Source: an optimization exercise on an open RTL-to-GDS flow (aim: small area). Production flows keep margins and buffers that such runs may drop.
Function was checked by simulation only, so behaviour that the tests miss may differ from the original.
The series may have gaps, and a smaller design here may also do less where the tests do not look.
Power figures rest on the tool's default switching activity, not on a simulated workload.

$ cat design/flow/run.sh
#!/bin/bash
# synth_recipe.tcl (not shown) runs the flow's synth.tcl, then flattens the netlist and writes it again
# the make line also repeats each setting of config.mk as NAME=value (left out here)
make -C /OpenROAD-flow-scripts/flow DESIGN_CONFIG=/design/flow/config.mk WORK_HOME=/design/flow/orfs CLKGATE_MAP_FILE= SYNTH_SCRIPT=/design/flow/synth_recipe.tcl finish
$ cat design/flow/config.mk
export PLATFORM = sky130hd
export DESIGN_NAME = top_axis_uart
export DESIGN_NICKNAME = top_axis_uart
export VERILOG_FILES = /design/flow/design.v
export SDC_FILE = /design/flow/constraint.sdc
export NUM_CORES = 4
export LEC_CHECK = 0
export CAP_MARGIN = 20
export CORE_MARGIN = 2
export CORE_UTILIZATION = 40
export SLEW_MARGIN = 20
$ cat design/flow/constraint.sdc
create_clock -name core_clock -period 10.0 [get_ports {clk}]
set_input_delay 2.0000 -clock core_clock [delete_from_list [all_inputs] [get_ports {clk}]]
set_output_delay 2.0000 -clock core_clock [all_outputs]
set_load 0.01 [all_outputs]
$ cat design/flow/design.v
module top_axis_uart #(parameter DATA_BITS = 8) (input clk,rst,input wire [7:0] axis_data,
input wire axis_valid,
input wire axis_last,output wire uart_tx,rx_valid,output m_axis_ready,output wire [DATA_BITS-1:0]rx_data); 
wire [7:0] m_axis_data;
wire axis_ready;
wire m_axis_valid_out;
assign m_axis_ready = axis_ready;
axis_master_inp #(.WIDTH(8)) mast_inst(.clk(clk),.rst(rst),.load_data(axis_data),
.m_axis_valid(axis_valid),.m_axis_ready(axis_ready),.m_axis_valid_out(m_axis_valid_out),.m_axis_data(m_axis_data));
axis_fifo_uart_tx #(.WIDTH(8),.DEPTH(8),.CLK_RATE(50000000),.BAUD(115200)) axis_fifo_uart_tx_inst(.clk(clk),.rst(rst),
.s_axis_data(m_axis_data),.s_axis_valid(m_axis_valid_out),.s_axis_ready(axis_ready),.s_axis_last(axis_last),.uart_tx(uart_tx));
uart_rec #(.CLK_FREQ(50000000),.BAUD(115200),.DATA_BITS(DATA_BITS)) 
uart_rec_inst(.clk(clk),.rst(rst),.rx(uart_tx),.rx_data(rx_data),.rx_valid(rx_valid)); 
endmodule
module axis_master_inp #(parameter WIDTH = 8) (
    input  wire clk,
    input  wire rst,
    input  wire [WIDTH-1:0] load_data,
    input  wire m_axis_ready,
    input  wire m_axis_valid,    
    input wire m_axis_last,
    output reg  m_axis_valid_out,
    output reg  [WIDTH-1:0] m_axis_data
);
    always @(posedge clk or posedge rst) begin
        if (rst) begin
            m_axis_data <= 0;
            m_axis_valid_out <= 0;
        end else begin
          m_axis_valid_out <= m_axis_valid;
            if (m_axis_valid && m_axis_ready)
                m_axis_data <= load_data;
        end
    end
endmodule
module axis_fifo_uart_tx #(parameter WIDTH = 8, DEPTH = 8, CLK_RATE = 50000000, BAUD = 115200)
(
 input clk,rst,
 input [WIDTH-1:0] s_axis_data,
 input s_axis_valid,
 input s_axis_last,
 output wire s_axis_ready,
 output wire uart_tx
);
wire[WIDTH-1:0] fifo_out;
wire fifo_out_last;
wire fifo_full,fifo_empty;
wire fifo_wr_en,fifo_rd_en;
reg uart_valid_temp,s_axis_ready_temp;
assign s_axis_ready = !fifo_full;
always@(posedge clk or posedge rst)begin
if(rst)begin
 s_axis_ready_temp <= 0;
 end
else begin
 s_axis_ready_temp <= s_axis_ready;
 end
end
assign fifo_wr_en = s_axis_valid && s_axis_ready_temp;
always@(posedge clk or posedge rst)begin
if(rst)
 uart_valid_temp <= 0;
else 
 uart_valid_temp <= !fifo_empty;
 end
wire uart_valid = uart_valid_temp;
wire uart_ready;
assign fifo_rd_en = uart_valid && uart_ready;
sync_fifo #(.WIDTH(WIDTH),.DEPTH(DEPTH)) fifo_inst(.clk(clk),.rst(rst),
.wr_en(fifo_wr_en),.din(s_axis_data),.din_last(s_axis_last),.full(fifo_full),
.empty(fifo_empty),.rd_en(fifo_rd_en),.dout(fifo_out),.dout_last(fifo_out_last));
uart_tx #(.clk_rate(CLK_RATE),.Baud(BAUD),.Word_len(WIDTH)) uart_inst(.clk(clk),.rst(rst),
.tx_data(fifo_out),.tx_data_valid(uart_valid),.tx_data_ready(uart_ready),.tx_data_last(fifo_out_last),
.Uart_tx(uart_tx));
endmodule
module sync_fifo #(
    parameter WIDTH = 8,
    parameter DEPTH = 8
)(
    input  wire clk,
    input  wire rst,
    input  wire wr_en,
    input  wire din_last,
    input  wire [WIDTH-1:0] din,
    output wire full,
    input  wire rd_en,
    output reg  dout_last,
    output wire empty,
    output reg  [WIDTH-1:0] dout
);
    localparam ADDR_WIDTH = $clog2(DEPTH);
    reg [WIDTH-1:0] mem_data [0:DEPTH-1];
    reg             mem_last [0:DEPTH-1];
    reg [ADDR_WIDTH-1:0] wr_ptr, rd_ptr;
    reg [ADDR_WIDTH:0]   count;
    integer i;
    always @(posedge clk or posedge rst) begin
        if (rst) begin
            wr_ptr <= 0;
            rd_ptr <= 0;
            count  <= 0;
            dout   <= 0;
            dout_last <= 0;
            for (i = 0; i < DEPTH; i = i + 1) begin
                mem_data[i] <= 0;
                mem_last[i] <= 0;
            end
        end 
        else begin
            if (wr_en && !full) begin
                mem_data[wr_ptr] <= din;
                mem_last[wr_ptr] <= din_last;
                wr_ptr <= wr_ptr + 1'b1;
            end
            if (rd_en && !empty) begin
                dout      <= mem_data[rd_ptr];
                dout_last <= mem_last[rd_ptr];
                rd_ptr    <= rd_ptr + 1'b1;
            end
            else if(dout_last == 1) dout_last <= 0;            
            case ({wr_en && !full, rd_en && !empty})
                2'b10: count <= count + 1'b1;   
                2'b01: count <= count - 1'b1;   
                default: count <= count;        
            endcase
        end
    end
    assign full  = (count == DEPTH);
    assign empty = (count == 0);
endmodule
module uart_tx #(
    parameter clk_rate = 50_000_000,
    parameter Baud     = 115200,
    parameter Word_len = 8,
    parameter PARITY   = "even"  
)
(
    input clk, rst,
    input [Word_len-1:0] tx_data,
    input tx_data_valid,tx_data_last,
    output wire tx_data_ready,
    output reg Uart_tx
);
    localparam Baud_div = (clk_rate / Baud);
    localparam Idle   = 3'd0,
               Start  = 3'd1,
               Data   = 3'd2,
               Parity = 3'd3,
               Stop   = 3'd4;
    reg [2:0] current_state, next_state;
    reg [$clog2(Baud_div)-1:0] baud_cnt;
    reg [$clog2(Word_len)-1:0] bit_cnt;
    reg [Word_len-1:0] shift_reg;
    reg parity_bit;
    reg tx_data_ready_temp;
    reg tx_data_last_temp,tx_data_valid_temp;
    assign tx_data_ready = (next_state == Idle);
    always @(posedge clk or posedge rst) begin
        if (rst) begin
            current_state <= Idle;
            tx_data_last_temp <= 0;
            tx_data_valid_temp <= 0;
            end
        else begin
            current_state <= next_state;
            tx_data_last_temp <= tx_data_last;
            tx_data_valid_temp <= tx_data_valid;
          end  
    end
    always @(*) begin
        next_state = current_state;
        case (current_state)
            Idle: begin
                if (tx_data_valid && !tx_data_last_temp) next_state = Start;
                else next_state = Idle;
            end
            Start: begin
                if (baud_cnt == (Baud_div - 1)) next_state = Data;
            end
            Data: begin
                if (bit_cnt == Word_len - 1 && baud_cnt == (Baud_div - 1)) begin
                    if (PARITY == "none")
                        next_state = Stop;
                    else
                        next_state = Parity;
                end
            end
            Parity: begin
                if (baud_cnt == (Baud_div - 1)) next_state = Stop;
            end
            Stop: begin
                if(baud_cnt == (Baud_div - 1)) next_state = Idle;
                 else if (tx_data_last)next_state = Idle;
                  else next_state = Stop;
            end
            default: next_state = Idle;
        endcase
    end
    always @(posedge clk or posedge rst) begin
        if (rst) begin
            baud_cnt <= 0;
            bit_cnt <= 0;
            shift_reg <= 0;
            Uart_tx <= 1'b1;
            parity_bit <= 1'b0;
        end else begin
            case (current_state)
                Idle: begin
                    baud_cnt <= 0;
                    bit_cnt <= 0;
                    Uart_tx <= 1'b1;
                end
                Start: begin
                 if (tx_data_valid_temp) begin
                        shift_reg <= tx_data;
                        if (PARITY == "even")
                            parity_bit <= ^tx_data;
                        else if (PARITY == "odd")
                            parity_bit <= ~^tx_data;
                    end
                    Uart_tx <= 1'b0;
                    if (baud_cnt == (Baud_div - 1))
                        baud_cnt <= 0;
                    else
                        baud_cnt <= baud_cnt + 1;
                end
                Data: begin
                    Uart_tx <= shift_reg[0];
                    if (baud_cnt == (Baud_div - 1)) begin
                        baud_cnt <= 0;
                        shift_reg <= {1'b1, shift_reg[Word_len-1:1]};  
                        bit_cnt <= bit_cnt + 1;
                    end else
                        baud_cnt <= baud_cnt + 1;
                end
                Parity: begin
                    Uart_tx <= parity_bit;  
                     if (baud_cnt == (Baud_div - 1))
                        baud_cnt <= 0;
                    else
                        baud_cnt <= baud_cnt + 1;
                end
                Stop: begin
                    Uart_tx <= 1'b1;
                    if (baud_cnt == (Baud_div - 1))
                        baud_cnt <= 0;
                    else
                        baud_cnt <= baud_cnt + 1;
                end
            endcase
        end
    end
endmodule
module uart_rec #(
    parameter CLK_FREQ    = 50_000_000,
    parameter BAUD        = 115200,
    parameter DATA_BITS   = 8,
    parameter PARITY      = "even"       
)(
    input  wire clk,
    input  wire rst,
    input  wire rx,                      
    output reg  [DATA_BITS-1:0] rx_data,  
    output reg  rx_valid               
);
    localparam BAUD_DIV    = (CLK_FREQ / BAUD);
    localparam HALF_BAUD   = BAUD_DIV / 2;
    localparam IDLE   = 3'd0,
               START  = 3'd1,
               DATA   = 3'd2,
               PARITY_S = 3'd3,  
               STOP   = 3'd4;
    reg [2:0] state, next_state;
    reg [$clog2(BAUD_DIV):0] baud_cnt;
    reg [$clog2(DATA_BITS):0] bit_cnt;
    reg [DATA_BITS-1:0] shift_reg;
    reg received_parity_bit;
    wire calculated_parity;
    wire parity_match;
   assign parity_match = (calculated_parity == received_parity_bit);
    assign calculated_parity = ^shift_reg;
    always @(posedge clk or posedge rst) begin
        if (rst)
            state <= IDLE;
        else
            state <= next_state;
    end
    always @(*) begin
        next_state = state;
        case (state)
            IDLE: begin
                if (!rx)  
                    next_state = START;
            end
            START: begin
                if (baud_cnt == (BAUD_DIV-3))
                    next_state = DATA;
            end
            DATA: begin
                if (baud_cnt == (BAUD_DIV - 1) && bit_cnt == DATA_BITS - 1) begin
                    if (PARITY == "none")
                        next_state = STOP;
                    else
                        next_state = PARITY_S;
                end
            end
            PARITY_S: begin
                if (baud_cnt == (BAUD_DIV - 1))
                    next_state = STOP;
            end
            STOP: begin
                if (baud_cnt == (BAUD_DIV - 1))
                    next_state = IDLE;
            end
            default: next_state = IDLE;
        endcase
    end
    always @(posedge clk or posedge rst) begin
        if (rst) begin
            baud_cnt <= 0;
            bit_cnt <= 0;
            shift_reg <= 0;
            rx_data <= 0;
            rx_valid <= 0;
            received_parity_bit <= 0;
        end else begin
            rx_valid <= 0;
            case (state)
                IDLE: begin
                    bit_cnt <= 0;
                    baud_cnt <= 0;
                end
                START: begin
                    if (baud_cnt == (BAUD_DIV-3)) begin
                       baud_cnt <= baud_cnt + 1;
                        bit_cnt <= 0;
                     end  
                     else  baud_cnt <= baud_cnt + 1;
                end
                DATA: begin
                    if (baud_cnt == (BAUD_DIV - 1)) begin
                        baud_cnt <= 0;
                        shift_reg <= {rx, shift_reg[DATA_BITS-1:1]};
                        bit_cnt <= bit_cnt + 1;
                    end else
                        baud_cnt <= baud_cnt + 1;
                end
                PARITY_S: begin
                    if (baud_cnt == (BAUD_DIV - 1)) begin
                        baud_cnt <= 0;
                        received_parity_bit <= rx;  
                    end else
                        baud_cnt <= baud_cnt + 1;
                end
                STOP: begin
                    if (baud_cnt == (BAUD_DIV - 1)) begin
                        baud_cnt <= 0;
                        rx_data <= shift_reg;
                        if (PARITY == "none") begin
                            rx_valid <= 1'b1;
                        end else begin
                            rx_valid <= rx_valid;  
                            if (parity_match) begin
                                rx_valid <= 1'b1;  
                            end else begin
                                rx_valid <= 1'b0;  
                            end
                        end
                    end else
                        baud_cnt <= baud_cnt + 1;
                end
            endcase
        end
    end
endmodule
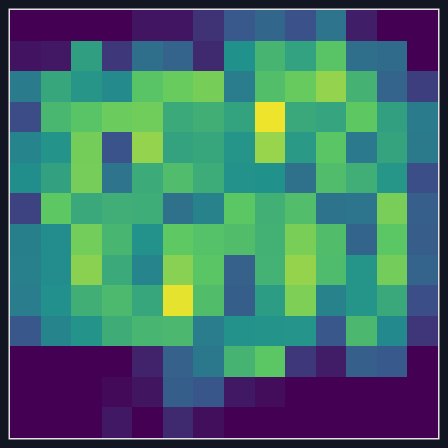
*Cell density map, run 1*
The die is cut into 14 by 14 equal tiles; dark purple is low, yellow is high, 0 to 100% covered.
The densest ninth of the die: center. 11% of the tiles are over 75% full. The mean over all tiles is 42%. 16% of the tiles are nearly empty. The fullest tile reaches 98%.
post-layout util: 46.8%
initial core utilization: 40.7%
area of the core: 0.0186 mm2

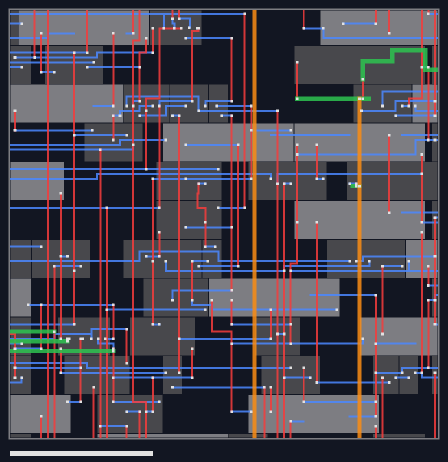
*A small window of the routed layout, run 1*
Bar = 10 um. Region (56, 84) to (86, 114) um. Cells in gray, sequential cells in the stronger gray; small squares are vias.
Key: red = metal 2; green = metal 3; blue = metal 1; orange = metal 4
Netlist names of flops here include `axis_fifo_uart_tx_inst.fifo_inst.dout` (3), `axis_fifo_uart_tx_inst.fifo_inst.mem_data` (2), `axis_fifo_uart_tx_inst.fifo_inst.rd_ptr` (2). Sequential cells in the window: 9. Most frequent: dfrtp_1 (9), ha_1 (6), mux2_2 (5). 35 logic cells have their middle in the window.

==> impl_summary.txt, run 1 <==
----------------------------------------------------
[Clocking]
  Clock tree root buffer cell ... clkbuf_16
  Number of buffers added to fix hold violations after cts ... 0
  Worst-Skew Late Latency ... 0.43 ns
  Total setup buffers inserted after CTS ... 0
  Clock transition time at the flip-flop clock pins of the worst setup and hold paths ... 0.07 ns
  Clock buffer count from CTS ... 17
  Number of sinks handled by clock tree synthesis ... 164
  Number of instances resized during post-cts repair ... 0
  Bufs on Longest Clock Path ... 2
  Number of H-tree branching levels ... 4
  Clock tree from TritonCTS ... yes

[Floorplanning]
  Row count ... 50
  Chip width ... about 140 um
  Total die area ... roughly 0.020 mm2
  Chip Height ... approximately 140 um

[Placed design]
  Number of placed instances, taps included ... 850
  Final weighted congestion in routability-driven placement ... 0.784
  DP HPWL ... slightly below 10000 um

[Final layout]
  Post-layout net count ... 670
  Antenna diode instance count ... 0
  Multi-input logic area ... 0.00330 mm2
  Register with the most flip-flops ... axis_fifo_uart_tx_inst.fifo_inst.mem_data
  Filler instances ... 1661
  Sequential cell area ... 0.00411 mm2
  Registers with the most flip-flops ... axis_fifo_uart_tx_inst.fifo_inst.mem_data: 64 flops, uart_rec_inst.baud_cnt: 10 flops, axis_fifo_uart_tx_inst.uart_inst.baud_cnt: 9 flops
  Max reg flops ... 64
  Ratio of cells with drive above 1 in the final layout ... 24.6%
  P&R area growth vs syn ... 15.0%

[Yosys]
  Gate count after technology mapping ... 614
  Synthesized Nets ... 649
  Number of enable flip-flop cells after synthesis ... 0
  Warnings from Yosys ... 7
  Proportion of synthesized chip area in sequential cells ... 54.1%
  Post-synthesis register bit count ... 164
  Count of cell types in the netlist ... 57
  Ys async rst share ... 100%
  Most instantiated flip-flop cell in the synthesis netlist ... dfrtp_1
  Mapped cell area ... ~0.0076 mm2
  Average footprint of a synthesized cell ... 12.3 um2

[Detailed routing]
  Post-detailed-route DRC marker count ... 0
  Wire length per cell ... 17.2 um
  Detailed-route vias per instance ... 5.44
  Remaining antenna violation count after routing ... 0
  Overall via count from detail_route ... approximately 4.8k
  Detailed-routing iteration count for the pre-antenna-repair pass ... 5
  Wire length reported by the detailed router ... 15100 um
  DR iter-0 viols ... roughly 280

[Timing]
  Maximum clock frequency ... ~270 MHz
  Share of the clock period used by the worst path ... 36.9%
  Setup repair after global routing missed its margin ... no
  Max-slew violations ... 0
  Transition at the pin with the smallest max-transition slack ... between 0.8 and 0.9 ns
  Hold Fails Final Rpt ... 0
  Relative slew slack ... 41.5%
  Number of setup violations in the final report ... 0
  Final Skew ... between 0.009 and 0.01 ns

[Worst setup path]
  Endpoint type of the worst setup path ... output pin
  Data required time at the worst endpoint ... 8.00 ns
  Path depth of the worst reg2reg path ... 11
  WS Path Type ... reg2out
  CP Max Fanout ... 5
  Category of the worst setup path launch point ... register
  Worst r2r src ... axis_fifo_uart_tx_inst.uart_inst.current_state[0]$_DFF_PP0_
  Capturing point of the worst reg2reg path ... axis_fifo_uart_tx_inst.fifo_inst.count[3]$_DFFE_PP0P_
  Critical path arrival ... 1.69 ns
  Worst setup slack for register-to-register paths ... 6.57 ns

[Global route]
  Vias in the first global route ... 4954
  Total Routing Usage GR ... 16.2%
  Wire length of the first global-routing pass ... 25500 um
  GR Overflow Total ... 0
  Antenna violations before repair ... 0
  Pin count of the biggest net entering global routing ... 95

[Run status]
  Status ... no timing/DRC/antenna violations

[Pwr]
  Maximum VDD drop ... roughly 0.14 mV
  Power density of the placed cells ... 291 mW/mm2
  Static Leakage ... 3.85 nW

[Run]
  Maxcap violations ... 0

[Hold path]
  Launch point of the worst hold path ... axis_fifo_uart_tx_inst.fifo_inst.dout_last$_DFF_PP0_
  Terminating pin of the worst hold path ... axis_fifo_uart_tx_inst.uart_inst.tx_data_last_temp$_DFF_PP0_
  Hold Crit Class ... reg2reg
  Cell depth of the worst hold path ... 0

----------------------------------------------------
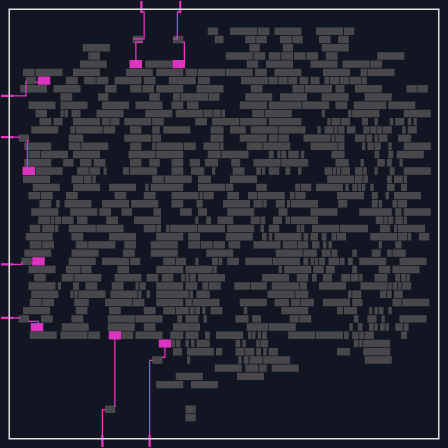
*Port wiring, run 1*
Key: magenta = `axis_data` [bits 8, direction input, end cells 8, buffers 8, wire 150 um]
IO Count: 23
# port buffers: 22

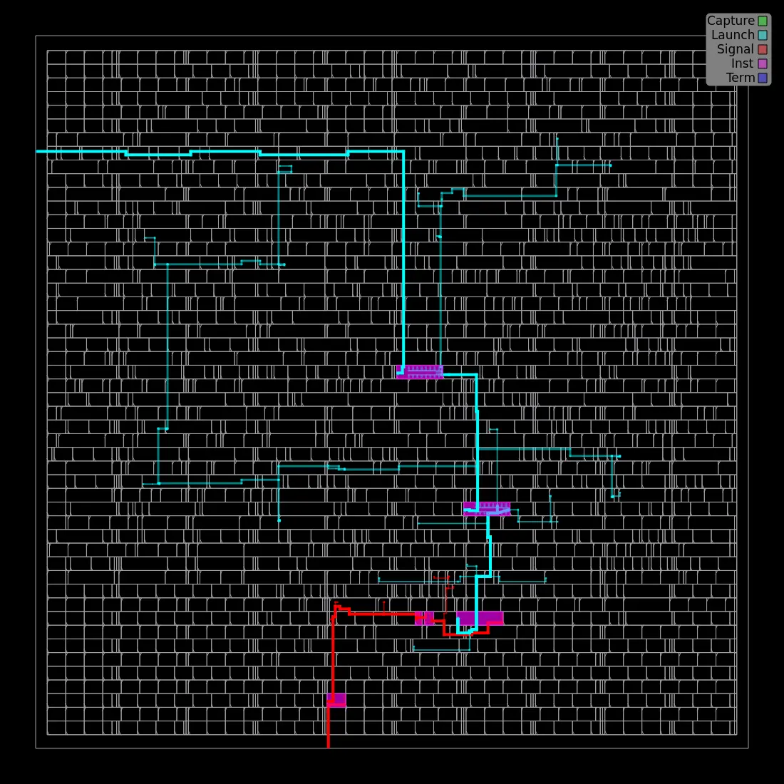
*Critical path on the layout, run 1*
worst setup margin: 6.31 ns
Total Negative Setup Slacks: 0 ns
shortest clock period the worst path allows after layout: 3.69 ns
post-route non-filler standard cell count: 881

[run 1: routing by layer]
metal  global-route usage, %  part of all wire (%)  vias to the layer above
met2                    26.5                    49                       62
met4                    5.32                   1.3                        0
met3                    3.24                   3.3                       24
met5                       0                     0                        -
li1                        -                     -                     2255
met1                    21.6                    47                     2451
[run 1: cells by family (layout without fill, tap and decap cells)]
group	count (synthesis)	in the layout	synth area share, %
flip-flops	164	164	54.1
AND/OR/NAND/NOR	137	137	8.96
multiplexers	124	124	18.6
AO/OA/AOI/OAI	89	89	8.27
buffers and inverters	44	77	2.36
XOR/XNOR	33	33	3.81
adder cells (fa/ha/maj)	23	23	3.89
[run 1: power by group]
group	switching [W]	internal, W
logic	0.000349	0.000377
clock network	0.000255	0.000501
registers	0.000161	0.000895
[run 1: worst max-delay path: stages (launching register included)]
cell and delay [ns]:
dfrtp_1 0.43, nor3_1 0.20, nand2_1 0.13, clkdlybuf4s50_1 0.51
[run 1: cell usage after synthesis (all sizes together) (3+ instances only)]
master | n | share of area (%)
dfrtp | 163 | 54
mux2 | 115 | 17
nand2 | 57 | 2.8
o21ai | 29 | 1.9
nor2 | 25 | 1.3
ha | 22 | 3.6
inv | 21 | 1.0
xnor2 | 20 | 2.3
clkbuf | 17 | 0.84
nand3 | 14 | 0.92
xor2 | 13 | 1.5
a222oi | 12 | 1.6
and3 | 10 | 0.83
a21oi | 9 | 0.59
mux2i | 9 | 1.2
a21o | 7 | 0.69
nand4 | 7 | 0.58
buf | 6 | 0.48
a221oi | 5 | 0.58
a311oi | 3 | 0.35
nor3 | 3 | 0.20
[run 1: how the worst max path moves through the flow]
stage,from,end,slack [ns],cells past startpoint
after global placement,rst,mast_inst.m_axis_data[1]$_DFFE_PP0P_,5.99,3
after global routing,axis_fifo_uart_tx_inst.fifo_inst.count[0]$_DFFE_PP0P_,m_axis_ready,6.17,3
after detailed placement,rst,mast_inst.m_axis_data[1]$_DFFE_PP0P_,5.92,3
after floorplan,rst,axis_fifo_uart_tx_inst.fifo_inst.count[0]$_DFFE_PP0P_,3.57,1
after CTS,axis_fifo_uart_tx_inst.fifo_inst.count[1]$_DFFE_PP0P_,m_axis_ready,6.28,3
final,axis_fifo_uart_tx_inst.fifo_inst.count[1]$_DFFE_PP0P_,m_axis_ready,6.31,3
[run 1: per-stage QoR]
step / worst slack (ns) / util (%) / power [W] / cell area [um2] / hold slack [ns]
floorplan: 3.57 / - / 0.00159 / 7580 / 0.347
global placement: 5.99 / 43.0 / 0.00175 / 8020 / 0.385
detailed placement: 5.92 / 43.0 / 0.00180 / 8020 / 0.377
CTS: 6.28 / 46.7 / 0.00256 / 8710 / 0.391
global route: 6.17 / 46.8 / 0.00270 / 8720 / 0.398
finish: 6.31 / 46.8 / 0.00254 / 8720 / 0.387
[run 1: area by class of cell]
type,count,area share (%)
sequential,164,47.1
multi-input combinational,406,37.9
clock buffer,23,5.71
tap,234,3.36
timing repair buffer,25,2.78
clock inverter,8,2.22
inverter,21,0.961
[run 1: cells in the final DEF, fill, tap and decap left out, drive strengths merged, types with 3 or more instances in the layout]
cell	Yosys	final
ha	22	22
inv	21	21
mux2i	9	9
and3	10	10
clkbuf	17	23
o21ai	29	29
nor2	25	25
mux2	115	115
a222oi	12	12
nand2	57	57
a311oi	3	3
nand4	7	7
xnor2	20	20
bufinv	0	6
dfrtp	163	163
xor2	13	13
clkdlybuf4s50	0	22
a21oi	9	9
nor3	3	3
buf	6	3
a21o	7	7
a221oi	5	5
nand3	14	14
==> inputs of run 2 (changes only) <==
==> design/flow/design.v (replaced) <==
module top_axis_uart #(parameter DATA_BITS = 8) (
    input  wire       clk,
    input  wire       rst,
    input  wire [7:0] axis_data,
    input  wire       axis_valid,
    input  wire       axis_last,
    output wire       uart_tx,
    output wire       rx_valid,
    output wire       m_axis_ready,
    output wire [DATA_BITS-1:0] rx_data
);
    localparam CLK_RATE = 50000000;
    localparam BAUD     = 115200;
    localparam BDIV     = CLK_RATE / BAUD;
    localparam BW       = $clog2(BDIV);
    localparam [3:0] P_IDLE = 4'd0, P_START = 4'd1, P_PAR = 4'd10, P_STOP = 4'd11;
    reg [7:0] mem_data [0:7];
    reg       mem_last [0:7];
    reg [2:0] wr_ptr, rd_ptr;
    reg [3:0] count;
    reg       pend;         
    reg [7:0] dout;
    reg       dout_last;
    reg       uvalid;       
    reg       last_t;       
    reg [3:0]    ph;
    reg [BW-1:0] baud;
    reg          tx;
    reg [7:0]    rxd;
    wire full  = count[3];
    wire empty = (count == 4'd0);
    wire bend  = (baud == BDIV - 1);
    wire idle  = (ph == P_IDLE);
    wire go    = idle & uvalid & ~last_t;
    wire nidle = (idle & ~go) | ((ph == P_STOP) & bend);
    wire rd    = uvalid & nidle & ~empty;
    wire wr    = pend;
    wire [3:0] count_n  = count + {3'b0, wr} - {3'b0, rd};
    wire [2:0] wr_ptr_n = wr_ptr + {2'b0, wr};
    wire       pend_n   = axis_valid & ~full & ~count_n[3];
    always @(posedge clk) begin
        if (pend_n) mem_data[wr_ptr_n] <= axis_data;
        if (wr)     mem_last[wr_ptr]   <= axis_last;
    end
    always @(posedge clk or posedge rst) begin
        if (rst) begin
            wr_ptr <= 0; rd_ptr <= 0; count <= 0; pend <= 0;
            dout <= 0; dout_last <= 0; uvalid <= 0; last_t <= 0;
        end else begin
            pend   <= pend_n;
            wr_ptr <= wr_ptr_n;
            count  <= count_n;
            uvalid <= ~empty;
            last_t <= dout_last;
            if (rd) begin
                dout      <= mem_data[rd_ptr];
                dout_last <= mem_last[rd_ptr];
                rd_ptr    <= rd_ptr + 3'd1;
            end else
                dout_last <= 1'b0;
        end
    end
    wire [2:0] bidx = ph[2:0] - 3'd2;
    wire       dbit = dout[bidx];
    always @(posedge clk or posedge rst) begin
        if (rst) begin
            ph <= P_IDLE; baud <= 0; tx <= 1'b1; rxd <= 0;
        end else begin
            if (idle) begin
                baud <= 0;
                if (go) ph <= P_START;
            end else begin
                baud <= bend ? {BW{1'b0}} : baud + 1'b1;
                if (bend) ph <= (ph == P_STOP) ? P_IDLE : ph + 4'd1;
            end
            case (ph)
                P_IDLE:  tx <= 1'b1;
                P_START: tx <= 1'b0;
                P_PAR:   tx <= ^dout;
                P_STOP:  tx <= 1'b1;
                default: tx <= dbit;
            endcase
            if (ph == P_STOP && baud == 1) rxd <= dout;
        end
    end
    assign uart_tx      = tx;
    assign m_axis_ready = ~full;
    assign rx_data      = rxd;
    assign rx_valid     = (ph == P_STOP) & (baud == 2);
endmodule
==> design/flow/flow/run.sh (new file) <==
#!/bin/bash
# Standard ORFS layout, with a lighter clock tree (no dummy loads, few
# mid-size buffers) and the smallest buffer on each port.
set -e
export CTS_ARGS="-sink_clustering_enable -repair_clock_nets -dont_use_dummy_load -buf_list sky130_fd_sc_hd__clkbuf_8 -sink_clustering_size 30 -sink_clustering_max_diameter 100"
export BUFFER_PORTS_ARGS="-buffer_cell sky130_fd_sc_hd__buf_1"
bash standard.sh > standard.log 2>&1
==> design/flow/standard.sh (new file) <==
#!/bin/bash
# synth_recipe.tcl (not shown) runs the flow's synth.tcl, then flattens the netlist and writes it again
# the make line also repeats each setting of config.mk as NAME=value (left out here)
make -C /OpenROAD-flow-scripts/flow DESIGN_CONFIG=/design/flow/config.mk WORK_HOME=/design/flow/orfs CLKGATE_MAP_FILE= SYNTH_SCRIPT=/design/flow/synth_recipe.tcl "${@:-finish}"
removed: design/flow/run.sh
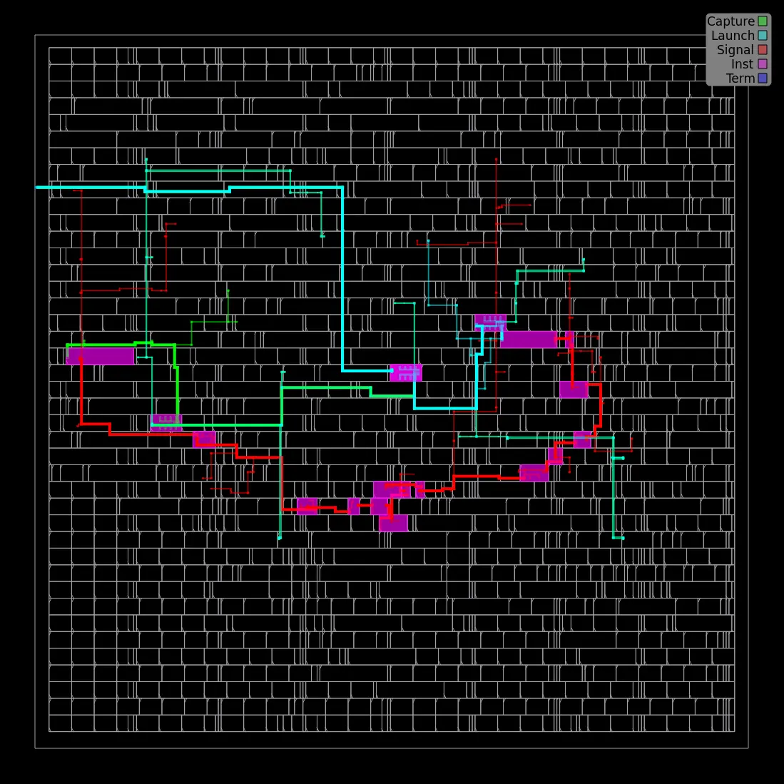
*Critical path on the layout, run 2*
post-layout util: 44.8%
worst setup margin: 6.00 ns
shortest clock period the worst path allows after layout: 4.00 ns

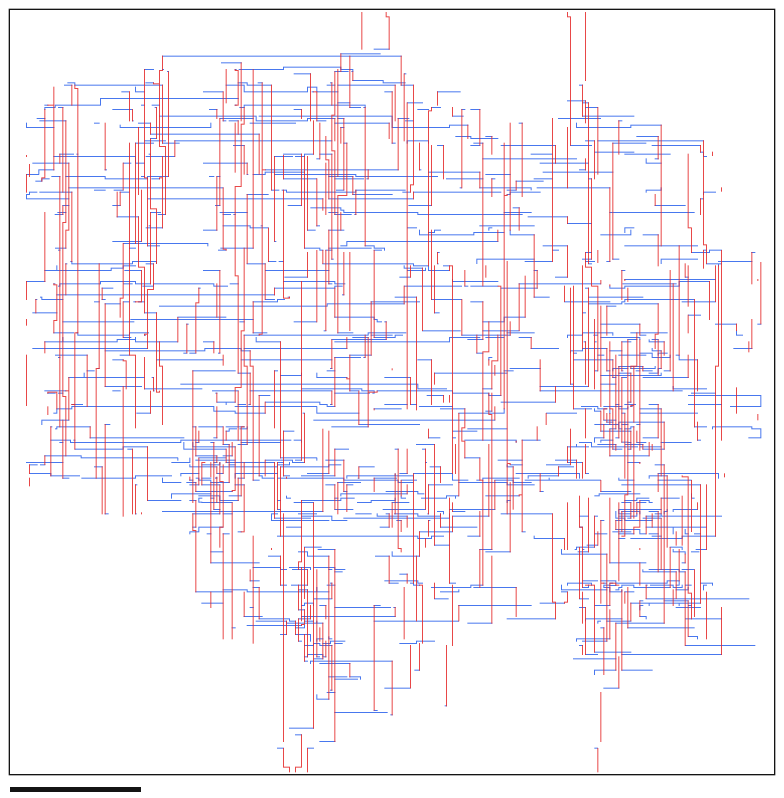
*Signal wires by layer, run 2*
Bar = 20 um. Only two layers are drawn.
Key: red = metal 2 [wire length 4180 um]; blue = metal 1 [wire length 3840 um]

==> impl_summary.txt, run 2 <==
----------------------------------------------------
[Hold path]
  Launch point of the worst hold path ... dout_last$_DFF_PP0_
  Hold Crit Class ... reg2reg
  Terminating pin of the worst hold path ... last_t$_DFF_PP0_
  Cell depth of the worst hold path ... 0

[Clocking]
  Number of buffers added to fix hold violations after cts ... 0
  Number of instances resized during post-cts repair ... 0
  Clock tree root buffer cell ... clkbuf_8
  Clock buffer count from CTS ... 17
  Worst-Skew Late Latency ... ~0.42 ns
  Number of sinks handled by clock tree synthesis ... 116
  Bufs on Longest Clock Path ... 2
  Clock tree from TritonCTS ... yes
  Number of H-tree branching levels ... 4
  Clock transition time at the flip-flop clock pins of the worst setup and hold paths ... 0.06 ns
  Total setup buffers inserted after CTS ... 0

[Placed design]
  Final weighted congestion in routability-driven placement ... 0.819
  # port buffers ... 22
  DP HPWL ... 5660 um
  Number of placed instances, taps included ... 506

[Pwr]
  Power density of the placed cells ... 208 mW/mm2
  Static Leakage ... 2.11 nW
  Maximum VDD drop ... around 0.1 mV
  Power consumption ... 0.00116 W

[Detailed routing]
  Post-detailed-route DRC marker count ... 0
  Detailed-routing iteration count for the pre-antenna-repair pass ... 4
  Remaining antenna violation count after routing ... 0
  Wire length per cell ... 16.0 um
  DR iter-0 viols ... 182
  Overall via count from detail_route ... roughly 2.6k
  Detailed-route vias per instance ... about 5
  Wire length reported by the detailed router ... between 8000 and 9000 um

[Timing]
  Transition at the pin with the smallest max-transition slack ... ~0.91 ns
  Relative slew slack ... between 30% and 40%
  Max-slew violations ... 0
  Total Negative Setup Slacks ... 0 ns
  Maximum clock frequency ... 250 MHz
  Number of setup violations in the final report ... 0
  Final Skew ... 0.0348 ns
  Setup repair after global routing missed its margin ... no
  Hold Fails Final Rpt ... 0
  Share of the clock period used by the worst path ... 40.0%

[Worst setup path]
  Critical path arrival ... 4.03 ns
  Stage delay of the slowest cell on the critical path ... 0.65 ns
  Endpoint type of the worst setup path ... register
  Capturing point of the worst reg2reg path ... mem_data[0][2]$_DFFE_PP_
  Data required time at the worst endpoint ... between 10 and 15 ns
  WS Path Type ... reg2reg
  Crit path max-delay cell type ... nor3_2
  Critical path cell sequence ... inv_1 -> ha_1 -> nor3b_1 -> and2_1 -> o211ai_2 -> inv_1 -> ha_1 -> inv_1 -> ha_1 -> a21o_1 -> a21oi_1 -> xor2_1 -> nor3_2
  Path depth of the worst reg2reg path ... 13
  Category of the worst setup path launch point ... register
  Setup crit start ... ph[0]$_DFFE_PP0P_
  CP Max Fanout ... 12
  Worst setup slack for register-to-register paths ... approximately 6.0 ns
  Worst r2r src ... ph[0]$_DFFE_PP0P_

[Yosys]
  Post-synthesis register bit count ... ~120
  Synth top cells by count ... edfxtp_1, dfrtp_1, mux2_2
  Most repeated cell in the gate-level netlist after synthesis ... edfxtp_1
  Number of enable flip-flop cells after synthesis ... 72
  Count of cell types in the netlist ... 45
  Warnings from Yosys ... 1
  Gate count after technology mapping ... 312
  Ys async rst share ... between 30% and 40%
  Average footprint of a synthesized cell ... 16.2 um2
  Largest cells by area after synthesis ... edfxtp_1, dfrtp_1, mux2_2
  Post-synth top area share ... 42.8%
  Mapped cell area ... 0.00505 mm2
  Most instantiated flip-flop cell in the synthesis netlist ... edfxtp_1
  Largest area contributor in the synthesized netlist ... edfxtp_1
  Proportion of synthesized chip area in sequential cells ... 64.7%
  Synthesized Nets ... 341

[Global route]
  Vias in the first global route ... 2785
  Total Routing Usage GR ... between 10 and 15%
  Antenna violations before repair ... 0
  Pin count of the biggest net entering global routing ... 45
  Wire length of the first global-routing pass ... around 14000 um
  GR Overflow Total ... 0

[Final layout]
  Antenna diode instance count ... 0
  Register with the most flip-flops ... mem_data
  Max reg flops ... 64
  Post-layout net count ... roughly 380
  Registers with the most flip-flops ... mem_data: 64 flops, baud: 9 flops
  P&R area growth vs syn ... 10.7%
  Ratio of cells with drive above 1 in the final layout ... 19.9%
  Highest-count cells in the layout ignoring fill and taps ... edfxtp_1, dfrtp_1, mux2_2, nor2_1, buf_1
  Commonest non-fill, non-tap cell in the layout ... edfxtp_1
  Post-route non-filler standard cell count ... between 500 and 600

[Floorplanning]
  Area of the core ... 0.0125 mm2
  Chip Height ... 116 um
  Row count ... 41
  Initial core utilization ... 40.5%
  Total die area ... ~0.014 mm2
  Chip width ... 116 um
  IO Count ... 23

[Run]
  Maxcap violations ... 0

[Run status]
  Status ... no timing/DRC/antenna violations

----------------------------------------------------
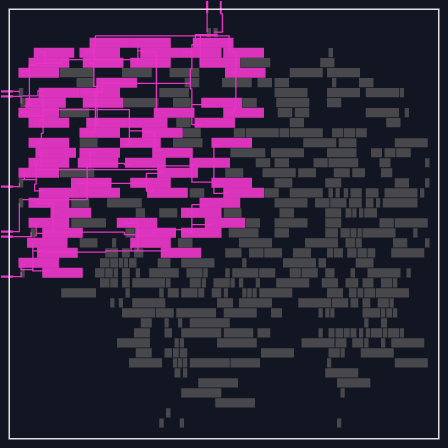
*Port wiring, run 2*
Key: magenta = `axis_data` [bits 8, direction input, end cells 64, buffers 8, wire 728 um]

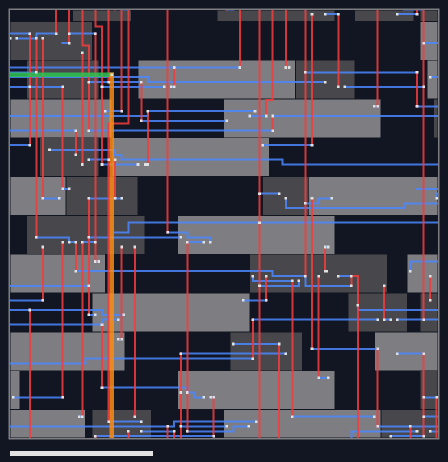
*A small window of the routed layout, run 2*
Bar = 10 um. Region (43, 66) to (73, 96) um. Cells in gray, sequential cells in the stronger gray; small squares are vias.
Key: orange = metal 4; green = metal 3; blue = metal 1; red = metal 2
Most frequent: edfxtp_1 (10), mux2_2 (5), clkbuf_8 (3). Sequential cells in the window: 11. 23 logic cells have their middle in the window. Netlist names of flops here include `mem_data` (10), `rd_ptr` (1).

## run 2: cell types whose count changed in the layout (fill, tap and decap cells not counted), sizes merged, moves of 8 or more
cell and change:
buf +26, o21ai -26, nand2 -45, clkdlybuf4s50 -22, nand3 -9, dfrtp -120, edfxtp +72, and3 -9
mux2 -88, a222oi -12, mux4 +20, xor2 -10, a21oi -8
## run 2: per-stage QoR
stage	instance area [um2]	hold slack (ns)	setup slack (ns)	util, %
after floorplan	5050	0.331	6.15	-
after global placement	5340	0.333	5.74	42.8
after detailed placement	5340	0.347	5.62	42.8
after CTS	5570	0.385	5.63	44.7
after global routing	5580	0.405	5.63	44.8
final	5580	0.378	6.00	44.8
## run 2: area by class of cell
cell class / count / area (um2)
clock buffer: 17 / 234
fill: 1113 / 6880
sequential: 116 / 3260
timing repair buffer: 29 / 135
tap: 172 / 215
inverter: 20 / 75.1
multi-input combinational: 169 / 1660
## run 2: worst max-delay path: cells and delay by family (launching register included)
kind                       cells  cell delay (ns)
AOI/OAI and AO/OA              3             0.89
xor gates and xnor gates       1             0.25
adders and majority gates      3             0.70
buffers and inverters          3             0.28
DFF                            1             0.49
and+or+nand+nor                3             1.02
## run 2: kinds of logic (layout without fill, tap and decap cells)
| group | after synthesis | after routing | share of synthesized area (%) |
|---|---|---|---|
| fa+ha+maj | 17 | 17 | 4.36 |
| flops | 116 | 116 | 64.7 |
| simple gates | 68 | 68 | 6.69 |
| mux | 51 | 51 | 16.3 |
| compound gates | 14 | 14 | 2.08 |
| buf+inv | 27 | 66 | 2.60 |
| xor+xnor | 19 | 19 | 3.30 |
## run 2: how the worst max path moves through the flow
stage,end,slack (ns)
4_1_cts,mem_data[4][0]$_DFFE_PP_,5.63
3_5_place_dp,mem_data[4][5]$_DFFE_PP_,5.62
2_1_floorplan,mem_data[1][0]$_DFFE_PP_,6.15
5_1_grt,mem_data[0][2]$_DFFE_PP_,5.63
3_3_place_gp,mem_data[0][6]$_DFFE_PP_,5.74
6_report,mem_data[0][2]$_DFFE_PP_,6.00
## run 2: where the power goes
part | internal, W | switching (W)
clock | 0.000149 | 0.000148
combinational | 0.0000925 | 0.000152
sequential | 0.000577 | 0.0000408
## run 2: layer usage
metal	share of wire, %	track usage [%]	vias to the layer above
met1	46	17.6	1305
met5	0	0	-
met2	50	23.1	46
met4	1.0	5.79	0
met3	3.5	4.46	10
li1	-	-	1238
==> inputs of run 3 (changes only) <==
==> design/flow/run.sh (new file) <==
#!/bin/bash
# synth_recipe.tcl (not shown) runs the flow's synth.tcl, then flattens the netlist and writes it again
# the make line also repeats each setting of config.mk as NAME=value (left out here)
make -C /OpenROAD-flow-scripts/flow DESIGN_CONFIG=/design/flow/config.mk WORK_HOME=/design/flow/orfs CLKGATE_MAP_FILE= SYNTH_SCRIPT=/design/flow/synth_recipe.tcl finish
removed: design/flow/flow/run.sh
removed: design/flow/standard.sh
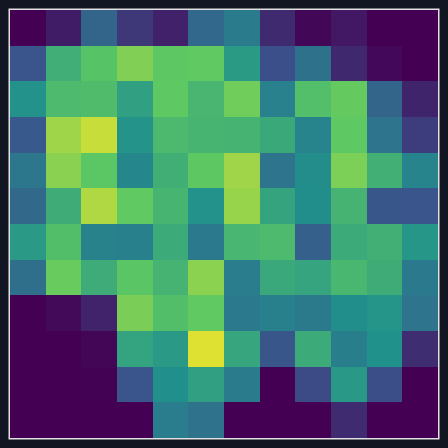
*Cell density map, run 3*
The die is cut into 12 by 12 equal tiles; dark purple is low, yellow is high, 0 to 100% covered.
The fullest tile reaches 95%. The mean over all tiles is 43%. The emptiest ninth of the die: lower left. 16% of the tiles are nearly empty. 13% of the tiles are over 75% full.

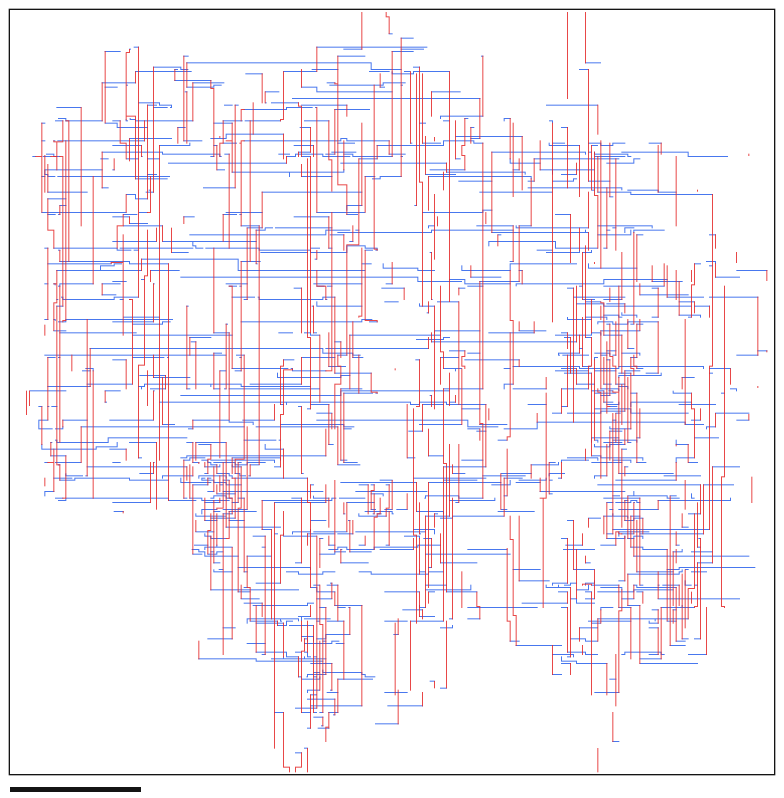
*Signal wires by layer, run 3*
Bar = 20 um. Only two layers are drawn.
Key: blue = metal 1 [wire length 3890 um]; red = metal 2 [wire length 4170 um]
Total Routing Usage GR: 14.6%
wire length reported by the detailed router: 8550 um
wire length per cell: 15.9 um

==> impl_summary.txt, run 3 <==
----------------------------------------------------
[Run status]
  Status ... no timing/DRC/antenna violations

[Timing]
  Maximum clock frequency ... 242 MHz
  Hold Fails Final Rpt ... 0
  Worst setup margin ... 5.87 ns
  Number of setup violations in the final report ... 0
  Share of the clock period used by the worst path ... 41.3%
  Setup repair after global routing missed its margin ... no
  Max-slew violations ... 0
  Total Negative Setup Slacks ... 0 ns
  Shortest clock period the worst path allows after layout ... ~4.1 ns
  Final Skew ... 0.00943 ns
  Final worst hold slack ... roughly 0.35 ns
  Transition at the pin with the smallest max-transition slack ... a little under 0.9 ns
  Relative slew slack ... approximately 40%

[Final layout]
  Commonest non-fill, non-tap cell in the layout ... edfxtp_1
  P&R area growth vs syn ... 19.8%
  Post-layout util ... 48.5%
  Registers with the most flip-flops ... mem_data: 64 flops, baud: 9 flops
  Post-route non-filler standard cell count ... between 500 and 600
  Post-layout net count ... 382
  Max reg flops ... 64
  Highest-count cells in the layout ignoring fill and taps ... edfxtp_1, dfrtp_1, mux2_2, nor2_1, clkdlybuf4s50_1
  Multi-input logic area ... 0.00166 mm2
  Antenna diode instance count ... 0
  Ratio of cells with drive above 1 in the final layout ... between 20% and 30%
  Sequential cell area ... about 0.0033 mm2
  Register with the most flip-flops ... mem_data
  Filler instances ... about 1.1k

[Pwr]
  Part of the total power dissipated in the clock network ... 39.3%
  Part of the power in registers ... 43.1%
  Power density of the placed cells ... 237 mW/mm2
  Switching share of power ... 28.9%
  Combinational Power Share ... 17.6%
  Maximum VDD drop ... 0.125 mV
  Internal power of the cells ... just over 0.001 W
  Static Leakage ... 2.31 nW
  Switching power of the nets ... 0.000415 W

[Global route]
  GR Overflow Total ... 0
  Antenna violations before repair ... 0
  Wire length of the first global-routing pass ... roughly 14000 um
  Vias in the first global route ... approximately 2.8k
  Pin count of the biggest net entering global routing ... 45

[Worst setup path]
  Data required time at the worst endpoint ... 8.00 ns
  Critical path cell sequence ... ha_1 -> and3b_1 -> and4_1 -> clkdlybuf4s50_1
  Cell family with most CP delay ... buffers and inverters
  Stage delay of the slowest cell on the critical path ... 0.53 ns
  WS Path Type ... reg2out
  Critical path arrival ... approximately 2.1 ns
  Category of the worst setup path launch point ... register
  Crit path max-delay cell type ... clkdlybuf4s50_1
  Count of buffering cells on the critical path with inverters included ... 1
  CP Max Fanout ... 8
  Endpoint type of the worst setup path ... output pin

[Yosys]
  Number of enable flip-flop cells after synthesis ... 72
  Synth top cells by count ... edfxtp_1, dfrtp_1, mux2_2
  Fraction of synthesized cell area in xor and xnor cells ... 3.30%
  Post-synthesis adder-cell area fraction ... about 4.4%
  Largest area contributor in the synthesized netlist ... edfxtp_1
  Warnings from Yosys ... 1
  Synthesized Nets ... 341
  Ys async rst share ... a little under two fifths
  Post-synthesis register bit count ... 116
  Average footprint of a synthesized cell ... 16.2 um2
  Mapped cell area ... 0.00505 mm2
  Largest cells by area after synthesis ... edfxtp_1, dfrtp_1, mux2_2
  Post-synth top area share ... 42.8%
  Most instantiated flip-flop cell in the synthesis netlist ... edfxtp_1
  Count of cell types in the netlist ... 45
  Proportion of synthesized chip area in sequential cells ... 64.7%
  Dominant combinational cell family by area after synthesis ... multiplexers
  Share of the synthesized area in compound gates (AO/OA/AOI/OAI) ... 2.08%
  Gate count after technology mapping ... 312
  Most repeated cell in the gate-level netlist after synthesis ... edfxtp_1
  Multiplexer area fraction after synthesis ... 16.3%
  Post-synthesis share of cell area spent on and, or, nand and nor gates ... 6.69%

[Clocking]
  Clock buffer count from CTS ... 17
  Bufs on Longest Clock Path ... 2
  Number of sinks handled by clock tree synthesis ... 116
  Total setup buffers inserted after CTS ... 0
  Clock transition time at the flip-flop clock pins of the worst setup and hold paths ... 0.06 ns
  Clock tree root buffer cell ... clkbuf_16
  Number of buffers added to fix hold violations after cts ... 0
  Number of H-tree branching levels ... 4
  Clock tree from TritonCTS ... yes
  Worst-Skew Late Latency ... roughly 0.4 ns
  Number of instances resized during post-cts repair ... 0

[Hold path]
  Hold Crit Class ... reg2reg

[Floorplanning]
  Area of the core ... ~0.012 mm2
  IO Count ... 23
  Row count ... 41
  Chip Height ... 116 um
  Chip width ... between 100 and 150 um
  Total die area ... 0.0135 mm2
  Initial core utilization ... 40.5%

[Detailed routing]
  Overall via count from detail_route ... 2636
  DR iter-0 viols ... 150
  Post-detailed-route DRC marker count ... 0
  Detailed-routing iteration count for the pre-antenna-repair pass ... 5
  Remaining antenna violation count after routing ... 0
  Detailed-route vias per instance ... 4.90

[Run]
  Maxcap violations ... 0

[Placed design]
  # port buffers ... 22
  Number of placed instances, taps included ... 506
  DP Worst Slack ... 5.53 ns
  Final weighted congestion in routability-driven placement ... 0.783
  DP HPWL ... 5590 um

----------------------------------------------------
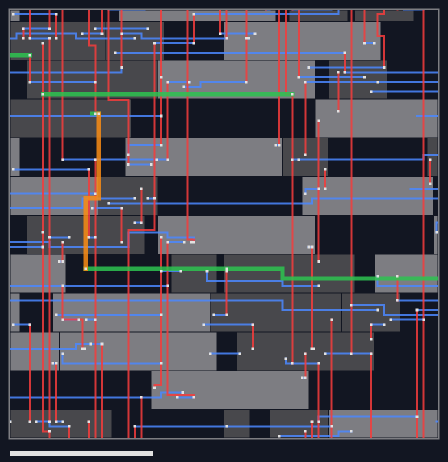
*A small window of the routed layout, run 3*
Bar = 10 um. Region (43, 66) to (73, 96) um. Cells in gray, sequential cells in the stronger gray; small squares are vias.
Key: green = metal 3; blue = metal 1; red = metal 2; orange = metal 4
Sequential cells in the window: 11. Most frequent: edfxtp_1 (8), mux2_2 (5). Netlist names of flops here include `mem_data` (8), `dout` (2). 27 logic cells have their middle in the window.

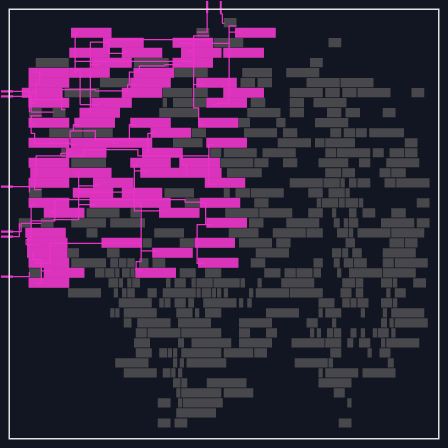
*Port wiring, run 3*
Key: magenta = `axis_data` [bits 8, direction input, end cells 64, buffers 8, wire 747 um]

[run 3: cell counts after synthesis]
No cell type changed its count.
[run 3: power groups by stage]
stage,Combinational (W),Sequential [W],Clock (W)
6_report,0.000252,0.000619,0.000563
5_1_grt,0.000285,0.000627,0.000600
4_1_cts,0.000252,0.000619,0.000577
3_5_place_dp,0.000250,0.000628,0
3_3_place_gp,0.000241,0.000625,0
2_1_floorplan,0.000179,0.000619,0
[run 3: layout make-up]
cell class / instances / share of cell area (%)
tap: 172 / 3.56
clock buffer: 18 / 7.10
multi-input combinational: 169 / 27.5
clock inverter: 14 / 2.13
inverter: 20 / 1.24
timing repair buffer: 29 / 4.51
sequential: 116 / 54.0
[run 3: cells by family (layout without fill, tap and decap cells)]
kind of cell,count (synthesis),in the layout
buffers and inverters,27,81
and+or+nand+nor,68,68
DFF,116,116
xor gates and xnor gates,19,19
adders and majority gates,17,17
AOI/OAI and AO/OA,14,14
muxes,51,51
[run 3: per-layer routing]
metal	wire length, um	GRT usage (%)	vias to the layer above
met5	0	0	-
met4	101	5.95	0
met3	388	5.60	11
met2	4170	23.4	36
met1	3890	17.8	1326
li1	-	-	1263
[run 3: worst paths after layout]
kind	startpoint	to	slack, ns	cells after the start
worst max-delay path	ph[0]$_DFFE_PP0P_	rx_valid	5.87	4
worst min-delay path	dout_last$_DFF_PP0_	last_t$_DFF_PP0_	0.35	0
worst max register to register	ph[0]$_DFFE_PP0P_	mem_data[0][0]$_DFFE_PP_	5.96	13
worst min register to register	dout_last$_DFF_PP0_	last_t$_DFF_PP0_	0.35	0
max in group asynchronous	rst	dout[5]$_DFFE_PP0P_	7.33	2
min in group asynchronous	rst	rxd[3]$_DFFE_PP0P_	2.11	2
[run 3: metrics by stage]
step	total power, W	area [um2]
6_report	0.00143	6050
2_1_floorplan	0.000798	5050
5_1_grt	0.00151	6050
3_5_place_dp	0.000878	5480
4_1_cts	0.00145	6040
3_3_place_gp	0.000866	5480
[run 3: worst register-to-register path, stage by stage, from the launching register on]
cell      delay [ns]
dfrtp_1         0.50
inv_1           0.11
ha_1            0.24
nor3b_1         0.17
and2_1          0.19
o211ai_2        0.55
inv_1           0.12
ha_1            0.24
inv_1           0.07
ha_1            0.22
a21o_1          0.18
a21oi_1         0.17
xor2_1          0.25
nor3_2          0.66
==> inputs of run 4 (changes only) <==
--- a/design/flow/config.mk
+++ b/design/flow/config.mk
@@ -8,4 +8,7 @@
 export CAP_MARGIN = 20
 export CORE_MARGIN = 2
 export CORE_UTILIZATION = 40
+export CTS_BUF_LIST = sky130_fd_sc_hd__clkbuf_8
+export CTS_CLUSTER_DIAMETER = 100
+export CTS_CLUSTER_SIZE = 30
 export SLEW_MARGIN = 20
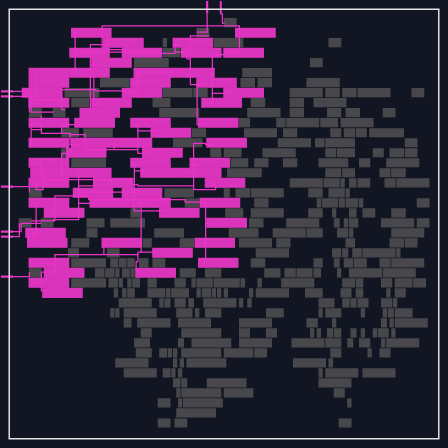
*Port wiring, run 4*
Key: magenta = `axis_data` [bits 8, direction input, end cells 64, buffers 8, wire 764 um]

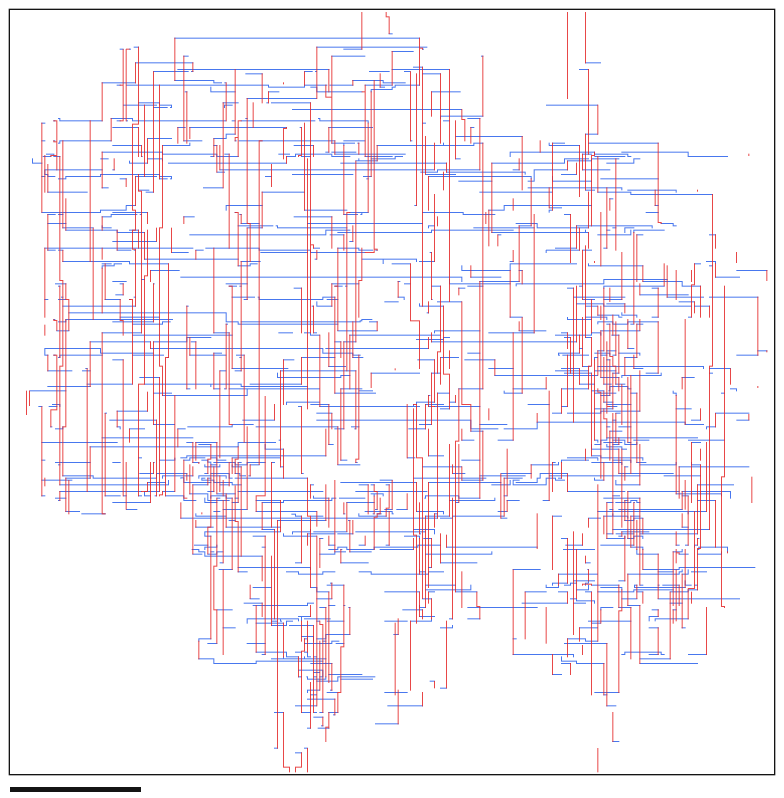
*Signal wires by layer, run 4*
Bar = 20 um. Only two layers are drawn.
Key: blue = metal 1 [wire length 3980 um]; red = metal 2 [wire length 4220 um]

==> impl_summary.txt, run 4 <==
----------------------------------------------------
[Run status]
  Status ... no timing/DRC/antenna violations

[Detailed routing]
  Wire length per cell ... 15.9 um
  DR iter-0 viols ... approximately 130
  Post-detailed-route DRC marker count ... 0
  Overall via count from detail_route ... 2664
  Remaining antenna violation count after routing ... 0
  Detailed-routing iteration count for the pre-antenna-repair pass ... 4
  Detailed-route vias per instance ... ~5
  Wire length reported by the detailed router ... 8540 um

[Yosys]
  Average footprint of a synthesized cell ... 16.2 um2
  Post-synthesis register bit count ... 116
  Number of enable flip-flop cells after synthesis ... slightly above 70
  Proportion of synthesized chip area in sequential cells ... 64.7%
  Largest area contributor in the synthesized netlist ... edfxtp_1
  Mapped cell area ... 0.00505 mm2
  Most instantiated flip-flop cell in the synthesis netlist ... edfxtp_1
  Synthesized Nets ... 341
  Warnings from Yosys ... 1
  Count of cell types in the netlist ... 45
  Ys async rst share ... between 30% and 40%
  Synth top cells by count ... edfxtp_1, dfrtp_1, mux2_2
  Largest cells by area after synthesis ... edfxtp_1, dfrtp_1, mux2_2
  Gate count after technology mapping ... 312
  Most repeated cell in the gate-level netlist after synthesis ... edfxtp_1
  Post-synth top area share ... around 43%

[Global route]
  Total Routing Usage GR ... roughly 14%
  Wire length of the first global-routing pass ... around 14000 um
  Antenna violations before repair ... 0
  Pin count of the biggest net entering global routing ... between 40 and 50
  Vias in the first global route ... 2757
  GR Overflow Total ... 0

[Hold path]
  Launch point of the worst hold path ... dout_last$_DFF_PP0_
  Cell depth of the worst hold path ... 0
  Terminating pin of the worst hold path ... last_t$_DFF_PP0_
  Hold Crit Class ... reg2reg

[Timing]
  Number of setup violations in the final report ... 0
  Maximum clock frequency ... 240 MHz
  Transition at the pin with the smallest max-transition slack ... 0.899 ns
  Max-slew violations ... 0
  Share of the clock period used by the worst path ... 41.7%
  Hold Fails Final Rpt ... 0
  Relative slew slack ... approximately two fifths
  Final Skew ... about 0.011 ns
  Setup repair after global routing missed its margin ... no
  Total Negative Setup Slacks ... 0 ns

[Final layout]
  Post-layout net count ... 382
  Registers with the most flip-flops ... mem_data: 64 flops, baud: 9 flops
  Multi-input logic area ... 0.00166 mm2
  Filler instances ... ~1.1k
  Register with the most flip-flops ... mem_data
  Ratio of cells with drive above 1 in the final layout ... about 23%
  Highest-count cells in the layout ignoring fill and taps ... edfxtp_1, dfrtp_1, mux2_2, nor2_1, clkdlybuf4s50_1
  Max reg flops ... 64
  P&R area growth vs syn ... 16.0%
  Antenna diode instance count ... 0
  Sequential cell area ... 0.00326 mm2
  Commonest non-fill, non-tap cell in the layout ... edfxtp_1

[Run]
  Maxcap violations ... 0

[Placed design]
  Number of placed instances, taps included ... 506
  # port buffers ... 22
  DP HPWL ... 5590 um
  Final weighted congestion in routability-driven placement ... approximately 0.8
  DP Worst Slack ... about 5.5 ns

[Floorplanning]
  Total die area ... 0.0135 mm2
  IO Count ... 23
  Row count ... 41
  Initial core utilization ... 40.5%
  Chip Height ... 116 um
  Chip width ... 116 um
  Area of the core ... between 0.01 and 0.015 mm2

[Worst setup path]
  Critical path cell sequence ... ha_1 -> and3b_1 -> and4_1 -> clkdlybuf4s50_1
  Data required time at the worst endpoint ... 8.00 ns
  Path depth of the worst reg2reg path ... 13
  Endpoint type of the worst setup path ... output pin
  Crit path max-delay cell type ... clkdlybuf4s50_1
  Worst r2r src ... ph[0]$_DFFE_PP0P_
  Critical path arrival ... 2.17 ns
  Capturing point of the worst reg2reg path ... mem_data[0][0]$_DFFE_PP_
  CP Max Fanout ... 8
  Category of the worst setup path launch point ... register
  Worst setup slack for register-to-register paths ... around 5.9 ns
  Stage delay of the slowest cell on the critical path ... 0.54 ns
  WS Path Type ... reg2out

[Clocking]
  Clock transition time at the flip-flop clock pins of the worst setup and hold paths ... 0.07 ns
  Number of sinks handled by clock tree synthesis ... 116
  Number of instances resized during post-cts repair ... 0
  Number of buffers added to fix hold violations after cts ... 0
  Clock buffer count from CTS ... 17
  Clock tree root buffer cell ... clkbuf_8
  Worst-Skew Late Latency ... 0.43 ns
  Number of H-tree branching levels ... 4
  Bufs on Longest Clock Path ... 2
  Clock tree from TritonCTS ... yes
  Total setup buffers inserted after CTS ... 0

[Pwr]
  Power density of the placed cells ... 216 mW/mm2
  Static Leakage ... 2.22 nW
  Maximum VDD drop ... 0.114 mV
  Power consumption ... between 0.001 and 0.0015 W

----------------------------------------------------
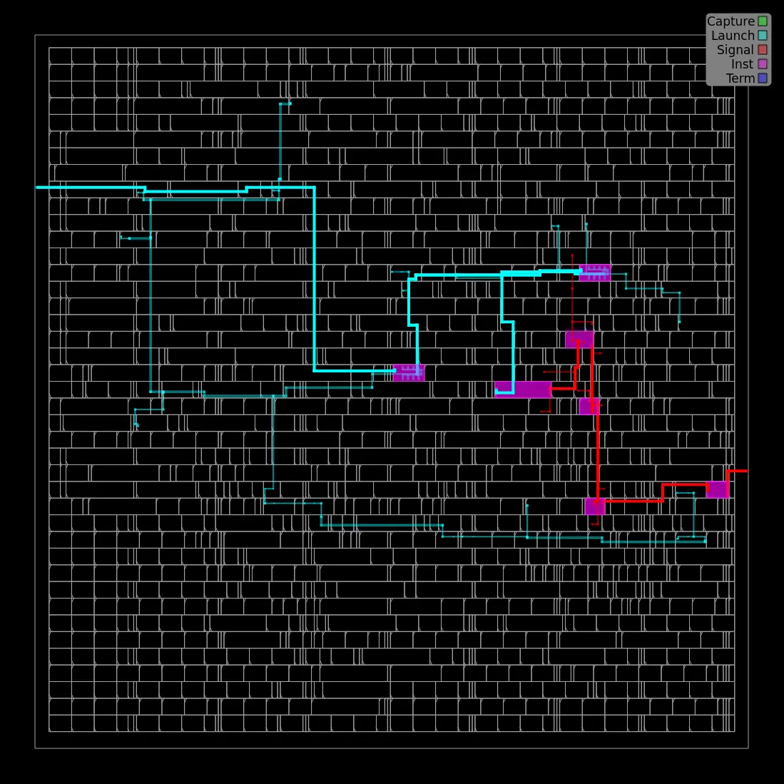
*Critical path on the layout, run 4*
shortest clock period the worst path allows after layout: 4.17 ns
post-route non-filler standard cell count: 538
post-layout util: 47.0%
worst setup margin: 5.83 ns

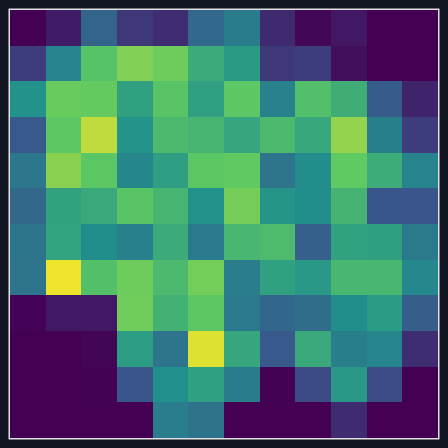
*Cell density map, run 4*
The die is cut into 12 by 12 equal tiles; dark purple is low, yellow is high, 0 to 100% covered.
The fullest tile reaches 98%. The emptiest ninth of the die: lower left. The mean over all tiles is 42%. 17% of the tiles are nearly empty. 10% of the tiles are over 75% full.

## run 4: changes by cell type in the layout (fill, tap and decap cells not counted), sizes merged
cell    previous run  this run
clkbuf            18        17
inv               23        24
## run 4: layout make-up
cell class,count,share of cell area (%)
Clock buffer,17,4.00
Clock inverter,15,2.27
Inverter,20,1.28
Multi-Input combinational cell,169,28.4
Sequential cell,116,55.8
Tap cell,172,3.68
Timing Repair Buffer,29,4.66
## run 4: through the flow
step | hold WS (ns) | cell area (um2)
after detailed placement | 0.346 | 5480
after floorplan | 0.331 | 5050
after global placement | 0.334 | 5480
final | 0.357 | 5850
after CTS | 0.362 | 5840
after global routing | 0.374 | 5850
## run 4: kinds of logic (layout without fill, tap and decap cells)
| kind of cell | after synthesis | after routing | synth area share, % |
|---|---|---|---|
| buf+inv | 27 | 81 | 2.60 |
| compound gates | 14 | 14 | 2.08 |
| xor+xnor | 19 | 19 | 3.30 |
| fa+ha+maj | 17 | 17 | 4.36 |
| simple gates | 68 | 68 | 6.69 |
| mux | 51 | 51 | 16.3 |
| flops | 116 | 116 | 64.7 |
## run 4: power by group
group | switching, W | total, W | internal [W]
clock network | 0.000198 | 0.000395 | 0.000197
logic | 0.000152 | 0.000252 | 0.0000996
registers | 0.0000416 | 0.000618 | 0.000576
## run 4: routing by layer
| layer | track usage (%) | up-vias | part of all wire [%] |
|---|---|---|---|
| met2 | 23.3 | 38 | 49 |
| met5 | 0 | - | 0 |
| met1 | 17.6 | 1360 | 47 |
| li1 | - | 1259 | - |
| met4 | 5.48 | 0 | 0.85 |
| met3 | 5.29 | 7 | 3.2 |
## run 4: how the worst max path moves through the flow
stage / startpoint / end / cells past startpoint / slack [ns]
final: ph[0]$_DFFE_PP0P_ / rx_valid / 4 / 5.83
after global placement: ph[0]$_DFFE_PP0P_ / mem_data[0][7]$_DFFE_PP_ / 13 / 5.74
after floorplan: ph[0]$_DFFE_PP0P_ / mem_data[1][0]$_DFFE_PP_ / 14 / 6.15
after detailed placement: ph[0]$_DFFE_PP0P_ / mem_data[0][5]$_DFFE_PP_ / 13 / 5.53
after CTS: ph[0]$_DFFE_PP0P_ / mem_data[0][0]$_DFFE_PP_ / 13 / 5.49
after global routing: ph[0]$_DFFE_PP0P_ / mem_data[0][0]$_DFFE_PP_ / 13 / 5.49
## run 4: worst max-delay path, delay by kind of cell, from the launching register on
kind / cells / cell delay, ns
buffers and inverters: 1 / 0.54
DFF: 1 / 0.50
and+or+nand+nor: 2 / 0.45
adders and majority gates: 1 / 0.25
==> inputs of run 5 (changes only) <==
==> design/flow/flow/run.sh (new file) <==
#!/bin/bash
set -e
export CTS_ARGS="-sink_clustering_enable -repair_clock_nets -dont_use_dummy_load -buf_list \"sky130_fd_sc_hd__clkbuf_1 sky130_fd_sc_hd__clkbuf_2 sky130_fd_sc_hd__clkbuf_4\""
export BUFFER_PORTS_ARGS="-buffer_cell sky130_fd_sc_hd__buf_1"
bash standard.sh > standard.log 2>&1
==> design/flow/standard.sh (new file) <==
#!/bin/bash
# synth_recipe.tcl (not shown) runs the flow's synth.tcl, then flattens the netlist and writes it again
# the make line also repeats each setting of config.mk as NAME=value (left out here)
make -C /OpenROAD-flow-scripts/flow DESIGN_CONFIG=/design/flow/config.mk WORK_HOME=/design/flow/orfs CLKGATE_MAP_FILE= SYNTH_SCRIPT=/design/flow/synth_recipe.tcl "${@:-finish}"
--- a/design/flow/config.mk
+++ b/design/flow/config.mk
@@ -8,7 +8,4 @@
 export CAP_MARGIN = 20
 export CORE_MARGIN = 2
 export CORE_UTILIZATION = 40
-export CTS_BUF_LIST = sky130_fd_sc_hd__clkbuf_8
-export CTS_CLUSTER_DIAMETER = 100
-export CTS_CLUSTER_SIZE = 30
 export SLEW_MARGIN = 20
removed: design/flow/run.sh
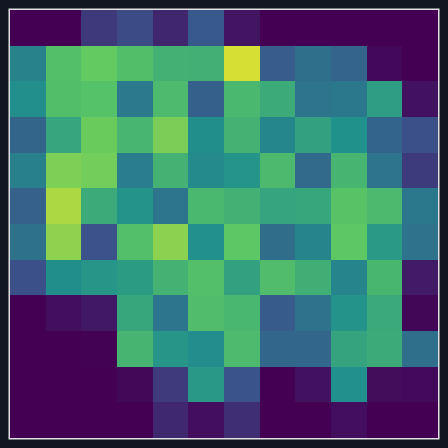
*Cell density map, run 5*
The die is cut into 12 by 12 equal tiles; dark purple is low, yellow is high, 0 to 100% covered.
17% of the tiles are nearly empty. The densest ninth of the die: center. The emptiest ninth of the die: lower left. The fullest tile reaches 94%. The mean over all tiles is 39%.
initial core utilization: 40.5%
post-layout util: 43.9%
area of the core: 0.0125 mm2

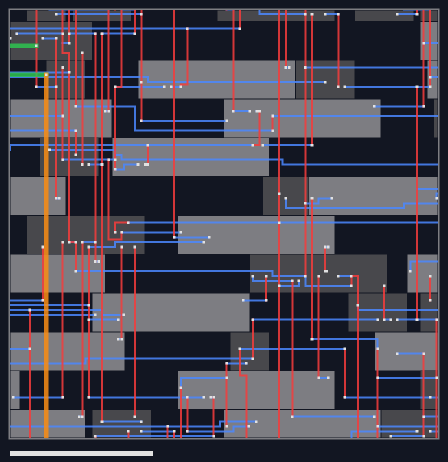
*A small window of the routed layout, run 5*
Bar = 10 um. Region (43, 66) to (73, 96) um. Cells in gray, sequential cells in the stronger gray; small squares are vias.
Key: red = metal 2; orange = metal 4; blue = metal 1; green = metal 3
Netlist names of flops here include `mem_data` (10), `rd_ptr` (1). Sequential cells in the window: 11. Most frequent: edfxtp_1 (10), mux2_2 (5). 22 logic cells have their middle in the window.

==> impl_summary.txt, run 5 <==
----------------------------------------------------
[Pwr]
  Switching share of power ... a little under a third
  Combinational Power Share ... 22.7%
  Static Leakage ... 2.06 nW
  Part of the total power dissipated in the clock network ... 20.0%
  Switching power of the nets ... 0.000330 W
  Maximum VDD drop ... approximately 0.091 mV
  Power density of the placed cells ... 197 mW/mm2
  Internal power of the cells ... 0.000746 W
  Part of the power in registers ... 57.3%

[Floorplanning]
  IO Count ... 23
  Total die area ... between 0.01 and 0.015 mm2
  Chip Height ... between 100 and 150 um
  Row count ... 41
  Chip width ... 116 um

[Yosys]
  Largest cells by area after synthesis ... edfxtp_1, dfrtp_1, mux2_2
  Post-synthesis adder-cell area fraction ... roughly 4.4%
  Average footprint of a synthesized cell ... 16.2 um2
  Number of enable flip-flop cells after synthesis ... 72
  Post-synthesis register bit count ... about 120
  Dominant combinational cell family by area after synthesis ... multiplexers
  Multiplexer area fraction after synthesis ... roughly 16%
  Ys async rst share ... 37.9%
  Most repeated cell in the gate-level netlist after synthesis ... edfxtp_1
  Synthesized Nets ... 341
  Post-synthesis share of cell area spent on and, or, nand and nor gates ... 6.69%
  Warnings from Yosys ... 1
  Fraction of synthesized cell area in xor and xnor cells ... 3.30%
  Gate count after technology mapping ... 312
  Most instantiated flip-flop cell in the synthesis netlist ... edfxtp_1
  Synth top cells by count ... edfxtp_1, dfrtp_1, mux2_2
  Proportion of synthesized chip area in sequential cells ... 64.7%
  Mapped cell area ... 0.00505 mm2
  Count of cell types in the netlist ... 45
  Post-synth top area share ... between 40% and 50%
  Share of the synthesized area in compound gates (AO/OA/AOI/OAI) ... under 10%
  Largest area contributor in the synthesized netlist ... edfxtp_1

[Detailed routing]
  Uppermost metal layer occupied by signal nets ... met4
  Detailed-route wire length on metal 1 ... 3870 um
  Remaining antenna violation count after routing ... 0
  Met2 routed WL ... 4130 um
  Wire length per cell ... 16.0 um
  Detailed-routing iteration count for the pre-antenna-repair pass ... 6
  Detail Route met3 WL ... 331 um
  Post-detailed-route DRC marker count ... 0
  Detailed-route vias per instance ... between 4 and 5
  DR iter-0 viols ... 199
  Overall via count from detail_route ... 2594
  Wire length reported by the detailed router ... 8390 um

[Timing]
  Total Negative Setup Slacks ... 0 ns
  Setup repair after global routing missed its margin ... no
  Relative slew slack ... 39.2%
  Maximum clock frequency ... 251 MHz
  Hold Fails Final Rpt ... 0
  Final Skew ... between 0.05 and 0.06 ns
  Share of the clock period used by the worst path ... 39.9%
  Transition at the pin with the smallest max-transition slack ... 0.911 ns
  Number of setup violations in the final report ... 0
  Max-slew violations ... 0

[Placed design]
  Final weighted congestion in routability-driven placement ... approximately 0.82
  DP HPWL ... about 5700 um
  # port buffers ... 22

[Clocking]
  Number of H-tree branching levels ... 4
  Number of sinks handled by clock tree synthesis ... approximately 120
  Bufs on Longest Clock Path ... 2
  Number of instances resized during post-cts repair ... 0
  Clock transition time at the flip-flop clock pins of the worst setup and hold paths ... 0.08 ns
  Total setup buffers inserted after CTS ... 0
  Clock tree from TritonCTS ... yes
  Worst-Skew Late Latency ... 0.50 ns
  Number of buffers added to fix hold violations after cts ... 0
  Clock tree root buffer cell ... clkbuf_4
  Clock buffer count from CTS ... 17

[Worst setup path]
  CP Max Fanout ... 12
  Endpoint type of the worst setup path ... register
  WS Path Type ... reg2reg
  Data required time at the worst endpoint ... 10.10 ns
  Critical path arrival ... between 4 and 5 ns
  Category of the worst setup path launch point ... register

[Final layout]
  P&R area growth vs syn ... 8.55%
  Antenna diode instance count ... 0
  Multi-input logic area ... 0.00166 mm2
  Commonest non-fill, non-tap cell in the layout ... edfxtp_1
  Register with the most flip-flops ... mem_data
  Filler instances ... 1124
  Registers with the most flip-flops ... mem_data: 64 flops, baud: 9 flops
  Sequential cell area ... 0.00326 mm2
  Ratio of cells with drive above 1 in the final layout ... 19.9%
  Max reg flops ... 64
  Highest-count cells in the layout ignoring fill and taps ... edfxtp_1, dfrtp_1, mux2_2, nor2_1, buf_1
  Post-layout net count ... 382

[Global route]
  Antenna violations before repair ... 0
  Vias in the first global route ... 2775
  Total Routing Usage GR ... between 10% and 20%
  Pin count of the biggest net entering global routing ... between 40 and 50
  Wire length of the first global-routing pass ... 14000 um
  GR Overflow Total ... 0

[Hold path]
  Hold Crit Class ... reg2reg

[Run status]
  Status ... no timing/DRC/antenna violations

[Run]
  Maxcap violations ... 0

----------------------------------------------------
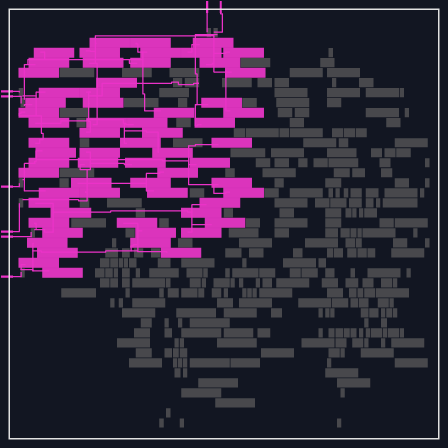
*Port wiring, run 5*
Key: magenta = `axis_data` [bits 8, direction input, end cells 64, buffers 8, wire 722 um]

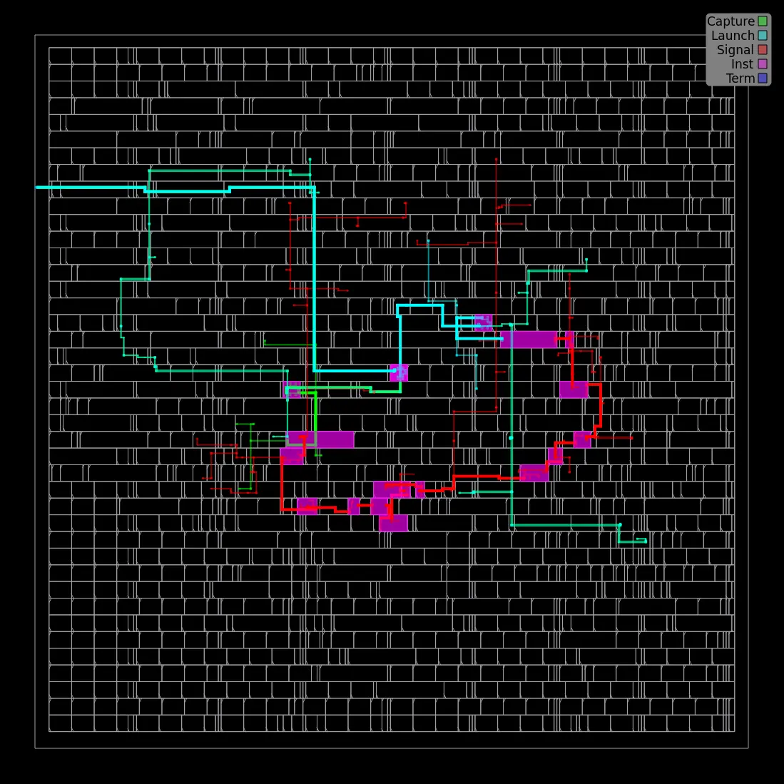
*Critical path on the layout, run 5*
post-route non-filler standard cell count: 523
worst setup margin: 6.01 ns
shortest clock period the worst path allows after layout: 3.99 ns

==> run 5: final timing paths <==
path / start / end / slack, ns / cells past startpoint
min reg2reg: dout_last$_DFF_PP0_ / last_t$_DFF_PP0_ / 0.39 / 0
min: dout_last$_DFF_PP0_ / last_t$_DFF_PP0_ / 0.39 / 0
min in group asynchronous: rst / wr_ptr[2]$_DFF_PP0_ / 1.69 / 2
max: ph[0]$_DFFE_PP0P_ / mem_data[4][0]$_DFFE_PP_ / 6.01 / 13
max in group asynchronous: rst / rxd[0]$_DFFE_PP0P_ / 7.69 / 2
max reg2reg: ph[0]$_DFFE_PP0P_ / mem_data[4][0]$_DFFE_PP_ / 6.01 / 13
==> run 5: cell type report <==
cell class / instances / share of cell area (%)
multi-input cells: 169 / 30.3
inverters: 20 / 1.37
well taps: 172 / 3.93
flip-flops and latches: 116 / 59.6
clock buffers: 17 / 2.33
repair buffers: 29 / 2.47
==> run 5: power groups by stage <==
stage / combinational (W) / sequential, W / clock [W]
2_1_floorplan: 0.000179 / 0.000619 / 0
3_3_place_gp: 0.000235 / 0.000625 / 0
3_5_place_dp: 0.000242 / 0.000628 / 0
4_1_cts: 0.000243 / 0.000617 / 0.000227
5_1_grt: 0.000278 / 0.000626 / 0.000247
6_report: 0.000245 / 0.000617 / 0.000215
==> run 5: logic make-up after synthesis <==
kind of cell / count (synthesis)
AND/OR/NAND/NOR: 68
adder cells (fa/ha/maj): 17
AO/OA/AOI/OAI: 14
multiplexers: 51
buffers and inverters: 27
flip-flops: 116
XOR/XNOR: 19
==> run 5: metrics by stage <==
| step | instances | setup slack [ns] | instance area [um2] | hold WS, ns | total power, W |
|---|---|---|---|---|---|
| floorplan | 312 | 6.15 | 5050 | 0.331 | 0.000798 |
| global placement | 506 | 5.74 | 5340 | 0.333 | 0.000860 |
| CTS | 523 | 5.63 | 5470 | 0.400 | 0.00109 |
| finish | 523 | 6.01 | 5480 | 0.391 | 0.00108 |
| detailed placement | 506 | 5.62 | 5340 | 0.347 | 0.000869 |
| global route | 523 | 5.62 | 5480 | 0.425 | 0.00115 |
==> run 5: critical path: stages (launching register included) <==
cell	delay, ns
dfrtp_1	0.49
inv_1	0.10
ha_1	0.24
nor3b_1	0.17
and2_1	0.20
o211ai_2	0.55
inv_1	0.11
ha_1	0.24
inv_1	0.07
ha_1	0.22
a21o_1	0.17
a21oi_1	0.17
xor2_1	0.25
nor3_2	0.65
==> run 5: per-layer routing <==
metal / up-vias / GRT usage (%)
met3: 6 / 4.31
li1: 1239 / -
met4: 0 / 5.08
met1: 1296 / 17.6
met5: - / 0
met2: 53 / 23.1

-- separate check: timing with driven ports --
The flow's constraints put no driver on any port. The routed layouts listed below were extracted and timed again, unchanged, in two steps.
Step 1 (the two cells are an assumption about what drives the block):
set clk [get_ports {clk}]
set_driving_cell -lib_cell sky130_fd_sc_hd__clkbuf_16 $clk
set_driving_cell -lib_cell sky130_fd_sc_hd__buf_2 [delete_from_list [all_inputs] $clk]
Step 2 moves the port delays by t, midway between the first and last clock arrival at a register: inputs arrive t later, outputs are due t later. That takes back most of the time a late clock gives input paths.
Slacks: ideal ports / drivers / drivers and shift; pairs: ideal ports / drivers.
| run | t, ns | setup slack, ns | latest minus earliest clock arrival (ns) |
|---|---|---|---|
| run 1 | 0.464 | 6.311 / 6.267 / 6.053 | 0.010 / 0.011 |
| run 2 | 0.435 | 6.001 / 6.001 / 6.001 | 0.035 / 0.035 |
| run 3 | 0.448 | 5.867 / 5.830 / 5.963 | 0.010 / 0.009 |
| run 4 | 0.457 | 5.831 / 5.798 / 5.938 | 0.012 / 0.011 |
| run 5 | 0.500 | 6.012 / 6.012 / 6.012 | 0.053 / 0.053 |
After both steps every run listed still meets setup and hold. For run 1, which loses most, drivers alone change the setup slack by -0.044 ns; drivers and shift together by -0.258 ns. Setup slack includes reset recovery checks.
